Background: an optimization exercise with open tools, aiming at small area. Do not read the settings as production practice. Only the layout flow was run in this run; the RTL was not checked for function there.

`flow/config.mk`:
```
export PLATFORM = sky130hd
export DESIGN_NAME = fm_synth_wrapper
export DESIGN_NICKNAME = fm_synth_wrapper
export VERILOG_FILES = /design/flow/design.v
export SDC_FILE = /design/flow/constraint.sdc
export NUM_CORES = 8
export LEC_CHECK = 0
export CAP_MARGIN = 20
export CORE_MARGIN = 2
export CORE_UTILIZATION = 40
export SLEW_MARGIN = 20
export SYNTH_MEMORY_MAX_BITS = 32768
```
`flow/constraint.sdc`:
```
create_clock -name core_clock -period 40.0 [get_ports {s_axi_aclk}]
set_input_delay 8.0000 -clock core_clock [delete_from_list [all_inputs] [get_ports {s_axi_aclk}]]
set_output_delay 8.0000 -clock core_clock [all_outputs]
set_load 0.01 [all_outputs]
```
`flow/design.v`:
```
    package const_pckg;
        localparam CARRIER_0_ADDR  = 0;
        localparam CARRIER_1_ADDR  = 1;
        localparam CARRIER_2_ADDR  = 2;
        localparam CARRIER_3_ADDR  = 3;
        localparam CARRIER_4_ADDR  = 4;
        localparam CARRIER_5_ADDR  = 5;
        localparam CARRIER_6_ADDR  = 6;
        localparam CARRIER_7_ADDR  = 7;
        localparam CARRIER_8_ADDR  = 8;
        localparam CARRIER_9_ADDR  = 9;
        localparam CARRIER_10_ADDR = 10;
        localparam CARRIER_11_ADDR = 11;
        localparam CARRIER_12_ADDR = 12;
        localparam CARRIER_13_ADDR = 13;
        localparam CARRIER_14_ADDR = 14;
        localparam CARRIER_15_ADDR = 15;
        localparam MODULATOR_0_ADDR  = 16;
        localparam MODULATOR_1_ADDR  = 17;
        localparam MODULATOR_2_ADDR  = 18;
        localparam MODULATOR_3_ADDR  = 19;
        localparam MODULATOR_4_ADDR  = 20;
        localparam MODULATOR_5_ADDR  = 21;
        localparam MODULATOR_6_ADDR  = 22;
        localparam MODULATOR_7_ADDR  = 23;
        localparam MODULATOR_8_ADDR  = 24;
        localparam MODULATOR_9_ADDR  = 25;
        localparam MODULATOR_10_ADDR = 26;
        localparam MODULATOR_11_ADDR = 27;
        localparam MODULATOR_12_ADDR = 28;
        localparam MODULATOR_13_ADDR = 29;
        localparam MODULATOR_14_ADDR = 30;
        localparam MODULATOR_15_ADDR = 31;
        localparam VELOCITY_0_ADDR  = 32;
        localparam VELOCITY_1_ADDR  = 33;
        localparam VELOCITY_2_ADDR  = 34;
        localparam VELOCITY_3_ADDR  = 35;
        localparam VELOCITY_4_ADDR  = 36;
        localparam VELOCITY_5_ADDR  = 37;
        localparam VELOCITY_6_ADDR  = 38;
        localparam VELOCITY_7_ADDR  = 39;
        localparam VELOCITY_8_ADDR  = 40;
        localparam VELOCITY_9_ADDR  = 41;
        localparam VELOCITY_10_ADDR = 42;
        localparam VELOCITY_11_ADDR = 43;
        localparam VELOCITY_12_ADDR = 44;
        localparam VELOCITY_13_ADDR = 45;
        localparam VELOCITY_14_ADDR = 46;
        localparam VELOCITY_15_ADDR = 47;
        localparam CONTROL_REG_ADDR = 48;
        localparam RC_ATTACK_ADDR   = 49;
        localparam RC_DECAY_ADDR    = 50;
        localparam RC_RELEASE_ADDR  = 51;
        localparam MOD_TAU_ADDR     = 52;
    endpackage
`timescale 1 ns / 1 ps
import const_pckg::*;
module axi_lite_cs_reg #(
    parameter integer C_DATA_WIDTH      = 32,
    parameter integer C_NUM_REG         = 51,
    parameter integer C_ADDR_WIDTH      = ($clog2(C_NUM_REG) + 2),
    parameter integer C_NUM_BITS_TAU    = 16
    )(
    input   wire                            s_axi_aclk,
    input   wire                            s_axi_aresetn,
    input   wire    [C_ADDR_WIDTH-1:0]      s_axi_awaddr,
    input   wire    [2:0]                   s_axi_awprot,
    input   wire                            s_axi_awvalid,
    output  wire                            s_axi_awready,
    input   wire    [C_DATA_WIDTH-1:0]      s_axi_wdata,
    input   wire    [(C_DATA_WIDTH/8)-1:0]  s_axi_wstrb,
    input   wire                            s_axi_wvalid,
    output  wire                            s_axi_wready,
    output  wire    [1:0]                   s_axi_bresp,
    output  wire                            s_axi_bvalid,
    input   wire                            s_axi_bready,
    input   wire    [C_ADDR_WIDTH-1:0]      s_axi_araddr,
    input   wire    [2:0]                   s_axi_arprot,
    input   wire                            s_axi_arvalid,
    output  wire                            s_axi_arready,
    output  wire    [C_DATA_WIDTH-1:0]      s_axi_rdata,
    output  wire    [1:0]                   s_axi_rresp,
    output  wire                            s_axi_rvalid,
    input   wire                            s_axi_rready,
    output  wire    [(C_DATA_WIDTH * 16)-1:0]        carrier_out,
    output  wire    [(C_DATA_WIDTH * 16)-1:0]        modulator_out,
    output  wire    [(C_DATA_WIDTH * 16)-1:0]        velocity_out,
    output  wire    [C_NUM_BITS_TAU-1:0]    attack_tau,
    output  wire    [C_NUM_BITS_TAU-1:0]    decay_tau,
    output  wire    [C_NUM_BITS_TAU-1:0]    release_tau,
    output  wire    [7:0]                   mod_amplitude,
    output  wire    [7:0]                   volume_reg,
    output  wire    [1:0]                   wave_sel,
    output  wire    [C_DATA_WIDTH-1:0]      mod_tau,
    output  wire                            mod_enable
    );
    localparam  [1:0]   C_OKAY      = 2'b00;
    localparam  [1:0]   C_EX_OKAY   = 2'b01;
    localparam  [1:0]   C_SLV_ERR   = 2'b10;
    localparam  [1:0]   C_DEC_ERR   = 2'b11;
    reg [C_DATA_WIDTH-1:0]  carrier_0;
    reg [C_DATA_WIDTH-1:0]  carrier_1;
    reg [C_DATA_WIDTH-1:0]  carrier_2;
    reg [C_DATA_WIDTH-1:0]  carrier_3;
    reg [C_DATA_WIDTH-1:0]  carrier_4;
    reg [C_DATA_WIDTH-1:0]  carrier_5;
    reg [C_DATA_WIDTH-1:0]  carrier_6;
    reg [C_DATA_WIDTH-1:0]  carrier_7;
    reg [C_DATA_WIDTH-1:0]  carrier_8;
    reg [C_DATA_WIDTH-1:0]  carrier_9;
    reg [C_DATA_WIDTH-1:0]  carrier_10;
    reg [C_DATA_WIDTH-1:0]  carrier_11;
    reg [C_DATA_WIDTH-1:0]  carrier_12;
    reg [C_DATA_WIDTH-1:0]  carrier_13;
    reg [C_DATA_WIDTH-1:0]  carrier_14;
    reg [C_DATA_WIDTH-1:0]  carrier_15;
    reg [C_DATA_WIDTH-1:0]  modulator_0;
    reg [C_DATA_WIDTH-1:0]  modulator_1;
    reg [C_DATA_WIDTH-1:0]  modulator_2;
    reg [C_DATA_WIDTH-1:0]  modulator_3;
    reg [C_DATA_WIDTH-1:0]  modulator_4;
    reg [C_DATA_WIDTH-1:0]  modulator_5;
    reg [C_DATA_WIDTH-1:0]  modulator_6;
    reg [C_DATA_WIDTH-1:0]  modulator_7;
    reg [C_DATA_WIDTH-1:0]  modulator_8;
    reg [C_DATA_WIDTH-1:0]  modulator_9;
    reg [C_DATA_WIDTH-1:0]  modulator_10;
    reg [C_DATA_WIDTH-1:0]  modulator_11;
    reg [C_DATA_WIDTH-1:0]  modulator_12;
    reg [C_DATA_WIDTH-1:0]  modulator_13;
    reg [C_DATA_WIDTH-1:0]  modulator_14;
    reg [C_DATA_WIDTH-1:0]  modulator_15;
    reg [C_DATA_WIDTH-1:0]  velocity_0;
    reg [C_DATA_WIDTH-1:0]  velocity_1;
    reg [C_DATA_WIDTH-1:0]  velocity_2;
    reg [C_DATA_WIDTH-1:0]  velocity_3;
    reg [C_DATA_WIDTH-1:0]  velocity_4;
    reg [C_DATA_WIDTH-1:0]  velocity_5;
    reg [C_DATA_WIDTH-1:0]  velocity_6;
    reg [C_DATA_WIDTH-1:0]  velocity_7;
    reg [C_DATA_WIDTH-1:0]  velocity_8;
    reg [C_DATA_WIDTH-1:0]  velocity_9;
    reg [C_DATA_WIDTH-1:0]  velocity_10;
    reg [C_DATA_WIDTH-1:0]  velocity_11;
    reg [C_DATA_WIDTH-1:0]  velocity_12;
    reg [C_DATA_WIDTH-1:0]  velocity_13;
    reg [C_DATA_WIDTH-1:0]  velocity_14;
    reg [C_DATA_WIDTH-1:0]  velocity_15;
    reg [C_DATA_WIDTH-1:0]  control_reg;
    reg [C_DATA_WIDTH-1:0]  rc_attack_reg;
    reg [C_DATA_WIDTH-1:0]  rc_decay_reg;
    reg [C_DATA_WIDTH-1:0]  rc_release_reg;
    reg [C_DATA_WIDTH-1:0]  mod_tau_reg;
    reg [C_ADDR_WIDTH-1:0]  i;
    reg [C_ADDR_WIDTH-1:0]  read_address;
    reg [C_ADDR_WIDTH-1:0]  write_address;
    reg [C_DATA_WIDTH-1:0]  read_data;
    reg [C_DATA_WIDTH-1:0]  write_data;
    reg [1:0]               read_resp;
    reg [1:0]               write_resp;
    reg                     rd_addr_rdy;
    reg                     rd_data_vld;
    reg                     wr_addr_rdy;
    reg                     wr_data_rdy;
    reg                     write_valid;
    reg                     rd_en;
    reg                     wr_addr_good;
    reg                     wr_data_good;
    genvar                  j;
    assign carrier_out =   {carrier_15, carrier_14, carrier_13, carrier_12,
                            carrier_11, carrier_10, carrier_9,  carrier_8,
                            carrier_7,  carrier_6,  carrier_5,  carrier_4,
                            carrier_3,  carrier_2,  carrier_1,  carrier_0};
    assign modulator_out = {modulator_15, modulator_14, modulator_13, modulator_12,
                            modulator_11, modulator_10, modulator_9,  modulator_8,
                            modulator_7,  modulator_6,  modulator_5,  modulator_4,
                            modulator_3,  modulator_2,  modulator_1,  modulator_0};
    assign velocity_out =  {velocity_15, velocity_14, velocity_13, velocity_12,
                            velocity_11, velocity_10, velocity_9,  velocity_8,
                            velocity_7,  velocity_6,  velocity_5,  velocity_4,
                            velocity_3,  velocity_2,  velocity_1,  velocity_0};
    assign wave_sel         = control_reg[31:30];
    assign mod_amplitude    = {1'b0, control_reg[28:22]};
    assign volume_reg       = {1'b0, control_reg[21:15]};
    assign attack_tau       = rc_attack_reg[C_NUM_BITS_TAU-1:0];
    assign decay_tau        = rc_decay_reg[C_NUM_BITS_TAU-1:0];
    assign release_tau      = rc_release_reg[C_NUM_BITS_TAU-1:0];
    assign mod_tau          = mod_tau_reg;
    assign mod_enable       = control_reg[0];
    assign s_axi_awready    = wr_addr_rdy;
    assign s_axi_wready     = wr_data_rdy;
    assign s_axi_bresp      = write_resp;
    assign s_axi_bvalid     = write_valid;
    assign s_axi_arready    = rd_addr_rdy;
    assign s_axi_rdata      = read_data;
    assign s_axi_rresp      = read_resp;
    assign s_axi_rvalid     = rd_data_vld;
    always @(posedge s_axi_aclk) begin
        if (~s_axi_aresetn) begin
            rd_addr_rdy     <= 1'b0;
            read_address    <= 0;
            read_data       <= 0;
            read_resp       <= 0;
            rd_data_vld     <= 1'b0;
            rd_en           <= 1'b0;
        end
        else begin
            if (s_axi_arvalid & ~rd_addr_rdy) begin
                rd_addr_rdy     <= 1'b1;
                read_address    <= s_axi_araddr;
                rd_en           <= 1'b1;
            end
            else begin
                rd_addr_rdy     <= 1'b0;
            end
            if (rd_en) begin
                read_resp   <= C_OKAY;
                rd_data_vld <= 1'b1;
                rd_en       <= 1'b0;
                case (read_address[C_ADDR_WIDTH-1:2])
                    CARRIER_0_ADDR      : read_data   <= carrier_0;
                    CARRIER_1_ADDR      : read_data   <= carrier_1;
                    CARRIER_2_ADDR      : read_data   <= carrier_2;
                    CARRIER_3_ADDR      : read_data   <= carrier_3;
                    CARRIER_4_ADDR      : read_data   <= carrier_4;
                    CARRIER_5_ADDR      : read_data   <= carrier_5;
                    CARRIER_6_ADDR      : read_data   <= carrier_6;
                    CARRIER_7_ADDR      : read_data   <= carrier_7;
                    CARRIER_8_ADDR      : read_data   <= carrier_8;
                    CARRIER_9_ADDR      : read_data   <= carrier_9;
                    CARRIER_10_ADDR     : read_data   <= carrier_10;
                    CARRIER_11_ADDR     : read_data   <= carrier_11;
                    CARRIER_12_ADDR     : read_data   <= carrier_12;
                    CARRIER_13_ADDR     : read_data   <= carrier_13;
                    CARRIER_14_ADDR     : read_data   <= carrier_14;
                    CARRIER_15_ADDR     : read_data   <= carrier_15;
                    MODULATOR_0_ADDR    : read_data   <= modulator_0;
                    MODULATOR_1_ADDR    : read_data   <= modulator_1;
                    MODULATOR_2_ADDR    : read_data   <= modulator_2;
                    MODULATOR_3_ADDR    : read_data   <= modulator_3;
                    MODULATOR_4_ADDR    : read_data   <= modulator_4;
                    MODULATOR_5_ADDR    : read_data   <= modulator_5;
                    MODULATOR_6_ADDR    : read_data   <= modulator_6;
                    MODULATOR_7_ADDR    : read_data   <= modulator_7;
                    MODULATOR_8_ADDR    : read_data   <= modulator_8;
                    MODULATOR_9_ADDR    : read_data   <= modulator_9;
                    MODULATOR_10_ADDR   : read_data   <= modulator_10;
                    MODULATOR_11_ADDR   : read_data   <= modulator_11;
                    MODULATOR_12_ADDR   : read_data   <= modulator_12;
                    MODULATOR_13_ADDR   : read_data   <= modulator_13;
                    MODULATOR_14_ADDR   : read_data   <= modulator_14;
                    MODULATOR_15_ADDR   : read_data   <= modulator_15;
                    VELOCITY_0_ADDR     : read_data   <= velocity_0;
                    VELOCITY_1_ADDR     : read_data   <= velocity_1;
                    VELOCITY_2_ADDR     : read_data   <= velocity_2;
                    VELOCITY_3_ADDR     : read_data   <= velocity_3;
                    VELOCITY_4_ADDR     : read_data   <= velocity_4;
                    VELOCITY_5_ADDR     : read_data   <= velocity_5;
                    VELOCITY_6_ADDR     : read_data   <= velocity_6;
                    VELOCITY_7_ADDR     : read_data   <= velocity_7;
                    VELOCITY_8_ADDR     : read_data   <= velocity_8;
                    VELOCITY_9_ADDR     : read_data   <= velocity_9;
                    VELOCITY_10_ADDR    : read_data   <= velocity_10;
                    VELOCITY_11_ADDR    : read_data   <= velocity_11;
                    VELOCITY_12_ADDR    : read_data   <= velocity_12;
                    VELOCITY_13_ADDR    : read_data   <= velocity_13;
                    VELOCITY_14_ADDR    : read_data   <= velocity_14;
                    VELOCITY_15_ADDR    : read_data   <= velocity_15;
                    CONTROL_REG_ADDR    : read_data   <= control_reg;
                    RC_ATTACK_ADDR      : read_data   <= rc_attack_reg;
                    RC_DECAY_ADDR       : read_data   <= rc_decay_reg;
                    RC_RELEASE_ADDR     : read_data   <= rc_release_reg;
                    MOD_TAU_ADDR        : read_data   <= mod_tau_reg;
                    default : begin
                        read_data <= 0;
                        read_resp   <= C_DEC_ERR;
                        rd_data_vld <= 1'b0;
                    end
                endcase
            end
            else begin
                if (s_axi_rready & rd_data_vld) begin
                    read_data   <= 0;
                    rd_data_vld <= 1'b0;
                end
            end
        end
    end
    always @(posedge s_axi_aclk) begin
        if (~s_axi_aresetn) begin
            wr_addr_rdy     <= 1'b0;
            write_address   <= 0;
            wr_data_rdy     <= 1'b0;
            write_data      <= 0;
            write_resp      <= 0;
            write_valid     <= 1'b0;
            wr_data_good    <= 1'b0;
            wr_addr_good    <= 1'b0;
            carrier_0       <= 0;
            carrier_1       <= 0;
            carrier_2       <= 0;
            carrier_3       <= 0;
            carrier_4       <= 0;
            carrier_5       <= 0;
            carrier_6       <= 0;
            carrier_7       <= 0;
            carrier_8       <= 0;
            carrier_9       <= 0;
            carrier_10      <= 0;
            carrier_11      <= 0;
            carrier_12      <= 0;
            carrier_13      <= 0;
            carrier_14      <= 0;
            carrier_15      <= 0;
            modulator_0     <= 0;
            modulator_1     <= 0;
            modulator_2     <= 0;
            modulator_3     <= 0;
            modulator_4     <= 0;
            modulator_5     <= 0;
            modulator_6     <= 0;
            modulator_7     <= 0;
            modulator_8     <= 0;
            modulator_9     <= 0;
            modulator_10    <= 0;
            modulator_11    <= 0;
            modulator_12    <= 0;
            modulator_13    <= 0;
            modulator_14    <= 0;
            modulator_15    <= 0;
            velocity_0      <= 0;
            velocity_1      <= 0;
            velocity_2      <= 0;
            velocity_3      <= 0;
            velocity_4      <= 0;
            velocity_5      <= 0;
            velocity_6      <= 0;
            velocity_7      <= 0;
            velocity_8      <= 0;
            velocity_9      <= 0;
            velocity_10     <= 0;
            velocity_11     <= 0;
            velocity_12     <= 0;
            velocity_13     <= 0;
            velocity_14     <= 0;
            velocity_15     <= 0;
            control_reg     <= 0;
            rc_attack_reg   <= 0;
            rc_decay_reg    <= 0;
            rc_release_reg  <= 0;
            mod_tau_reg     <= 0;
        end
        else begin
            if (s_axi_awvalid & ~wr_addr_rdy & ~wr_addr_good) begin
                wr_addr_rdy     <= 1'b1;
                write_address   <= s_axi_awaddr;
                wr_addr_good    <= 1'b1;
            end
            else begin
                wr_addr_rdy     <= 1'b0;
            end
            if (s_axi_wvalid & ~wr_data_rdy & ~wr_data_good) begin
                wr_data_rdy     <= 1'b1;
                write_data      <= s_axi_wdata;
                wr_data_good    <= 1'b1;
            end
            else begin
                wr_data_rdy     <= 1'b0;
            end
            if (wr_data_good & wr_addr_good) begin
                write_resp      <= C_OKAY;
                write_valid     <= 1'b1;
                wr_data_good    <= 1'b0;
                wr_addr_good    <= 1'b0;
                case (write_address[C_ADDR_WIDTH-1:2])
                    CARRIER_0_ADDR      : carrier_0      <= write_data;
                    CARRIER_1_ADDR      : carrier_1      <= write_data;
                    CARRIER_2_ADDR      : carrier_2      <= write_data;
                    CARRIER_3_ADDR      : carrier_3      <= write_data;
                    CARRIER_4_ADDR      : carrier_4      <= write_data;
                    CARRIER_5_ADDR      : carrier_5      <= write_data;
                    CARRIER_6_ADDR      : carrier_6      <= write_data;
                    CARRIER_7_ADDR      : carrier_7      <= write_data;
                    CARRIER_8_ADDR      : carrier_8      <= write_data;
                    CARRIER_9_ADDR      : carrier_9      <= write_data;
                    CARRIER_10_ADDR     : carrier_10     <= write_data;
                    CARRIER_11_ADDR     : carrier_11     <= write_data;
                    CARRIER_12_ADDR     : carrier_12     <= write_data;
                    CARRIER_13_ADDR     : carrier_13     <= write_data;
                    CARRIER_14_ADDR     : carrier_14     <= write_data;
                    CARRIER_15_ADDR     : carrier_15     <= write_data;
                    MODULATOR_0_ADDR    : modulator_0    <= write_data;
                    MODULATOR_1_ADDR    : modulator_1    <= write_data;
                    MODULATOR_2_ADDR    : modulator_2    <= write_data;
                    MODULATOR_3_ADDR    : modulator_3    <= write_data;
                    MODULATOR_4_ADDR    : modulator_4    <= write_data;
                    MODULATOR_5_ADDR    : modulator_5    <= write_data;
                    MODULATOR_6_ADDR    : modulator_6    <= write_data;
                    MODULATOR_7_ADDR    : modulator_7    <= write_data;
                    MODULATOR_8_ADDR    : modulator_8    <= write_data;
                    MODULATOR_9_ADDR    : modulator_9    <= write_data;
                    MODULATOR_10_ADDR   : modulator_10   <= write_data;
                    MODULATOR_11_ADDR   : modulator_11   <= write_data;
                    MODULATOR_12_ADDR   : modulator_12   <= write_data;
                    MODULATOR_13_ADDR   : modulator_13   <= write_data;
                    MODULATOR_14_ADDR   : modulator_14   <= write_data;
                    MODULATOR_15_ADDR   : modulator_15   <= write_data;
                    VELOCITY_0_ADDR     : velocity_0     <= write_data;
                    VELOCITY_1_ADDR     : velocity_1     <= write_data;
                    VELOCITY_2_ADDR     : velocity_2     <= write_data;
                    VELOCITY_3_ADDR     : velocity_3     <= write_data;
                    VELOCITY_4_ADDR     : velocity_4     <= write_data;
                    VELOCITY_5_ADDR     : velocity_5     <= write_data;
                    VELOCITY_6_ADDR     : velocity_6     <= write_data;
                    VELOCITY_7_ADDR     : velocity_7     <= write_data;
                    VELOCITY_8_ADDR     : velocity_8     <= write_data;
                    VELOCITY_9_ADDR     : velocity_9     <= write_data;
                    VELOCITY_10_ADDR    : velocity_10    <= write_data;
                    VELOCITY_11_ADDR    : velocity_11    <= write_data;
                    VELOCITY_12_ADDR    : velocity_12    <= write_data;
                    VELOCITY_13_ADDR    : velocity_13    <= write_data;
                    VELOCITY_14_ADDR    : velocity_14    <= write_data;
                    VELOCITY_15_ADDR    : velocity_15    <= write_data;
                    CONTROL_REG_ADDR    : control_reg    <= write_data;
                    RC_ATTACK_ADDR      : rc_attack_reg  <= write_data;
                    RC_DECAY_ADDR       : rc_decay_reg   <= write_data;
                    RC_RELEASE_ADDR     : rc_release_reg <= write_data;
                    MOD_TAU_ADDR        : mod_tau_reg    <= write_data;
                    default : begin
                        write_resp      <= C_DEC_ERR;
                        write_valid     <= 1'b0;;
                    end
                endcase
            end
            else if (write_valid & s_axi_bready) begin
                write_valid <= 1'b0;
            end
        end
    end
    endmodule
`timescale 1ns / 1ps
module fixed_point_mult #(
    parameter   WI_1    = 3,
    parameter   WF_1    = 5,
    parameter   WI_2    = 3,
    parameter   WF_2    = 5,
    parameter   WI_O    = WI_1+WI_2,
    parameter   WF_O    = WF_1+WF_2
    )(
    input   wire    signed  [WI_1+WF_1-1:0] in_1,
    input   wire    signed  [WI_2+WF_2-1:0] in_2,
    output  reg     signed  [WI_O+WF_O-1:0] data_out,
    output  reg                             ovf
    );
    localparam  PW = WI_1+WI_2+WF_1+WF_2;
    localparam  PF = WF_1+WF_2;
    wire    signed  [PW-1:0]    product;
    generate
        if (WI_O > WI_1+WI_2) begin : g_int_ext
            always @(*) begin
                data_out[WI_O+WF_O-1:WF_O] = {{WI_O-WI_1-WI_2{product[PW-1]}}, product[PW-1:PF]};
                ovf = 1'b0;
            end
        end
        else if (WI_O == WI_1+WI_2) begin : g_int_eq
            always @(*) begin
                data_out[WI_O+WF_O-1:WF_O] = product[PW-1:PF];
                ovf = 1'b0;
            end
        end
        else begin : g_int_cut
            always @(*) begin
                data_out[WI_O+WF_O-1:WF_O] = {product[PW-1], product[WI_O+PF-2:PF]};
                ovf = ((product[PW-1] && ~&product[PW-1:WI_O+PF-1]) ||
                      (~product[PW-1] && |product[PW-1:WI_O+PF-1])) ? 1'b1 : 1'b0;
            end
        end
        if (WF_O > PF) begin : g_frac_ext
            always @(*) data_out[WF_O-1:0] = {product[PF-1:0], {WF_O-PF{1'b0}}};
        end
        else if (WF_O == PF) begin : g_frac_eq
            always @(*) data_out[WF_O-1:0] = product[PF-1:0];
        end
        else if (WF_O > 0) begin : g_frac_cut
            always @(*) data_out[WF_O-1:0] = product[PF-1:PF-WF_O];
        end
    endgenerate
    assign product = in_1 * in_2;
endmodule
`timescale 1ns / 1ps
module fixed_point_adder #
    (
    parameter   WI_1    = 8,
    parameter   WF_1    = 8,
    parameter   WI_2    = 8,
    parameter   WF_2    = 8,
    parameter   WI_O    = 16,
    parameter   WF_O    = 16
    )
    (
    input   wire    [WI_1+WF_1-1:0] in_1,
    input   wire    [WI_2+WF_2-1:0] in_2,
    output  reg     [WI_O+WF_O-1:0] data_out,
    output  reg                     ovf
    );
    localparam  I_BITS  = WI_1>WI_2 ? WI_1 : WI_2;
    localparam  F_BITS  = WF_1>WF_2 ? WF_1 : WF_2;
    localparam  I_DIFF  = WI_1>WI_2 ? WI_1-WI_2 : WI_2-WI_1;
    localparam  F_DIFF  = WF_1>WF_2 ? WF_1-WF_2 : WF_2-WF_1;
    wire    [I_BITS-1:0]        int_1;
    wire    [I_BITS-1:0]        int_2;
    wire    [F_BITS-1:0]        frac_1;
    wire    [F_BITS-1:0]        frac_2;
    wire    [I_BITS:0]          i_out;
    wire    [F_BITS-1:0]        f_out;
    wire    [I_BITS+F_BITS:0]   input_1;
    wire    [I_BITS+F_BITS:0]   input_2;
    wire    [I_BITS+F_BITS:0]   result;
    assign  int_1   = WI_1>WI_2 ? in_1[WI_1+WF_1-1:WF_1] : {{I_DIFF{in_1[WI_1+WF_1-1]}}, in_1[WI_1+WF_1-1:WF_1]};
    assign  int_2   = WI_2>WI_1 ? in_2[WI_2+WF_2-1:WF_2] : {{I_DIFF{in_2[WI_2+WF_2-1]}}, in_2[WI_2+WF_2-1:WF_2]};
    assign  frac_1  = WF_1>WF_2 ? in_1[WF_1-1:0] : {in_1[WF_1-1:0], {F_DIFF{1'b0}}};
    assign  frac_2  = WF_2>WF_1 ? in_2[WF_2-1:0] : {in_2[WF_2-1:0], {F_DIFF{1'b0}}};
    assign  input_1 = {{1{int_1[I_BITS-1]}}, int_1, frac_1};
    assign  input_2 = {{1{int_2[I_BITS-1]}}, int_2, frac_2};
    assign  result  = input_1 + input_2;
    assign  {i_out, f_out} = result;
    always @(*)
    begin
        ovf = 1'b0;
        if (WI_O >= I_BITS+1)
            data_out[WI_O+WF_O-1:WF_O] = {{WI_O-(I_BITS+1'b1),{i_out[I_BITS]}}, i_out};
        else if (WI_O == I_BITS)
        begin
            data_out[WI_O+WF_O-1:WF_O] = {i_out[I_BITS], i_out[I_BITS-2:0]};
            ovf = (in_1[WI_1+WF_1-1] && in_2[WI_2+WF_2-1] && ~result[I_BITS+F_BITS-1]) ||
                  (~in_1[WI_1+WF_1-1] && ~in_2[WI_2+WF_2-1] && result[I_BITS+F_BITS-1]) ?
                  1'b1 : 1'b0;
        end
        else
        begin
            if (i_out[I_BITS] && ~&i_out[I_BITS-1:WI_O-1])
                ovf = 1'b1;
            else if(~i_out[I_BITS] && |i_out[I_BITS-1:WI_O-1])
                ovf = 1'b1;
            if (WI_O > 1)
                data_out[WI_O+WF_O-1:WF_O] = {i_out[I_BITS], i_out[WI_O-2:0]};
            else
                data_out[WI_O+WF_O-1:WF_O] = i_out[I_BITS];
        end
        if (WF_O >= F_BITS)
            data_out[WF_O-1:0] = {f_out, {WF_O-F_BITS{1'b0}}};
        else if (WF_O == F_BITS)
            data_out[WF_O-1:0] = f_out;
        else
            data_out[WF_O-1:0] = f_out[F_BITS-1:F_BITS-WF_O];
    end
endmodule
`timescale 1ns / 1ps
module control_unit #(
    parameter   NUM_BITS        = 32,
    parameter   NUM_CHANNELS    = 16,
    parameter   LATENCY         = 3
    )(
    input   wire                        clk,
    input   wire                        rst,
    input   wire                        en,
    input   wire    [(NUM_BITS*NUM_CHANNELS)-1:0]   carrier_in,
    input   wire    [(NUM_BITS*NUM_CHANNELS)-1:0]   modulator_in,
    input   wire    [NUM_CHANNELS-1:0]  available,
    output  wire    [NUM_CHANNELS-1:0]  note_en,
    output  wire    [NUM_CHANNELS-1:0]  car_reg_en,
    output  wire    [NUM_CHANNELS-1:0]  car_acc_en,
    output  wire    [NUM_CHANNELS-1:0]  mod_reg_en,
    output  wire    [NUM_CHANNELS-1:0]  mod_acc_en,
    output  wire    [NUM_CHANNELS-1:0]  mod_acc_clr,
    output  wire    [NUM_CHANNELS-1:0]  curr_note,
    output  reg     [NUM_BITS-1:0]      carrier_word,
    output  reg     [NUM_BITS-1:0]      mod_word,
    output  wire                        interrupt_out,
    output  wire                        s_clk,
    output  reg                         s_clk_pos,
    output  reg                         s_clk_neg,
    output  wire                        trig_en
    );
    wire    [NUM_BITS-1:0]          carriers    [0:NUM_CHANNELS-1];
    wire    [NUM_BITS-1:0]          modulators  [0:NUM_CHANNELS-1];
    reg     [6*NUM_CHANNELS-1:0]    count_0;
    reg     [6*NUM_CHANNELS-1:0]    count_1;
    reg     [1:0]                   s_cnt;
    genvar                          i;
    integer                         j;
    assign interrupt_out    = |available;
    assign s_clk            = s_cnt[1];
    assign trig_en          = count_0[0];
    generate
        for (i=0; i<NUM_CHANNELS; i=i+1) begin
            assign mod_acc_clr[i]   = modulators[i] == 0 ? 1 : 0;
            assign note_en[i]       = carrier_in[NUM_BITS*(i+1)-1];
            assign carriers[i]      = {1'b0,carrier_in[NUM_BITS*(i+1)-2:NUM_BITS*i]};
            assign modulators[i]    = modulator_in[NUM_BITS*(i+1)-1:NUM_BITS*i];
            assign curr_note[i]     = count_1[(6)*(i+1)-1];
            assign mod_acc_en[i]    = count_0[(6)*i];
            assign mod_reg_en[i]    = count_0[(6)*i+(LATENCY-1)];
            assign car_acc_en[i]    = count_0[(6)*i+LATENCY];
            assign car_reg_en[i]    = count_0[(6)*(i+1)-1];
        end
    endgenerate
    always @(posedge clk) begin
        if (rst) begin
            s_clk_pos   <= 0;
            s_clk_neg   <= 0;
            s_cnt       <= 0;
        end
        else begin
            s_clk_pos   <= 0;
            s_clk_neg   <= 0;
            s_cnt       <= s_cnt+1;
            if (s_cnt == 2'b00) begin
                s_clk_pos   <= 1;
            end
            if (s_cnt == 2'b10) begin
                s_clk_neg   <= 1;
            end
        end
    end
    always @(*) begin
        carrier_word    = 0;
        mod_word        = 0;
        for (j=0; j<NUM_CHANNELS; j=j+1) begin
            if (curr_note[j]) begin
                carrier_word    = carriers[j];
                mod_word        = modulators[j];
            end
        end
    end
    always@(posedge clk) begin
        if (rst) begin
            count_0         <= 1;
            count_1         <= 63;
        end
        else begin
            if (en) begin
                count_0 <= 1;
                count_1 <= 63;
            end
            else begin
                count_0 <= count_0 << 1;
                count_1 <= count_1 << 1;
            end
        end
    end
endmodule
`timescale 1ns / 1ps
module trig_gen #(
    parameter   NUM_BITS        = 32,
    parameter   NUM_CHANNELS    = 16
    )(
    input   wire                                clk,
    input   wire                                rst,
    input   wire                                trig_en,
    input   wire            [NUM_CHANNELS-1:0]  curr_note,
    input   wire unsigned   [NUM_BITS-1:0]      tuning_word,
    output  wire                                trigger
    );
    reg     [NUM_BITS-1:0]  acc;
    reg     [NUM_BITS-1:0]  trig_word;
    wire                    is_less;
    assign  trigger = acc[NUM_BITS-1];
    assign  is_zero = trig_word == 0 ? 1'b1 : 1'b0;
    assign  is_less = (tuning_word != 0) && (tuning_word < trig_word) ? 1'b1 : 1'b0;
    always @(posedge clk) begin
        if (rst) begin
            trig_word       <= 0;
            acc             <= 0;
        end
        else begin
            if (is_zero | is_less) begin
                trig_word   <= tuning_word;
            end
            if (trig_en) begin
                acc         <= acc + trig_word;
                trig_word   <= tuning_word;
                if (trig_word == 0) begin
                    acc <= 0;
                end
            end
        end
    end
endmodule
`timescale 1ns / 1ps
module phase_acc #(
    parameter   NUM_BITS        = 32,
    parameter   NUM_CHANNELS    = 16
    )(
    input   wire                                clk,
    input   wire                                rst,
    input   wire            [NUM_CHANNELS-1:0]  acc_en,
    input   wire            [NUM_CHANNELS-1:0]  acc_clr,
    input   wire            [NUM_CHANNELS-1:0]  curr_note,
    input   wire unsigned   [NUM_BITS-1:0]      phi_in,
    output  reg  unsigned   [NUM_BITS-1:0]      phi_out
    );
    reg [NUM_BITS-1:0]  acc [0:NUM_CHANNELS-1];
    integer             i;
    always@(posedge clk) begin
        if (rst) begin
            for (i=0; i<NUM_CHANNELS; i=i+1) begin
                acc[i]  <= 0;
            end
        end
        else begin
            for (i=0; i<NUM_CHANNELS; i=i+1) begin
                if (acc_clr[i]) begin
                    acc[i]  <= 0;
                end
                else if (acc_en[i]) begin
                    acc[i]  <= acc[i] + phi_in;
                end
            end
        end
    end
    always @(*) begin
        phi_out = 0;
        for (i=0; i<NUM_CHANNELS; i=i+1) begin
            if (curr_note[i]) begin
                phi_out  = acc[i];
            end
        end
    end
endmodule
`timescale 1ns / 1ps
module quadrant #
    (
    parameter ADDR_BITS = 12,
    parameter DATA_BITS = 36,
    parameter DEPTH     = 4096
    )
    (
    input   wire    [ADDR_BITS+1:0] addr_in,
    input   wire    [DATA_BITS-1:0] data_in,
    output  reg     [ADDR_BITS-1:0] addr_out,
    output  reg     [DATA_BITS-1:0] data_out
    );
    wire    [1:0]   quad;
    assign quad = addr_in[ADDR_BITS+1:ADDR_BITS];
    always @(*) begin
        case(quad)
            2'b00 : addr_out    = addr_in[ADDR_BITS-1:0];
            2'b01 : addr_out    = DEPTH-1-addr_in[ADDR_BITS-1:0];
            2'b10 : addr_out    = addr_in[ADDR_BITS-1:0];
            2'b11 : addr_out    = DEPTH*2-1-addr_in[ADDR_BITS-1:0];
        endcase
    end
    always @(*) begin
        case(quad)
            2'b00 : data_out    =  data_in;
            2'b01 : data_out    =  data_in;
            2'b10 : data_out    = ~data_in+1;
            2'b11 : data_out    = ~data_in+1;
        endcase
    end
endmodule
`timescale 1ns / 1ps
module cos_lut #(
    INIT_VAL    = "cos_lut_1024.mem",    
    WIDTH       = 18,    
    DEPTH       = 4096,  
    ADDR_WIDTH  = 12     
    )(
    input   wire                    clk,
    input   wire [ADDR_WIDTH-1:0]   addr,
    output  reg  [WIDTH-1:0]        data_out
    );
    reg [WIDTH-1:0] lut [0:DEPTH-1];
    integer i;
    initial begin
        $readmemb("cos_lut_1024.mem", lut, 0);
    end
    always@(posedge clk) begin
        data_out <= lut[addr];
    end
endmodule
`timescale 1ns / 1ps
module note_gen #(
    parameter   COS_LUT_VALUES  = "cos_lut_1024.mem",
    parameter   WIDTH           = 18,
    parameter   DEPTH           = 4096,
    parameter   NUM_BITS        = 32,
    parameter   NUM_CHANNELS    = 16
    )(
    input   wire                            clk,
    input   wire                            rst,
    input   wire    [1:0]                   wave_sel,
    input   wire    [NUM_CHANNELS-1:0]      acc_en,
    input   wire    [NUM_CHANNELS-1:0]      acc_clr,
    input   wire    [NUM_CHANNELS-1:0]      curr_note,
    input   wire    [NUM_BITS-1:0]          tuning_word,
    output  reg     [WIDTH-1:0]             wave_out,
    output  wire                            trig_out
    );
    localparam MAX  = 18'b111111111111111111;
    localparam HI   = 18'b010000000000000000;
    localparam LO   = 18'b110000000000000000;
    wire    [NUM_BITS-1:0]          phi_out;
    wire    [($clog2(DEPTH))+1:0]       addr;
    wire    [($clog2(DEPTH))-1:0]       addr_mapped;
    wire    [WIDTH-1:0]             lut_out;
    wire    [WIDTH-1:0]             sin_out;
    wire    [WIDTH-1:0]             sqr_out;
    wire    [WIDTH-1:0]             tri_out;
    wire    [WIDTH-1:0]             tri_up;
    wire    [WIDTH-1:0]             tri_down;
    wire    [1:0]                   quad;
    assign addr = phi_out[NUM_BITS-1:NUM_BITS-($clog2(DEPTH))-2];
    assign quad = phi_out[NUM_BITS-1:NUM_BITS-2];
    assign tri_out = (quad == 2'b11 || quad == 2'b00) ? tri_up : tri_down;
    assign tri_up = phi_out[NUM_BITS-2:NUM_BITS-WIDTH-1];
    assign tri_down = MAX - tri_up;
    assign trig_out = phi_out[NUM_BITS-1];
    always @(*) begin
        case (wave_sel)
            0 :         wave_out = sin_out;
            1 :         wave_out = {1'b0, phi_out[NUM_BITS-1:NUM_BITS-WIDTH-1]};
            2 :         wave_out = phi_out[NUM_BITS-1] ? LO : HI;
            3 :         wave_out = tri_out;
            default :   wave_out = sin_out;
        endcase
    end
    phase_acc #(
            .NUM_BITS       (NUM_BITS),
            .NUM_CHANNELS   (NUM_CHANNELS))
        accumulator (
            .clk        (clk),
            .rst        (rst),
            .acc_en     (acc_en),
            .acc_clr    (acc_clr),
            .curr_note  (curr_note),
            .phi_in     (tuning_word),
            .phi_out    (phi_out)
        );
    quadrant #(
            .ADDR_BITS  (($clog2(DEPTH))),
            .DATA_BITS  (WIDTH),
            .DEPTH      (DEPTH))
        quad_logic (
            .addr_in    (addr),
            .data_in    (lut_out),
            .addr_out   (addr_mapped),
            .data_out   (sin_out)
        );
    cos_lut #(
            .INIT_VAL   (COS_LUT_VALUES),
            .WIDTH      (WIDTH),
            .DEPTH      (DEPTH),
            .ADDR_WIDTH (($clog2(DEPTH))))
        lut (
            .clk        (clk),
            .addr       (addr_mapped),
            .data_out   (lut_out)
        );
endmodule
`timescale 1ns / 1ps
module phase_modulate #(
    NUM_BITS    = 32,
    WI          = 2,
    WF          = 16,
    NUM_CHAN    = 16
    )(
    input   wire                    clk,
    input   wire                    rst,
    input   wire    [7:0]           mod_scalar,
    input   wire    [NUM_BITS-1:0]  tuning_word,
    input   wire    [WI+WF-1:0]     mod_signal,
    input   wire    [NUM_CHAN-1:0]  acc_en,
    input   wire    [NUM_CHAN-1:0]  curr_note,
    input   wire    [NUM_CHAN-1:0]  note_enable,
    input   wire    [NUM_BITS-1:0]  mod_tau,
    input   wire                    mod_enable,
    output  wire    [NUM_BITS-1:0]  modulated_tuning_word
    );
    localparam  [NUM_BITS-1:0]  STEP = 32'h40000000;
    localparam  [NUM_BITS-1:0]  MAX  = 32'h3F000000;
    localparam  [NUM_BITS-1:0]  MIN  = 32'h00800000;
    wire    [NUM_BITS-1:0]  mod_scaled_0;
    wire    [NUM_BITS-1:0]  mod_scaled_1;
    wire    [NUM_BITS-1:0]  envelope;
    reg     [NUM_BITS-1:0]  env_delay;
    reg     [NUM_BITS-1:0]  step_delay;
    wire    [NUM_BITS-1:0]  product;
    wire    [NUM_BITS-1:0]  sum;
    integer                 i;
    reg     [NUM_BITS-1:0]  env_reg     [NUM_CHAN-1:0];
    assign  sum = step_delay - env_delay;
    assign  envelope = product + env_delay;
    assign  modulated_tuning_word = mod_scaled_1 + tuning_word;
    always @(*) begin
        step_delay  = 0;
        case (1'b1)
            curr_note[0]  : begin
                env_delay   = env_reg[0];
                if (note_enable[0]) begin
                    step_delay  = STEP;
                end
            end
            curr_note[1]  : begin
                env_delay   = env_reg[1];
                if (note_enable[1]) begin
                    step_delay  = STEP;
                end
            end
            curr_note[2]  : begin
                env_delay   = env_reg[2];
                if (note_enable[2]) begin
                    step_delay  = STEP;
                end
            end
            curr_note[3]  : begin
                env_delay   = env_reg[3];
                if (note_enable[3]) begin
                    step_delay  = STEP;
                end
            end
            curr_note[4]  : begin
                env_delay   = env_reg[4];
                if (note_enable[4]) begin
                    step_delay  = STEP;
                end
            end
            curr_note[5]  : begin
                env_delay   = env_reg[5];
                if (note_enable[5]) begin
                    step_delay  = STEP;
                end
            end
            curr_note[6]  : begin
                env_delay   = env_reg[6];
                if (note_enable[6]) begin
                    step_delay  = STEP;
                end
            end
            curr_note[7]  : begin
                env_delay   = env_reg[7];
                if (note_enable[7]) begin
                    step_delay  = STEP;
                end
            end
            curr_note[8]  : begin
                env_delay   = env_reg[8];
                if (note_enable[8]) begin
                    step_delay  = STEP;
                end
            end
            curr_note[9]  : begin
                env_delay   = env_reg[9];
                if (note_enable[9]) begin
                    step_delay  = STEP;
                end
            end
            curr_note[10] : begin
                env_delay =  env_reg[10];
                if (note_enable[10]) begin
                    step_delay  = STEP;
                end
            end
            curr_note[11] : begin
                env_delay =  env_reg[11];
                if (note_enable[11]) begin
                    step_delay  = STEP;
                end
            end
            curr_note[12] : begin
                env_delay =  env_reg[12];
                if (note_enable[12]) begin
                    step_delay  = STEP;
                end
            end
            curr_note[13] : begin
                env_delay =  env_reg[13];
                if (note_enable[13]) begin
                    step_delay  = STEP;
                end
            end
            curr_note[14] : begin
                env_delay =  env_reg[14];
                if (note_enable[14]) begin
                    step_delay  = STEP;
                end
            end
            curr_note[15] : begin
                env_delay =  env_reg[15];
                if (note_enable[15]) begin
                    step_delay  = STEP;
                end
            end
            default       : begin
                env_delay    = env_reg[0];
                if (note_enable[0]) begin
                    step_delay  = STEP;
                end
            end
        endcase
    end
    always @(posedge clk) begin
        if (rst) begin
            for (i=0; i<NUM_CHAN; i=i+1) begin
                env_reg[i]  <= 0;
            end
        end
        else begin
            for (i=0; i<NUM_CHAN; i=i+1) begin
                if (acc_en[i]) begin
                    env_reg[i]    <= envelope;
                end
            end
        end
    end
    fixed_point_mult #(
            .WI_1   (4),
            .WF_1   (28),
            .WI_2   (4),
            .WF_2   (28),
            .WI_O   (4),
            .WF_O   (28))
        scalar (
            .in_1       (mod_tau),
            .in_2       (sum),
            .data_out   (product),
            .ovf        ()
        );
    fixed_point_mult #(
            .WI_1   (NUM_BITS),
            .WF_1   (0),
            .WI_2   (WI),
            .WF_2   (WF),
            .WI_O   (NUM_BITS),
            .WF_O   (0))
        normalize (
            .in_1       (tuning_word),
            .in_2       (mod_signal),
            .data_out   (mod_scaled_0),
            .ovf        ()
        );
    fixed_point_mult #(
            .WI_1   (NUM_BITS),
            .WF_1   (0),
            .WI_2   (4),
            .WF_2   (28),
            .WI_O   (NUM_BITS),
            .WF_O   (0))
        scale (
            .in_1       (mod_scaled_0),
            .in_2       (envelope),
            .data_out   (mod_scaled_1),
            .ovf        ()
        );
endmodule
`timescale 1ns / 1ps
module rc_filter_fsm #(
    TAU_BITS    = 16,
    ENV_BITS    = 24
    )(
    input   wire                        clk,
    input   wire                        rst,
    input   wire                        en,
    input   wire                        on,
    input   wire        [31:0]          velocity,
    input   wire        [TAU_BITS-1:0]  attack_tau,
    input   wire        [TAU_BITS-1:0]  decay_tau,
    input   wire        [TAU_BITS-1:0]  release_tau,
    output  wire                        available,
    output  wire signed [ENV_BITS-1:0]  envelope
    );
    localparam      [ENV_BITS-1:0]  MAX             = 24'b00_1111000000000000000000;
    localparam      [ENV_BITS-1:0]  MIN             = 24'b00_0000000000000000001000;
    localparam                      S_IDLE          = 1'b0;
    localparam                      S_ACTIVE        = 1'b1;
    reg                             avail;
    reg                             state;
    reg     signed  [ENV_BITS-1:0]  env_delay;
    reg     signed  [ENV_BITS-1:0]  step_delay;
    wire    signed  [ENV_BITS-1:0]  product;
    wire    signed  [ENV_BITS-1:0]  sum;
    reg             [TAU_BITS-1:0]  tau;
    wire            [15:0]          attack;
    wire            [15:0]          decay;
    assign  attack  = velocity[31:16];
    assign  decay   = velocity[15:0];
    assign  sum         = step_delay - env_delay;
    assign  envelope    = product + env_delay;
    assign  available   = avail;
    always @(posedge clk) begin
        if (rst) begin
            state       <= S_IDLE;
            env_delay   <= 0;
            step_delay  <= 0;
            tau         <= 0;
            avail       <= 0;
        end
        else begin
            case (state)
                S_IDLE: begin
                    avail   <= 0;
                    if (en) begin
                        state       <= S_ACTIVE;
                        step_delay  <= {attack, 8'h00};
                        tau         <= {8'h00, attack_tau};
                    end
                end
                S_ACTIVE : begin
                    if (on) begin
                        env_delay   <= envelope;
                    end
                    if (en) begin
                        step_delay  <= {attack, 8'h00};
                    end
                    else begin
                        step_delay  <= 0;
                    end
                    if (envelope < MIN) begin
                        state       <= S_IDLE;
                        env_delay   <= 0;
                        tau         <= 0;
                        avail       <= 1;
                    end
                end
            endcase
        end
    end
    fixed_point_mult #(
            .WI_1   (2),
            .WF_1   (TAU_BITS+6),
            .WI_2   (2),
            .WF_2   (ENV_BITS-2),
            .WI_O   (2),
            .WF_O   (ENV_BITS-2))
        scalar (
            .in_1       (tau),
            .in_2       (sum),
            .data_out   (product),
            .ovf        ()
        );
endmodule
`timescale 1ns / 1ps
module amp_shaper #
    (
    parameter NUM_BITS_TAU  = 16,
    parameter NUM_BITS_WORD = 18
    )
    (
    input   wire                        clk,
    input   wire                        rst,
    input   wire                        ready,
    input   wire                        note_en,
    input   wire    [31:0]              velocity,
    input   wire    [NUM_BITS_TAU-1:0]  attack_tau,
    input   wire    [NUM_BITS_TAU-1:0]  decay_tau,
    input   wire    [NUM_BITS_TAU-1:0]  release_tau,
    input   wire    [NUM_BITS_WORD-1:0] word_in,
    output  wire    [NUM_BITS_WORD-1:0] word_out,
    output  wire                        available
    );
    localparam integer ENV_BITS = 24;
    wire    [ENV_BITS-1:0]  envelope;
    rc_filter_fsm #(
            .TAU_BITS   (NUM_BITS_TAU),
            .ENV_BITS   (ENV_BITS))
        envelope_shaper (
            .clk            (clk),
            .rst            (rst),
            .en             (note_en),
            .on             (ready),
            .velocity       (velocity),
            .attack_tau     (attack_tau),
            .decay_tau      (decay_tau),
            .release_tau    (release_tau),
            .available      (available),
            .envelope       (envelope)
        );
    fixed_point_mult #(
            .WI_1   (2),
            .WF_1   (NUM_BITS_WORD-2),
            .WI_2   (2),
            .WF_2   (NUM_BITS_WORD-2),
            .WI_O   (4),
            .WF_O   (NUM_BITS_WORD-4))
        amplitude_shaper (
            .in_1       (envelope[ENV_BITS-1-:NUM_BITS_WORD]),
            .in_2       (word_in),
            .data_out   (word_out),
            .ovf        ()
        );
endmodule
`timescale 1ns / 1ps
module sum_notes_16 #(
    parameter   NUM_BITS_IN     = 18,
    parameter   NUM_BITS_OUT    = 24
    )(
    input   wire    [16*NUM_BITS_IN-1:0]    notes_in,
    output  wire    [NUM_BITS_OUT-1:0]      note_out
    );
    wire    [NUM_BITS_IN-1:0]   notes_0 [0:15];
    wire    [NUM_BITS_IN:0]     notes_1 [0:7];
    wire    [NUM_BITS_IN+1:0]   notes_2 [0:3];
    wire    [NUM_BITS_IN+2:0]   notes_3 [0:1];
    genvar i;
    genvar k;
    genvar f;
    genvar h;
    generate 
        for (i=0; i<16; i=i+1) begin
            assign notes_0[i] = notes_in[NUM_BITS_IN*(i+1)-1:NUM_BITS_IN*i];
        end
    endgenerate
    generate
        for (k=0; k<16; k=k+2) begin
            fixed_point_adder #(
                    .WI_1   (4),
                    .WF_1   (14),
                    .WI_2   (4),
                    .WF_2   (14),
                    .WI_O   (5),
                    .WF_O   (14))
                first_sum (
                    .in_1       (notes_0[k]),
                    .in_2       (notes_0[k+1]),
                    .data_out   (notes_1[k/2]),
                    .ovf        ()
                );
        end
    endgenerate
    generate
        for (f=0; f<8; f=f+2) begin
            fixed_point_adder #(
                    .WI_1   (5),
                    .WF_1   (14),
                    .WI_2   (5),
                    .WF_2   (14),
                    .WI_O   (6),
                    .WF_O   (14))
                second_sum (
                    .in_1       (notes_1[f]),
                    .in_2       (notes_1[f+1]),
                    .data_out   (notes_2[f/2]),
                    .ovf        ()
                );
        end
    endgenerate
    generate
        for (h=0; h<4; h=h+2) begin
            fixed_point_adder #(
                    .WI_1   (6),
                    .WF_1   (14),
                    .WI_2   (6),
                    .WF_2   (14),
                    .WI_O   (7),
                    .WF_O   (14))
                second_sum (
                    .in_1       (notes_2[h]),
                    .in_2       (notes_2[h+1]),
                    .data_out   (notes_3[h/2]),
                    .ovf        ()
                );
        end
    endgenerate
    fixed_point_adder #(
            .WI_1   (7),
            .WF_1   (14),
            .WI_2   (7),
            .WF_2   (14),
            .WI_O   (8),
            .WF_O   (16))
        third_sum (
            .in_1       (notes_3[0]),
            .in_2       (notes_3[1]),
            .data_out   (note_out),
            .ovf        ()
        );
endmodule
`timescale 1ns / 1ps
module note_registers #(
    parameter   NUM_BITS_IN     = 18,
    parameter   NUM_BITS_OUT    = 24,
    parameter   NUM_BITS_TAU    = 16,
    parameter   NUM_CHANNELS    = 16
    )(
    input   wire                        clk,
    input   wire                        rst,
    input   wire    [NUM_CHANNELS-1:0]  reg_en,
    input   wire    [NUM_CHANNELS-1:0]  note_en,
    input   wire    [NUM_BITS_IN-1:0]   note_in,
    input   wire    [511:0]             velocity_in,
    input   wire    [NUM_BITS_TAU-1:0]  attack_tau,
    input   wire    [NUM_BITS_TAU-1:0]  decay_tau,
    input   wire    [NUM_BITS_TAU-1:0]  release_tau,
    output  wire    [NUM_BITS_OUT-1:0]  note_out,
    output  wire    [NUM_CHANNELS-1:0]  available
    );
    reg     [NUM_BITS_IN-1:0]   notes           [0:NUM_CHANNELS-1];
    wire    [31:0]              velocities      [0:NUM_CHANNELS-1];
    wire    [NUM_BITS_IN-1:0]   notes_shaped    [0:NUM_CHANNELS-1];
    wire    [(NUM_CHANNELS*NUM_BITS_IN)-1:0]   notes_shaped_flat;
    reg     [NUM_BITS_OUT-1:0]  note_out_reg;
    wire    [NUM_BITS_OUT-1:0]  note_out_i;
    reg                         latch;
    integer                     i;
    genvar                      j;
    genvar                      k;
    genvar                      f;
    genvar                      h;
    assign  note_out = note_out_reg;
    always @(posedge clk) begin
        if (rst) begin
            for (i=0; i<NUM_CHANNELS; i=i+1) begin
                notes[i]    <= 0;
            end
        end
        else begin
            for (i=0; i<NUM_CHANNELS; i=i+1) begin
                if (reg_en[i]) begin
                    notes[i]    <= note_in;
                end
            end
        end
    end
    generate
        for (j=0; j<NUM_CHANNELS; j=j+1) begin
            assign notes_shaped_flat[NUM_BITS_IN*(j+1)-1:NUM_BITS_IN*j] = notes_shaped[j];
            assign velocities[j] = velocity_in[32*(j+1)-1:32*j];
            amp_shaper #(
                    .NUM_BITS_TAU   (NUM_BITS_TAU),
                    .NUM_BITS_WORD  (NUM_BITS_IN))
                envelope_shaper (
                    .clk            (clk),
                    .rst            (rst),
                    .ready          (reg_en[j]),
                    .note_en        (note_en[j]),
                    .velocity       (velocities[j]),
                    .attack_tau     (attack_tau),
                    .decay_tau      (decay_tau),
                    .release_tau    (release_tau),
                    .word_in        (notes[j]),
                    .word_out       (notes_shaped[j]),
                    .available      (available[j])
                );
        end
    endgenerate
    generate
        if (NUM_CHANNELS == 8) begin
            sum_notes_8 #(
                    .NUM_BITS_IN    (NUM_BITS_IN),
                    .NUM_BITS_OUT   (NUM_BITS_OUT))
                sum_8 (
                    .notes_in   (notes_shaped_flat),
                    .note_out   (note_out_i)
                );
            end
        else if (NUM_CHANNELS == 16) begin
            sum_notes_16 #(
                    .NUM_BITS_IN    (NUM_BITS_IN),
                    .NUM_BITS_OUT   (NUM_BITS_OUT))
                sum_16 (
                    .notes_in   (notes_shaped_flat),
                    .note_out   (note_out_i)
                );
            end
    endgenerate
    always @(posedge clk) begin
        if (rst) begin
            note_out_reg    <= 0;
            latch           <= 0;
        end
        else begin
            if (latch) begin
                note_out_reg    <= note_out_i;
                latch           <= 0;
            end
            else begin
                latch   <= reg_en[NUM_CHANNELS-1];
            end
        end
    end
endmodule
`timescale 1ns / 1ps
module shift_reg #
    (
    parameter NUM_BITS = 24
    )
    (
    input   wire                    clk,
    input   wire                    clk_en,
    input   wire                    rst,
    input   wire                    load,
    input   wire    [NUM_BITS-1:0]  word_in,
    output  wire                    serial_out,
    output  reg                     ready
    );
    reg [NUM_BITS-1:0]          word_reg;
    reg [NUM_BITS-1:0]          count;
    assign  serial_out = word_reg[NUM_BITS-1];
    always @(posedge clk)
        if (rst) begin
            word_reg    <= 0;
            count       <= 0;
            ready       <= 0;
        end 
        else if (clk_en) begin
            word_reg    <= word_reg << 1;
            count       <= count << 1;
            ready       <= 0;
            if (load) begin
                word_reg    <= word_in;
                count       <= 1;
            end
            else if (count[NUM_BITS-2]) begin
                ready       <= 1;
            end
        end
endmodule
`timescale 1ns / 1ps
module i2s_transmitter #
    (
    parameter NUM_BITS = 24,
    parameter NUM_CHAN = 16
    )
    (
    input   wire                    clk,
    input   wire                    rst,
    input   wire                    s_clk_pos,
    input   wire                    s_clk_neg,
    input   wire    [NUM_BITS-1:0]  word_in,
    output  wire                    serial_out,
    output  wire                    word_select,
    output  wire                    ready
    );
    wire                load;
    wire                ready_i;
    reg                 ready_1;
    reg                 ready_2;
    reg                 ready_3;
    reg [NUM_BITS-1:0]  count;
    reg                 ws_d0;
    reg                 ws_d1;
    reg                 ws_d2;
    assign  load        = ws_d1 ^ ws_d2;
    assign  word_select = ws_d0;
    generate 
        if (NUM_CHAN == 16) begin
            assign ready = ready_i & ready_3;
        end
        else if (NUM_CHAN == 8) begin
            assign  ready = ready_i & ready_1;
        end
    endgenerate
    always @(posedge clk) begin
        if (rst) begin
            ready_1   <= 0;
            ready_2   <= 0;
            ready_3   <= 0;
        end
        else begin
                ready_1 <= ready_i;
                ready_2 <= ready_1;
                ready_3 <= ready_2;
        end
    end
    always @(posedge clk) begin
        if (rst) begin
            ws_d1   <= 0;
            ws_d2   <= 0;
        end
        else if (s_clk_pos) begin
            ws_d1   <= ws_d0;
            ws_d2   <= ws_d1;
        end
    end
    always @(posedge clk) begin
        if (rst) begin
            ws_d0   <= 0;
            count   <= 1;
        end
        else if (s_clk_neg) begin
            count   <= count << 1;
            if (count[NUM_BITS-1]) begin
                ws_d0   <= ~ws_d0;
                count   <= 1;
            end
        end
    end
    shift_reg #(
            .NUM_BITS   (NUM_BITS))
        serializer (
            .clk        (clk),
            .clk_en     (s_clk_neg),
            .rst        (rst),
            .load       (load),
            .word_in    (word_in),
            .serial_out (serial_out),
            .ready      (ready_i)
        );
endmodule
`timescale 1ns / 1ps
module fm_synth_top #(
    parameter   COS_LUT_VALUES  = "cos_lut_1024.mem",
    parameter   NUM_CHANNELS    = 16,
    parameter   LATENCY         = 3,
    parameter   NUM_BRAM        = 32,
    parameter   NUM_BITS        = 32,
    parameter   WI_OUT          = 2,
    parameter   WF_OUT          = 16,
    parameter   NUM_BITS_DAC    = 24,
    parameter   NUM_BITS_TAU    = 10
    )(
    input   wire                        clk,
    input   wire                        rst,
    input   wire    [1:0]               wave_sel,
    input   wire    [(NUM_BITS*NUM_CHANNELS)-1:0]   carrier_in,
    input   wire    [(NUM_BITS*NUM_CHANNELS)-1:0]   modulator_in,
    input   wire    [(NUM_BITS*NUM_CHANNELS)-1:0]   velocity_in,
    input   wire    [NUM_BITS_TAU-1:0]  attack_tau,
    input   wire    [NUM_BITS_TAU-1:0]  decay_tau,
    input   wire    [NUM_BITS_TAU-1:0]  release_tau,
    input   wire    [7:0]               mod_amplitude,
    input   wire    [7:0]               volume_reg,
    input   wire                        mod_enable,
    output  wire                        word_select,
    output  wire                        serial_data,
    output  wire                        interrupt_out,
    output  wire                        s_clk,
    output  wire                        trig_out,
    input   wire    [NUM_BITS-1:0]      mod_tau
    );
    localparam DEPTH = NUM_BRAM*1024;
    localparam WIDTH = 18;
    wire    [NUM_BITS-1:0]          carrier_word;
    wire    [NUM_BITS-1:0]          mod_word;
    wire    [NUM_BITS-1:0]          modulated_tuning_word;
    wire    [WI_OUT+WF_OUT-1:0]     car_out;
    wire    [WI_OUT+WF_OUT-1:0]     mod_sig;
    wire    [NUM_BITS_DAC-1:0]      final_word;
    wire    [NUM_BITS_DAC-1:0]      final_word_vol;
    wire    [NUM_CHANNELS-1:0]      note_en;
    wire    [NUM_CHANNELS-1:0]      car_reg_en;
    wire    [NUM_CHANNELS-1:0]      car_acc_en;
    wire    [NUM_CHANNELS-1:0]      mod_reg_en;
    wire    [NUM_CHANNELS-1:0]      mod_acc_en;
    wire    [NUM_CHANNELS-1:0]      mod_acc_clr;
    wire    [NUM_CHANNELS-1:0]      curr_note;
    wire    [NUM_CHANNELS-1:0]      available;
    wire                            ready;
    wire                            s_clk_pos;
    wire                            s_clk_neg;
    wire                            trig_en;
    control_unit #(
            .NUM_BITS       (NUM_BITS),
            .NUM_CHANNELS   (NUM_CHANNELS),
            .LATENCY        (LATENCY))
        controller (
            .clk            (clk),
            .rst            (rst),
            .en             (ready),
            .carrier_in     (carrier_in),
            .modulator_in   (modulator_in),
            .available      (available),
            .note_en        (note_en),
            .car_reg_en     (car_reg_en),
            .car_acc_en     (car_acc_en),
            .mod_reg_en     (mod_reg_en),
            .mod_acc_en     (mod_acc_en),
            .mod_acc_clr    (mod_acc_clr),
            .curr_note      (curr_note),
            .carrier_word   (carrier_word),
            .mod_word       (mod_word),
            .interrupt_out  (interrupt_out),
            .s_clk          (s_clk),
            .s_clk_pos      (s_clk_pos),
            .s_clk_neg      (s_clk_neg),
            .trig_en        (trig_en)
        );
    trig_gen #(
            .NUM_BITS       (NUM_BITS),
            .NUM_CHANNELS   (NUM_CHANNELS))
        trigger_gen (
            .clk            (clk),
            .rst            (rst),
            .trig_en        (trig_en),
            .curr_note      (curr_note),
            .tuning_word    (carrier_word),
            .trigger        (trig_out)
        );
    note_gen #(
            .COS_LUT_VALUES (COS_LUT_VALUES),
            .WIDTH          (WIDTH),
            .DEPTH          (DEPTH),
            .NUM_BITS       (NUM_BITS))
        modulating_signal (
            .clk            (clk),
            .rst            (rst),
            .wave_sel       (0),
            .acc_en         (mod_acc_en),
            .acc_clr        (mod_acc_clr),
            .curr_note      (curr_note),
            .tuning_word    (mod_word),
            .wave_out       (mod_sig),
            .trig_out       ()
        );
    phase_modulate #(
            .NUM_BITS   (NUM_BITS),
            .WI         (WI_OUT),
            .WF         (WF_OUT),
            .NUM_CHAN   (NUM_CHANNELS))
        apply_modulation (
            .clk                    (clk),
            .rst                    (rst),
            .mod_scalar             (mod_amplitude),
            .tuning_word            (carrier_word),
            .mod_signal             (mod_sig),
            .acc_en                 (mod_reg_en),
            .curr_note              (curr_note),
            .note_enable            (note_en),
            .mod_tau                (mod_tau),
            .mod_enable             (mod_enable),
            .modulated_tuning_word  (modulated_tuning_word)
        );
    note_gen #(
            .COS_LUT_VALUES (COS_LUT_VALUES),
            .WIDTH          (WIDTH),
            .DEPTH          (DEPTH),
            .NUM_BITS       (NUM_BITS))
        carrier_signal (
            .clk            (clk),
            .rst            (rst),
            .wave_sel       (wave_sel),
            .acc_en         (car_acc_en),
            .acc_clr        (0),
            .curr_note      (curr_note),
            .tuning_word    (modulated_tuning_word),
            .wave_out       (car_out),
            .trig_out       ()
        );
    note_registers #(
            .NUM_BITS_IN    (WIDTH),
            .NUM_BITS_OUT   (NUM_BITS_DAC),
            .NUM_BITS_TAU   (NUM_BITS_TAU),
            .NUM_CHANNELS   (NUM_CHANNELS))
        note_sum_point (
            .clk            (clk),
            .rst            (rst),
            .reg_en         (car_reg_en),
            .note_en        (note_en),
            .note_in        (car_out),
            .velocity_in    (velocity_in),
            .attack_tau     (attack_tau),
            .decay_tau      (decay_tau),
            .release_tau    (release_tau),
            .note_out       (final_word),
            .available      (available)
        );
    fixed_point_mult #(
            .WI_1   (8),
            .WF_1   (16),
            .WI_2   (7),
            .WF_2   (1),
            .WI_O   (10),
            .WF_O   (14))
        volume (
            .in_1       (final_word),
            .in_2       (volume_reg),
            .data_out   (final_word_vol),
            .ovf        ()
        );
    i2s_transmitter #(
            .NUM_BITS   (NUM_BITS_DAC),
            .NUM_CHAN   (NUM_CHANNELS))
        i2s_tx (
            .clk        (clk),
            .rst        (rst),
            .s_clk_pos  (s_clk_pos),
            .s_clk_neg  (s_clk_neg),
            .word_in    (final_word_vol),
            .serial_out (serial_data),
            .word_select(word_select),
            .ready      (ready)
        );
endmodule
`timescale 1ns / 1ps
module fm_synth_wrapper #(
    parameter   COS_LUT_VALUES  = "cos_lut_1024.mem",
    parameter   NUM_CHANNELS    = 16,
    parameter   NUM_REG         = 52,
    parameter   LATENCY         = 3,
    parameter   NUM_BRAM        = 1,
    parameter   NUM_BITS        = 32,
    parameter   WI_OUT          = 2,
    parameter   WF_OUT          = 16,
    parameter   NUM_BITS_DAC    = 24
    )(
    input   wire                            s_axi_aclk,
    input   wire                            s_axi_aresetn,
    input   wire    [($clog2(NUM_REG) + 2)-1:0]     s_axi_awaddr,
    input   wire    [2:0]                   s_axi_awprot,
    input   wire                            s_axi_awvalid,
    output  wire                            s_axi_awready,
    input   wire    [NUM_BITS-1:0]          s_axi_wdata,
    input   wire    [(NUM_BITS/8)-1:0]      s_axi_wstrb,
    input   wire                            s_axi_wvalid,
    output  wire                            s_axi_wready,
    output  wire    [1:0]                   s_axi_bresp,
    output  wire                            s_axi_bvalid,
    input   wire                            s_axi_bready,
    input   wire    [($clog2(NUM_REG) + 2)-1:0]     s_axi_araddr,
    input   wire    [2:0]                   s_axi_arprot,
    input   wire                            s_axi_arvalid,
    output  wire                            s_axi_arready,
    output  wire    [NUM_BITS-1:0]          s_axi_rdata,
    output  wire    [1:0]                   s_axi_rresp,
    output  wire                            s_axi_rvalid,
    input   wire                            s_axi_rready,
    input   wire                            sys_rst,
    output  wire                            word_select,
    output  wire                            serial_data,
    output  wire                            interrupt,
    output  wire                            s_clk,
    output  wire                            trig_out
    );
    localparam  NUM_BITS_TAU = 16;
    wire    [NUM_CHANNELS*NUM_BITS-1:0] carriers;
    wire    [NUM_CHANNELS*NUM_BITS-1:0] modulators;
    wire    [NUM_CHANNELS*NUM_BITS-1:0] velocities;
    wire    [NUM_BITS_TAU-1:0]          attack_tau;
    wire    [NUM_BITS_TAU-1:0]          decay_tau;
    wire    [NUM_BITS_TAU-1:0]          release_tau;
    wire    [NUM_BITS-1:0]              mod_tau;
    wire    [7:0]                       mod_amplitude;
    wire    [7:0]                       volume_reg;
    wire    [1:0]                       wave_sel;
    wire                                mod_enable;
    axi_lite_cs_reg #(
            .C_DATA_WIDTH   (NUM_BITS),
            .C_NUM_REG      (NUM_REG),
            .C_ADDR_WIDTH   (($clog2(NUM_REG) + 2)),
            .C_NUM_BITS_TAU (NUM_BITS_TAU))
        c_s_reg (
            .s_axi_aclk     (s_axi_aclk),
            .s_axi_aresetn  (s_axi_aresetn),
            .s_axi_awaddr   (s_axi_awaddr),
            .s_axi_awprot   (s_axi_awprot),
            .s_axi_awvalid  (s_axi_awvalid),
            .s_axi_awready  (s_axi_awready),
            .s_axi_wdata    (s_axi_wdata),
            .s_axi_wstrb    (s_axi_wstrb),
            .s_axi_wvalid   (s_axi_wvalid),
            .s_axi_wready   (s_axi_wready),
            .s_axi_bresp    (s_axi_bresp),
            .s_axi_bvalid   (s_axi_bvalid),
            .s_axi_bready   (s_axi_bready),
            .s_axi_araddr   (s_axi_araddr),
            .s_axi_arprot   (s_axi_arprot),
            .s_axi_arvalid  (s_axi_arvalid),
            .s_axi_arready  (s_axi_arready),
            .s_axi_rdata    (s_axi_rdata),
            .s_axi_rresp    (s_axi_rresp),
            .s_axi_rvalid   (s_axi_rvalid),
            .s_axi_rready   (s_axi_rready),
            .carrier_out    (carriers),
            .modulator_out  (modulators),
            .velocity_out   (velocities),
            .attack_tau     (attack_tau),
            .decay_tau      (decay_tau),
            .release_tau    (release_tau),
            .mod_amplitude  (mod_amplitude),
            .volume_reg     (volume_reg),
            .wave_sel       (wave_sel),
            .mod_tau        (mod_tau),
            .mod_enable     (mod_enable)
        );
    fm_synth_top #(
            .COS_LUT_VALUES (COS_LUT_VALUES),
            .NUM_CHANNELS   (NUM_CHANNELS),
            .LATENCY        (LATENCY),
            .NUM_BRAM       (NUM_BRAM),
            .NUM_BITS       (NUM_BITS),
            .WI_OUT         (WI_OUT),
            .WF_OUT         (WF_OUT),
            .NUM_BITS_DAC   (NUM_BITS_DAC),
            .NUM_BITS_TAU   (NUM_BITS_TAU))
        synth (
            .clk            (s_axi_aclk),
            .rst            (sys_rst),
            .wave_sel       (wave_sel),
            .carrier_in     (carriers),
            .modulator_in   (modulators),
            .velocity_in    (velocities),
            .attack_tau     (attack_tau),
            .decay_tau      (decay_tau),
            .release_tau    (release_tau),
            .volume_reg     (volume_reg),
            .mod_enable     (mod_enable),
            .mod_amplitude  (mod_amplitude),
            .word_select    (word_select),
            .serial_data    (serial_data),
            .interrupt_out  (interrupt),
            .s_clk          (s_clk),
            .trig_out       (trig_out),
            .mod_tau        (mod_tau)
        );
endmodule
```
`flow/cos_lut_1024.mem`:
```
000000000000000000
000000000001100101
000000000011001001
000000000100101110
000000000110010010
000000000111110111
000000001001011011
000000001011000000
000000001100100100
000000001110001001
000000001111101101
000000010001010010
000000010010110110
000000010100011011
000000010101111111
000000010111100100
000000011001001000
000000011010101101
000000011100010001
000000011101110110
000000011111011010
000000100000111111
000000100010100011
000000100100001000
000000100101101100
000000100111010001
000000101000110101
000000101010011010
000000101011111110
000000101101100010
000000101111000111
000000110000101011
000000110010010000
000000110011110100
000000110101011001
000000110110111101
000000111000100001
000000111010000110
000000111011101010
000000111101001110
000000111110110011
000001000000010111
000001000001111011
000001000011100000
000001000101000100
000001000110101000
000001001000001101
000001001001110001
000001001011010101
000001001100111001
000001001110011110
000001010000000010
000001010001100110
000001010011001010
000001010100101110
000001010110010011
000001010111110111
000001011001011011
000001011010111111
000001011100100011
000001011110000111
000001011111101011
000001100001010000
000001100010110100
000001100100011000
000001100101111100
000001100111100000
000001101001000100
000001101010101000
000001101100001100
000001101101110000
000001101111010100
000001110000111000
000001110010011011
000001110011111111
000001110101100011
000001110111000111
000001111000101011
000001111010001111
000001111011110011
000001111101010110
000001111110111010
000010000000011110
000010000010000010
000010000011100101
000010000101001001
000010000110101101
000010001000010000
000010001001110100
000010001011010111
000010001100111011
000010001110011111
000010010000000010
000010010001100110
000010010011001001
000010010100101101
000010010110010000
000010010111110100
000010011001010111
000010011010111010
000010011100011110
000010011110000001
000010011111100100
000010100001001000
000010100010101011
000010100100001110
000010100101110001
000010100111010101
000010101000111000
000010101010011011
000010101011111110
000010101101100001
000010101111000100
000010110000100111
000010110010001010
000010110011101101
000010110101010000
000010110110110011
000010111000010110
000010111001111001
000010111011011100
000010111100111111
000010111110100001
000011000000000100
000011000001100111
000011000011001010
000011000100101100
000011000110001111
000011000111110001
000011001001010100
000011001010110111
000011001100011001
000011001101111100
000011001111011110
000011010001000000
000011010010100011
000011010100000101
000011010101101000
000011010111001010
000011011000101100
000011011010001110
000011011011110001
000011011101010011
000011011110110101
000011100000010111
000011100001111001
000011100011011011
000011100100111101
000011100110011111
000011101000000001
000011101001100011
000011101011000101
000011101100100111
000011101110001000
000011101111101010
000011110001001100
000011110010101110
000011110100001111
000011110101110001
000011110111010010
000011111000110100
000011111010010101
000011111011110111
000011111101011000
000011111110111010
000100000000011011
000100000001111100
000100000011011110
000100000100111111
000100000110100000
000100001000000001
000100001001100010
000100001011000011
000100001100100100
000100001110000101
000100001111100110
000100010001000111
000100010010101000
000100010100001001
000100010101101010
000100010111001011
000100011000101011
000100011010001100
000100011011101100
000100011101001101
000100011110101110
000100100000001110
000100100001101111
000100100011001111
000100100100101111
000100100110010000
000100100111110000
000100101001010000
000100101010110000
000100101100010000
000100101101110001
000100101111010001
000100110000110001
000100110010010000
000100110011110000
000100110101010000
000100110110110000
000100111000010000
000100111001110000
000100111011001111
000100111100101111
000100111110001110
000100111111101110
000101000001001101
000101000010101101
000101000100001100
000101000101101100
000101000111001011
000101001000101010
000101001010001001
000101001011101000
000101001101001000
000101001110100111
000101010000000110
000101010001100100
000101010011000011
000101010100100010
000101010110000001
000101010111100000
000101011000111110
000101011010011101
000101011011111100
000101011101011010
000101011110111001
000101100000010111
000101100001110101
000101100011010100
000101100100110010
000101100110010000
000101100111101110
000101101001001100
000101101010101010
000101101100001000
000101101101100110
000101101111000100
000101110000100010
000101110010000000
000101110011011110
000101110100111011
000101110110011001
000101110111110110
000101111001010100
000101111010110001
000101111100001111
000101111101101100
000101111111001001
000110000000100110
000110000010000100
000110000011100001
000110000100111110
000110000110011011
000110000111111000
000110001001010100
000110001010110001
000110001100001110
000110001101101011
000110001111000111
000110010000100100
000110010010000000
000110010011011101
000110010100111001
000110010110010101
000110010111110010
000110011001001110
000110011010101010
000110011100000110
000110011101100010
000110011110111110
000110100000011010
000110100001110110
000110100011010001
000110100100101101
000110100110001001
000110100111100100
000110101001000000
000110101010011011
000110101011110110
000110101101010010
000110101110101101
000110110000001000
000110110001100011
000110110010111110
000110110100011001
000110110101110100
000110110111001111
000110111000101010
000110111010000101
000110111011011111
000110111100111010
000110111110010100
000110111111101111
000111000001001001
000111000010100011
000111000011111110
000111000101011000
000111000110110010
000111001000001100
000111001001100110
000111001011000000
000111001100011010
000111001101110011
000111001111001101
000111010000100111
000111010010000000
000111010011011010
000111010100110011
000111010110001101
000111010111100110
000111011000111111
000111011010011000
000111011011110001
000111011101001010
000111011110100011
000111011111111100
000111100001010101
000111100010101101
000111100100000110
000111100101011111
000111100110110111
000111101000010000
000111101001101000
000111101011000000
000111101100011000
000111101101110000
000111101111001000
000111110000100000
000111110001111000
000111110011010000
000111110100101000
000111110101111111
000111110111010111
000111111000101111
000111111010000110
000111111011011101
000111111100110101
000111111110001100
000111111111100011
001000000000111010
001000000010010001
001000000011101000
001000000100111111
001000000110010101
001000000111101100
001000001001000011
001000001010011001
001000001011110000
001000001101000110
001000001110011100
001000001111110010
001000010001001001
001000010010011111
001000010011110101
001000010101001010
001000010110100000
001000010111110110
001000011001001100
001000011010100001
001000011011110111
001000011101001100
001000011110100001
001000011111110110
001000100001001100
001000100010100001
001000100011110110
001000100101001010
001000100110011111
001000100111110100
001000101001001001
001000101010011101
001000101011110010
001000101101000110
001000101110011010
001000101111101111
001000110001000011
001000110010010111
001000110011101011
001000110100111111
001000110110010011
001000110111100110
001000111000111010
001000111010001101
001000111011100001
001000111100110100
001000111110001000
001000111111011011
001001000000101110
001001000010000001
001001000011010100
001001000100100111
001001000101111001
001001000111001100
001001001000011111
001001001001110001
001001001011000100
001001001100010110
001001001101101000
001001001110111010
001001010000001100
001001010001011110
001001010010110000
001001010100000010
001001010101010100
001001010110100101
001001010111110111
001001011001001000
001001011010011010
001001011011101011
001001011100111100
001001011110001101
001001011111011110
001001100000101111
001001100010000000
001001100011010000
001001100100100001
001001100101110010
001001100111000010
001001101000010010
001001101001100011
001001101010110011
001001101100000011
001001101101010011
001001101110100011
001001101111110010
001001110001000010
001001110010010010
001001110011100001
001001110100110001
001001110110000000
001001110111001111
001001111000011110
001001111001101101
001001111010111100
001001111100001011
001001111101011010
001001111110101000
001001111111110111
001010000001000101
001010000010010100
001010000011100010
001010000100110000
001010000101111110
001010000111001100
001010001000011010
001010001001101000
001010001010110101
001010001100000011
001010001101010000
001010001110011110
001010001111101011
001010010000111000
001010010010000101
001010010011010010
001010010100011111
001010010101101100
001010010110111000
001010011000000101
001010011001010010
001010011010011110
001010011011101010
001010011100110110
001010011110000010
001010011111001110
001010100000011010
001010100001100110
001010100010110010
001010100011111101
001010100101001001
001010100110010100
001010100111011111
001010101000101010
001010101001110110
001010101011000001
001010101100001011
001010101101010110
001010101110100001
001010101111101011
001010110000110110
001010110010000000
001010110011001010
001010110100010100
001010110101011110
001010110110101000
001010110111110010
001010111000111100
001010111010000101
001010111011001111
001010111100011000
001010111101100010
001010111110101011
001010111111110100
001011000000111101
001011000010000110
001011000011001110
001011000100010111
001011000101100000
001011000110101000
001011000111110000
001011001000111001
001011001010000001
001011001011001001
001011001100010001
001011001101011000
001011001110100000
001011001111101000
001011010000101111
001011010001110111
001011010010111110
001011010100000101
001011010101001100
001011010110010011
001011010111011010
001011011000100000
001011011001100111
001011011010101101
001011011011110100
001011011100111010
001011011110000000
001011011111000110
001011100000001100
001011100001010010
001011100010011000
001011100011011101
001011100100100011
001011100101101000
001011100110101110
001011100111110011
001011101000111000
001011101001111101
001011101011000001
001011101100000110
001011101101001011
001011101110001111
001011101111010100
001011110000011000
001011110001011100
001011110010100000
001011110011100100
001011110100101000
001011110101101011
001011110110101111
001011110111110010
001011111000110110
001011111001111001
001011111010111100
001011111011111111
001011111101000010
001011111110000101
001011111111000111
001100000000001010
001100000001001100
001100000010001111
001100000011010001
001100000100010011
001100000101010101
001100000110010111
001100000111011000
001100001000011010
001100001001011100
001100001010011101
001100001011011110
001100001100011111
001100001101100000
001100001110100001
001100001111100010
001100010000100011
001100010001100011
001100010010100100
001100010011100100
001100010100100100
001100010101100100
001100010110100100
001100010111100100
001100011000100100
001100011001100011
001100011010100011
001100011011100010
001100011100100001
001100011101100001
001100011110100000
001100011111011110
001100100000011101
001100100001011100
001100100010011010
001100100011011001
001100100100010111
001100100101010101
001100100110010011
001100100111010001
001100101000001111
001100101001001101
001100101010001010
001100101011000111
001100101100000101
001100101101000010
001100101101111111
001100101110111100
001100101111111001
001100110000110101
001100110001110010
001100110010101110
001100110011101011
001100110100100111
001100110101100011
001100110110011111
001100110111011011
001100111000010111
001100111001010010
001100111010001110
001100111011001001
001100111100000100
001100111100111111
001100111101111010
001100111110110101
001100111111110000
001101000000101010
001101000001100101
001101000010011111
001101000011011001
001101000100010011
001101000101001101
001101000110000111
001101000111000001
001101000111111010
001101001000110100
001101001001101101
001101001010100110
001101001011011111
001101001100011000
001101001101010001
001101001110001010
001101001111000010
001101001111111011
001101010000110011
001101010001101011
001101010010100011
001101010011011011
001101010100010011
001101010101001011
001101010110000010
001101010110111010
001101010111110001
001101011000101000
001101011001011111
001101011010010110
001101011011001101
001101011100000011
001101011100111010
001101011101110000
001101011110100110
001101011111011100
001101100000010010
001101100001001000
001101100001111110
001101100010110100
001101100011101001
001101100100011110
001101100101010100
001101100110001001
001101100110111110
001101100111110010
001101101000100111
001101101001011100
001101101010010000
001101101011000100
001101101011111000
001101101100101100
001101101101100000
001101101110010100
001101101111001000
001101101111111011
001101110000101111
001101110001100010
001101110010010101
001101110011001000
001101110011111011
001101110100101101
001101110101100000
001101110110010010
001101110111000101
001101110111110111
001101111000101001
001101111001011011
001101111010001100
001101111010111110
001101111011110000
001101111100100001
001101111101010010
001101111110000011
001101111110110100
001101111111100101
001110000000010110
001110000001000110
001110000001110111
001110000010100111
001110000011010111
001110000100000111
001110000100110111
001110000101100111
001110000110010110
001110000111000110
001110000111110101
001110001000100100
001110001001010011
001110001010000010
001110001010110001
001110001011011111
001110001100001110
001110001100111100
001110001101101011
001110001110011001
001110001111000111
001110001111110100
001110010000100010
001110010001010000
001110010001111101
001110010010101010
001110010011010111
001110010100000100
001110010100110001
001110010101011110
001110010110001011
001110010110110111
001110010111100011
001110011000010000
001110011000111100
001110011001100111
001110011010010011
001110011010111111
001110011011101010
001110011100010110
001110011101000001
001110011101101100
001110011110010111
001110011111000010
001110011111101100
001110100000010111
001110100001000001
001110100001101011
001110100010010101
001110100010111111
001110100011101001
001110100100010011
001110100100111100
001110100101100110
001110100110001111
001110100110111000
001110100111100001
001110101000001010
001110101000110010
001110101001011011
001110101010000011
001110101010101011
001110101011010100
001110101011111100
001110101100100011
001110101101001011
001110101101110011
001110101110011010
001110101111000001
001110101111101000
001110110000001111
001110110000110110
001110110001011101
001110110010000011
001110110010101010
001110110011010000
001110110011110110
001110110100011100
001110110101000010
001110110101101000
001110110110001101
001110110110110011
001110110111011000
001110110111111101
001110111000100010
001110111001000111
001110111001101011
001110111010010000
001110111010110100
001110111011011001
001110111011111101
001110111100100001
001110111101000101
001110111101101000
001110111110001100
001110111110101111
001110111111010010
001110111111110101
001111000000011000
001111000000111011
001111000001011110
001111000010000000
001111000010100011
001111000011000101
001111000011100111
001111000100001001
001111000100101011
001111000101001100
001111000101101110
001111000110001111
001111000110110001
001111000111010010
001111000111110011
001111001000010011
001111001000110100
001111001001010100
001111001001110101
001111001010010101
001111001010110101
001111001011010101
001111001011110101
001111001100010100
001111001100110100
001111001101010011
001111001101110010
001111001110010001
001111001110110000
001111001111001111
001111001111101101
001111010000001100
001111010000101010
001111010001001000
001111010001100110
001111010010000100
001111010010100010
001111010010111111
001111010011011101
001111010011111010
001111010100010111
001111010100110100
001111010101010001
001111010101101110
001111010110001010
001111010110100110
001111010111000011
001111010111011111
001111010111111011
001111011000010110
001111011000110010
001111011001001110
001111011001101001
001111011010000100
001111011010011111
001111011010111010
001111011011010101
001111011011101111
001111011100001010
001111011100100100
001111011100111110
001111011101011000
001111011101110010
001111011110001100
001111011110100101
001111011110111111
001111011111011000
001111011111110001
001111100000001010
001111100000100011
001111100000111011
001111100001010100
001111100001101100
001111100010000101
001111100010011101
001111100010110100
001111100011001100
001111100011100100
001111100011111011
001111100100010011
001111100100101010
001111100101000001
001111100101011000
001111100101101110
001111100110000101
001111100110011011
001111100110110010
001111100111001000
001111100111011110
001111100111110011
001111101000001001
001111101000011111
001111101000110100
001111101001001001
001111101001011110
001111101001110011
001111101010001000
001111101010011100
001111101010110001
001111101011000101
001111101011011001
001111101011101101
001111101100000001
001111101100010101
001111101100101000
001111101100111100
001111101101001111
001111101101100010
001111101101110101
001111101110001000
001111101110011010
001111101110101101
001111101110111111
001111101111010001
001111101111100011
001111101111110101
001111110000000111
001111110000011000
001111110000101010
001111110000111011
001111110001001100
001111110001011101
001111110001101110
001111110001111111
001111110010001111
001111110010100000
001111110010110000
001111110011000000
001111110011010000
001111110011011111
001111110011101111
001111110011111110
001111110100001110
001111110100011101
001111110100101100
001111110100111011
001111110101001001
001111110101011000
001111110101100110
001111110101110100
001111110110000011
001111110110010000
001111110110011110
001111110110101100
001111110110111001
001111110111000111
001111110111010100
001111110111100001
001111110111101110
001111110111111010
001111111000000111
001111111000010011
001111111000011111
001111111000101011
001111111000110111
001111111001000011
001111111001001111
001111111001011010
001111111001100110
001111111001110001
001111111001111100
001111111010000111
001111111010010001
001111111010011100
001111111010100110
001111111010110000
001111111010111010
001111111011000100
001111111011001110
001111111011011000
001111111011100001
001111111011101011
001111111011110100
001111111011111101
001111111100000110
001111111100001110
001111111100010111
001111111100011111
001111111100101000
001111111100110000
001111111100111000
001111111100111111
001111111101000111
001111111101001110
001111111101010110
001111111101011101
001111111101100100
001111111101101011
001111111101110001
001111111101111000
001111111101111110
001111111110000101
001111111110001011
001111111110010001
001111111110010110
001111111110011100
001111111110100010
001111111110100111
001111111110101100
001111111110110001
001111111110110110
001111111110111011
001111111110111111
001111111111000100
001111111111001000
001111111111001100
001111111111010000
001111111111010100
001111111111010111
001111111111011011
001111111111011110
001111111111100001
001111111111100100
001111111111100111
001111111111101010
001111111111101100
001111111111101111
001111111111110001
001111111111110011
001111111111110101
001111111111110111
001111111111111000
001111111111111010
001111111111111011
001111111111111100
001111111111111101
001111111111111110
001111111111111111
001111111111111111
010000000000000000
010000000000000000
```
`flow/run.sh`:
```
#!/bin/bash
# synth_recipe.tcl (not shown) runs the flow's synth.tcl, then flattens the netlist and writes it again
# the make line also repeats each setting of config.mk as NAME=value (left out here)
make -C /OpenROAD-flow-scripts/flow DESIGN_CONFIG=/design/flow/config.mk WORK_HOME=/design/flow/orfs CLKGATE_MAP_FILE= SYNTH_SCRIPT=/design/flow/synth_recipe.tcl finish
```
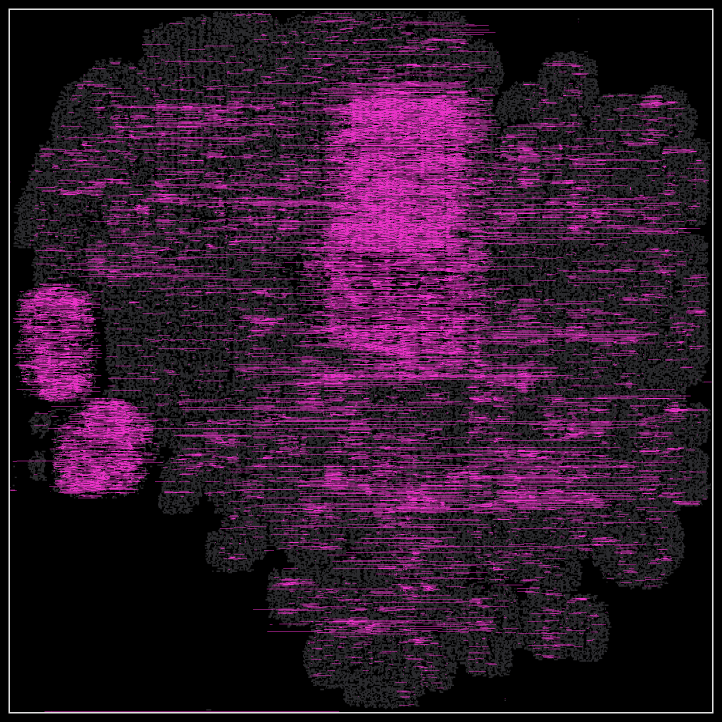
**Above:** metal 3.
Drawn at 0.5 px/um. Cells faint in the background.
wire length on this layer: 331 mm
nets with wire on the layer: 6,673
share of all routed wire: 11%

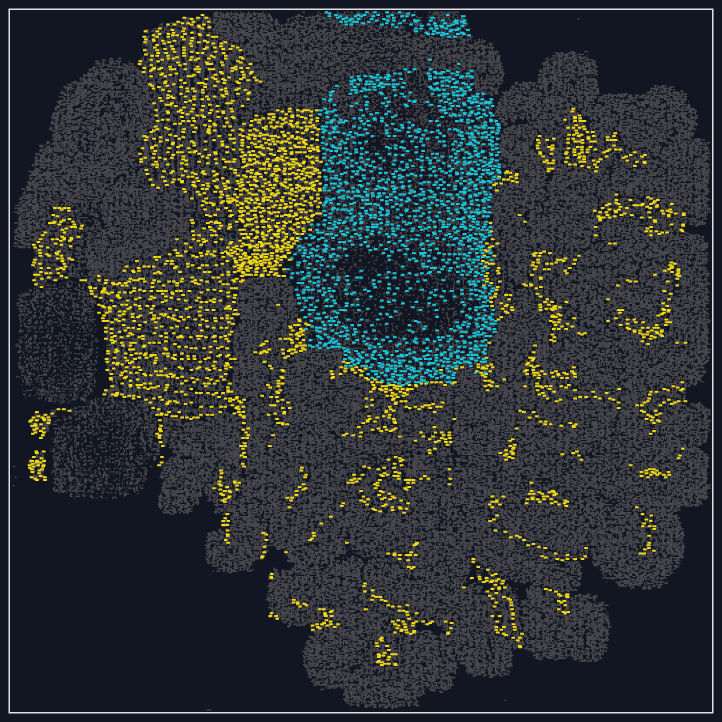
**Above:** hierarchy map of the flops.
Drawn at 0.5 px/um.
| colour | scope | sequential cells |
|---|---|---|
| yellow | synth | 3,145 |
| cyan | c_s_reg | 1,782 |

==> qor.tcl <==
set qor(die_area_sq_mm) 1.97
set qor(synth_top_family_by_area) {adder cells}
set qor(setup.worst_path.end_class) {register}
set qor(detailed_place_hpwl_mm) 2320
set qor(place_congestion) 1.05
set qor(antennaDiodeCount) 417
set qor(max_slew_margin) 0.0721
set qor(placement.cell_area_sq_mm) 0.821
set qor(synth_nets) 110000
set qor(maximum_number_of_pins_on_one_net_before_global_route_repair) 190
set qor(clkCellAreaFrac) 0.0265
set qor(clkbuf_count) 866
set qor(clock_insertion_delay_worst_skew_ns) 1.30
set qor(clock.fmax_mhz) 30.4
set qor(maxPowerGroup) {combinational cells}
set qor(dieWidth_mm) 1.40
set qor(globalRoute.totalOverflow) 0
set qor(finalNetCount) 108000
set qor(post_synthesis_instance_total) 90600
set qor(htree_num_levels) 6
set qor(seq_cells) 4927
set qor(hold_path.class) {reg -> reg}
set qor(topRoutingLayerUsed) {met5}
set qor(timing.rr.start) {synth.controller.count_1[83]}
set qor(finalPower_mw) 38.4
set qor(clock_net_power_mw) 6.34
set qor(final_cell_mix) {15,000 x sky130_fd_sc_hd__inv_1, 14,400 x sky130_fd_sc_hd__nand2_1, 14,300 x sky130_fd_sc_hd__fa_1}
set qor(cts-resized-gates) 0
set qor(synthAdderAreaFrac) 0.452
set qor(layout.cells.largest_class) {multi-input gates}
set qor(overall_track_demand_over_capacity_in_global_routing) 0.309
set qor(run_status) {timing/DRC/antenna clean}
set qor(switch_pwr_mw) 21.4
set qor(hold_path_startpoint) {synth.controller.count_0[43]}
set qor(synth.cell_area_sq_mm) 0.784
set qor(numCtsBuffers) 644
set qor(synth-compound-area-share) 0.107
set qor(asyncSetResetFlopFracSynth) 0
set qor(most_instantiated_library_cell_after_synthesis) {sky130_fd_sc_hd__inv_1}
set qor(post_cts_hold_buffer_count) 0
set qor(power.internal_mw) 17.0
set qor(synth_mux_area_frac) 0.0204
set qor(cts.path.max_buffers) 5
set qor(placement.setup.worst_slack_ns) 7.95
set qor(ranking_of_synthesized_cells_by_area) {sky130_fd_sc_hd__fa_1 37%, sky130_fd_sc_hd__dfxtp_1 13%, sky130_fd_sc_hd__ha_1 8.7%, sky130_fd_sc_hd__inv_1 7.2%, sky130_fd_sc_hd__nand2_1 6.9%}
set qor(filler_cell_count) 193000
set qor(reg2reg_slack_ns) 7.14
set qor(area_growth_pct) 7.81
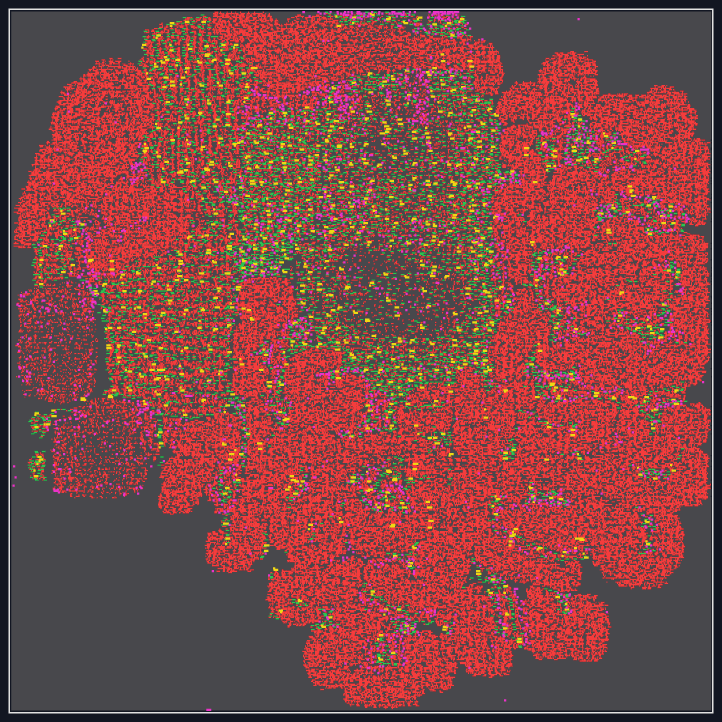
**Above:** placed cells, one colour a class.
Drawn at 0.5 px/um. Fill, decap, tap and diode cells in grey.
| colour | class | cells | share of their area |
|---|---|---|---|
| yellow | clock drivers and dummy loads | 1,165 | 2.8% |
| magenta | other buffers and delay cells | 2,264 | 2.2% |
| green | flops | 4,927 | 12% |
| red | combinational and other logic | 80,478 | 83% |

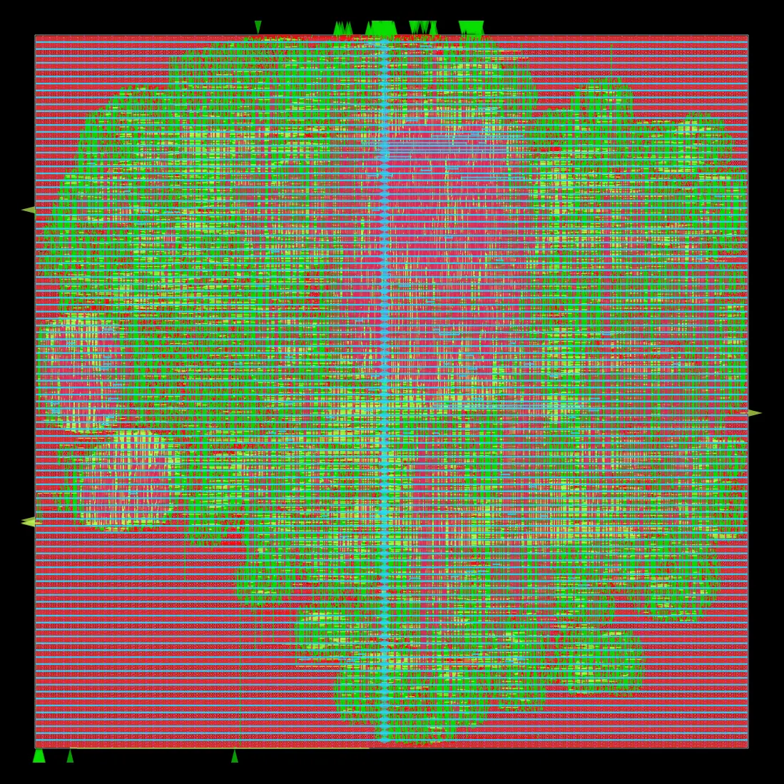
**Above:** finished layout with every layer on.
post-layout instance area: 0.845 sq mm
die span in y: 1.40 mm
number of placement rows: 514
utilization after layout: 0.432
post-route insts no fill: 115,000

-- port drivers added, routing unchanged --
The results above use ideal ports. As a check the final layout listed here was re-extracted and re-timed, cells and wires unchanged. Step 1 sets driving cells, clkbuf_16 on the clock port and buf_2 on the other inputs (assumed; they add their load-dependent delay and slew). Step 2 adds t to the input delays and takes it off the output delays; t is the mean of the earliest and latest rising clock arrival at the registers after step 1. Input paths then give back, and output paths get back, about the clock's delay inside the block. Slacks: no drivers / after step 1 / after step 2; pairs: no drivers / after step 1.
shift t [ns]: 1.430
setup slack, ns: 7.138 / 7.138 / 7.138
hold slack, ns: 0.328 / 0.328 / 0.328
slew at the worst register clock pin (ns): 0.08 / 0.08
cell pins on the clock port's net: 1
After both steps setup and hold are still met in this run. The setup slack of this run moves by 0.000 ns with the drivers and by 0.000 ns with both steps.
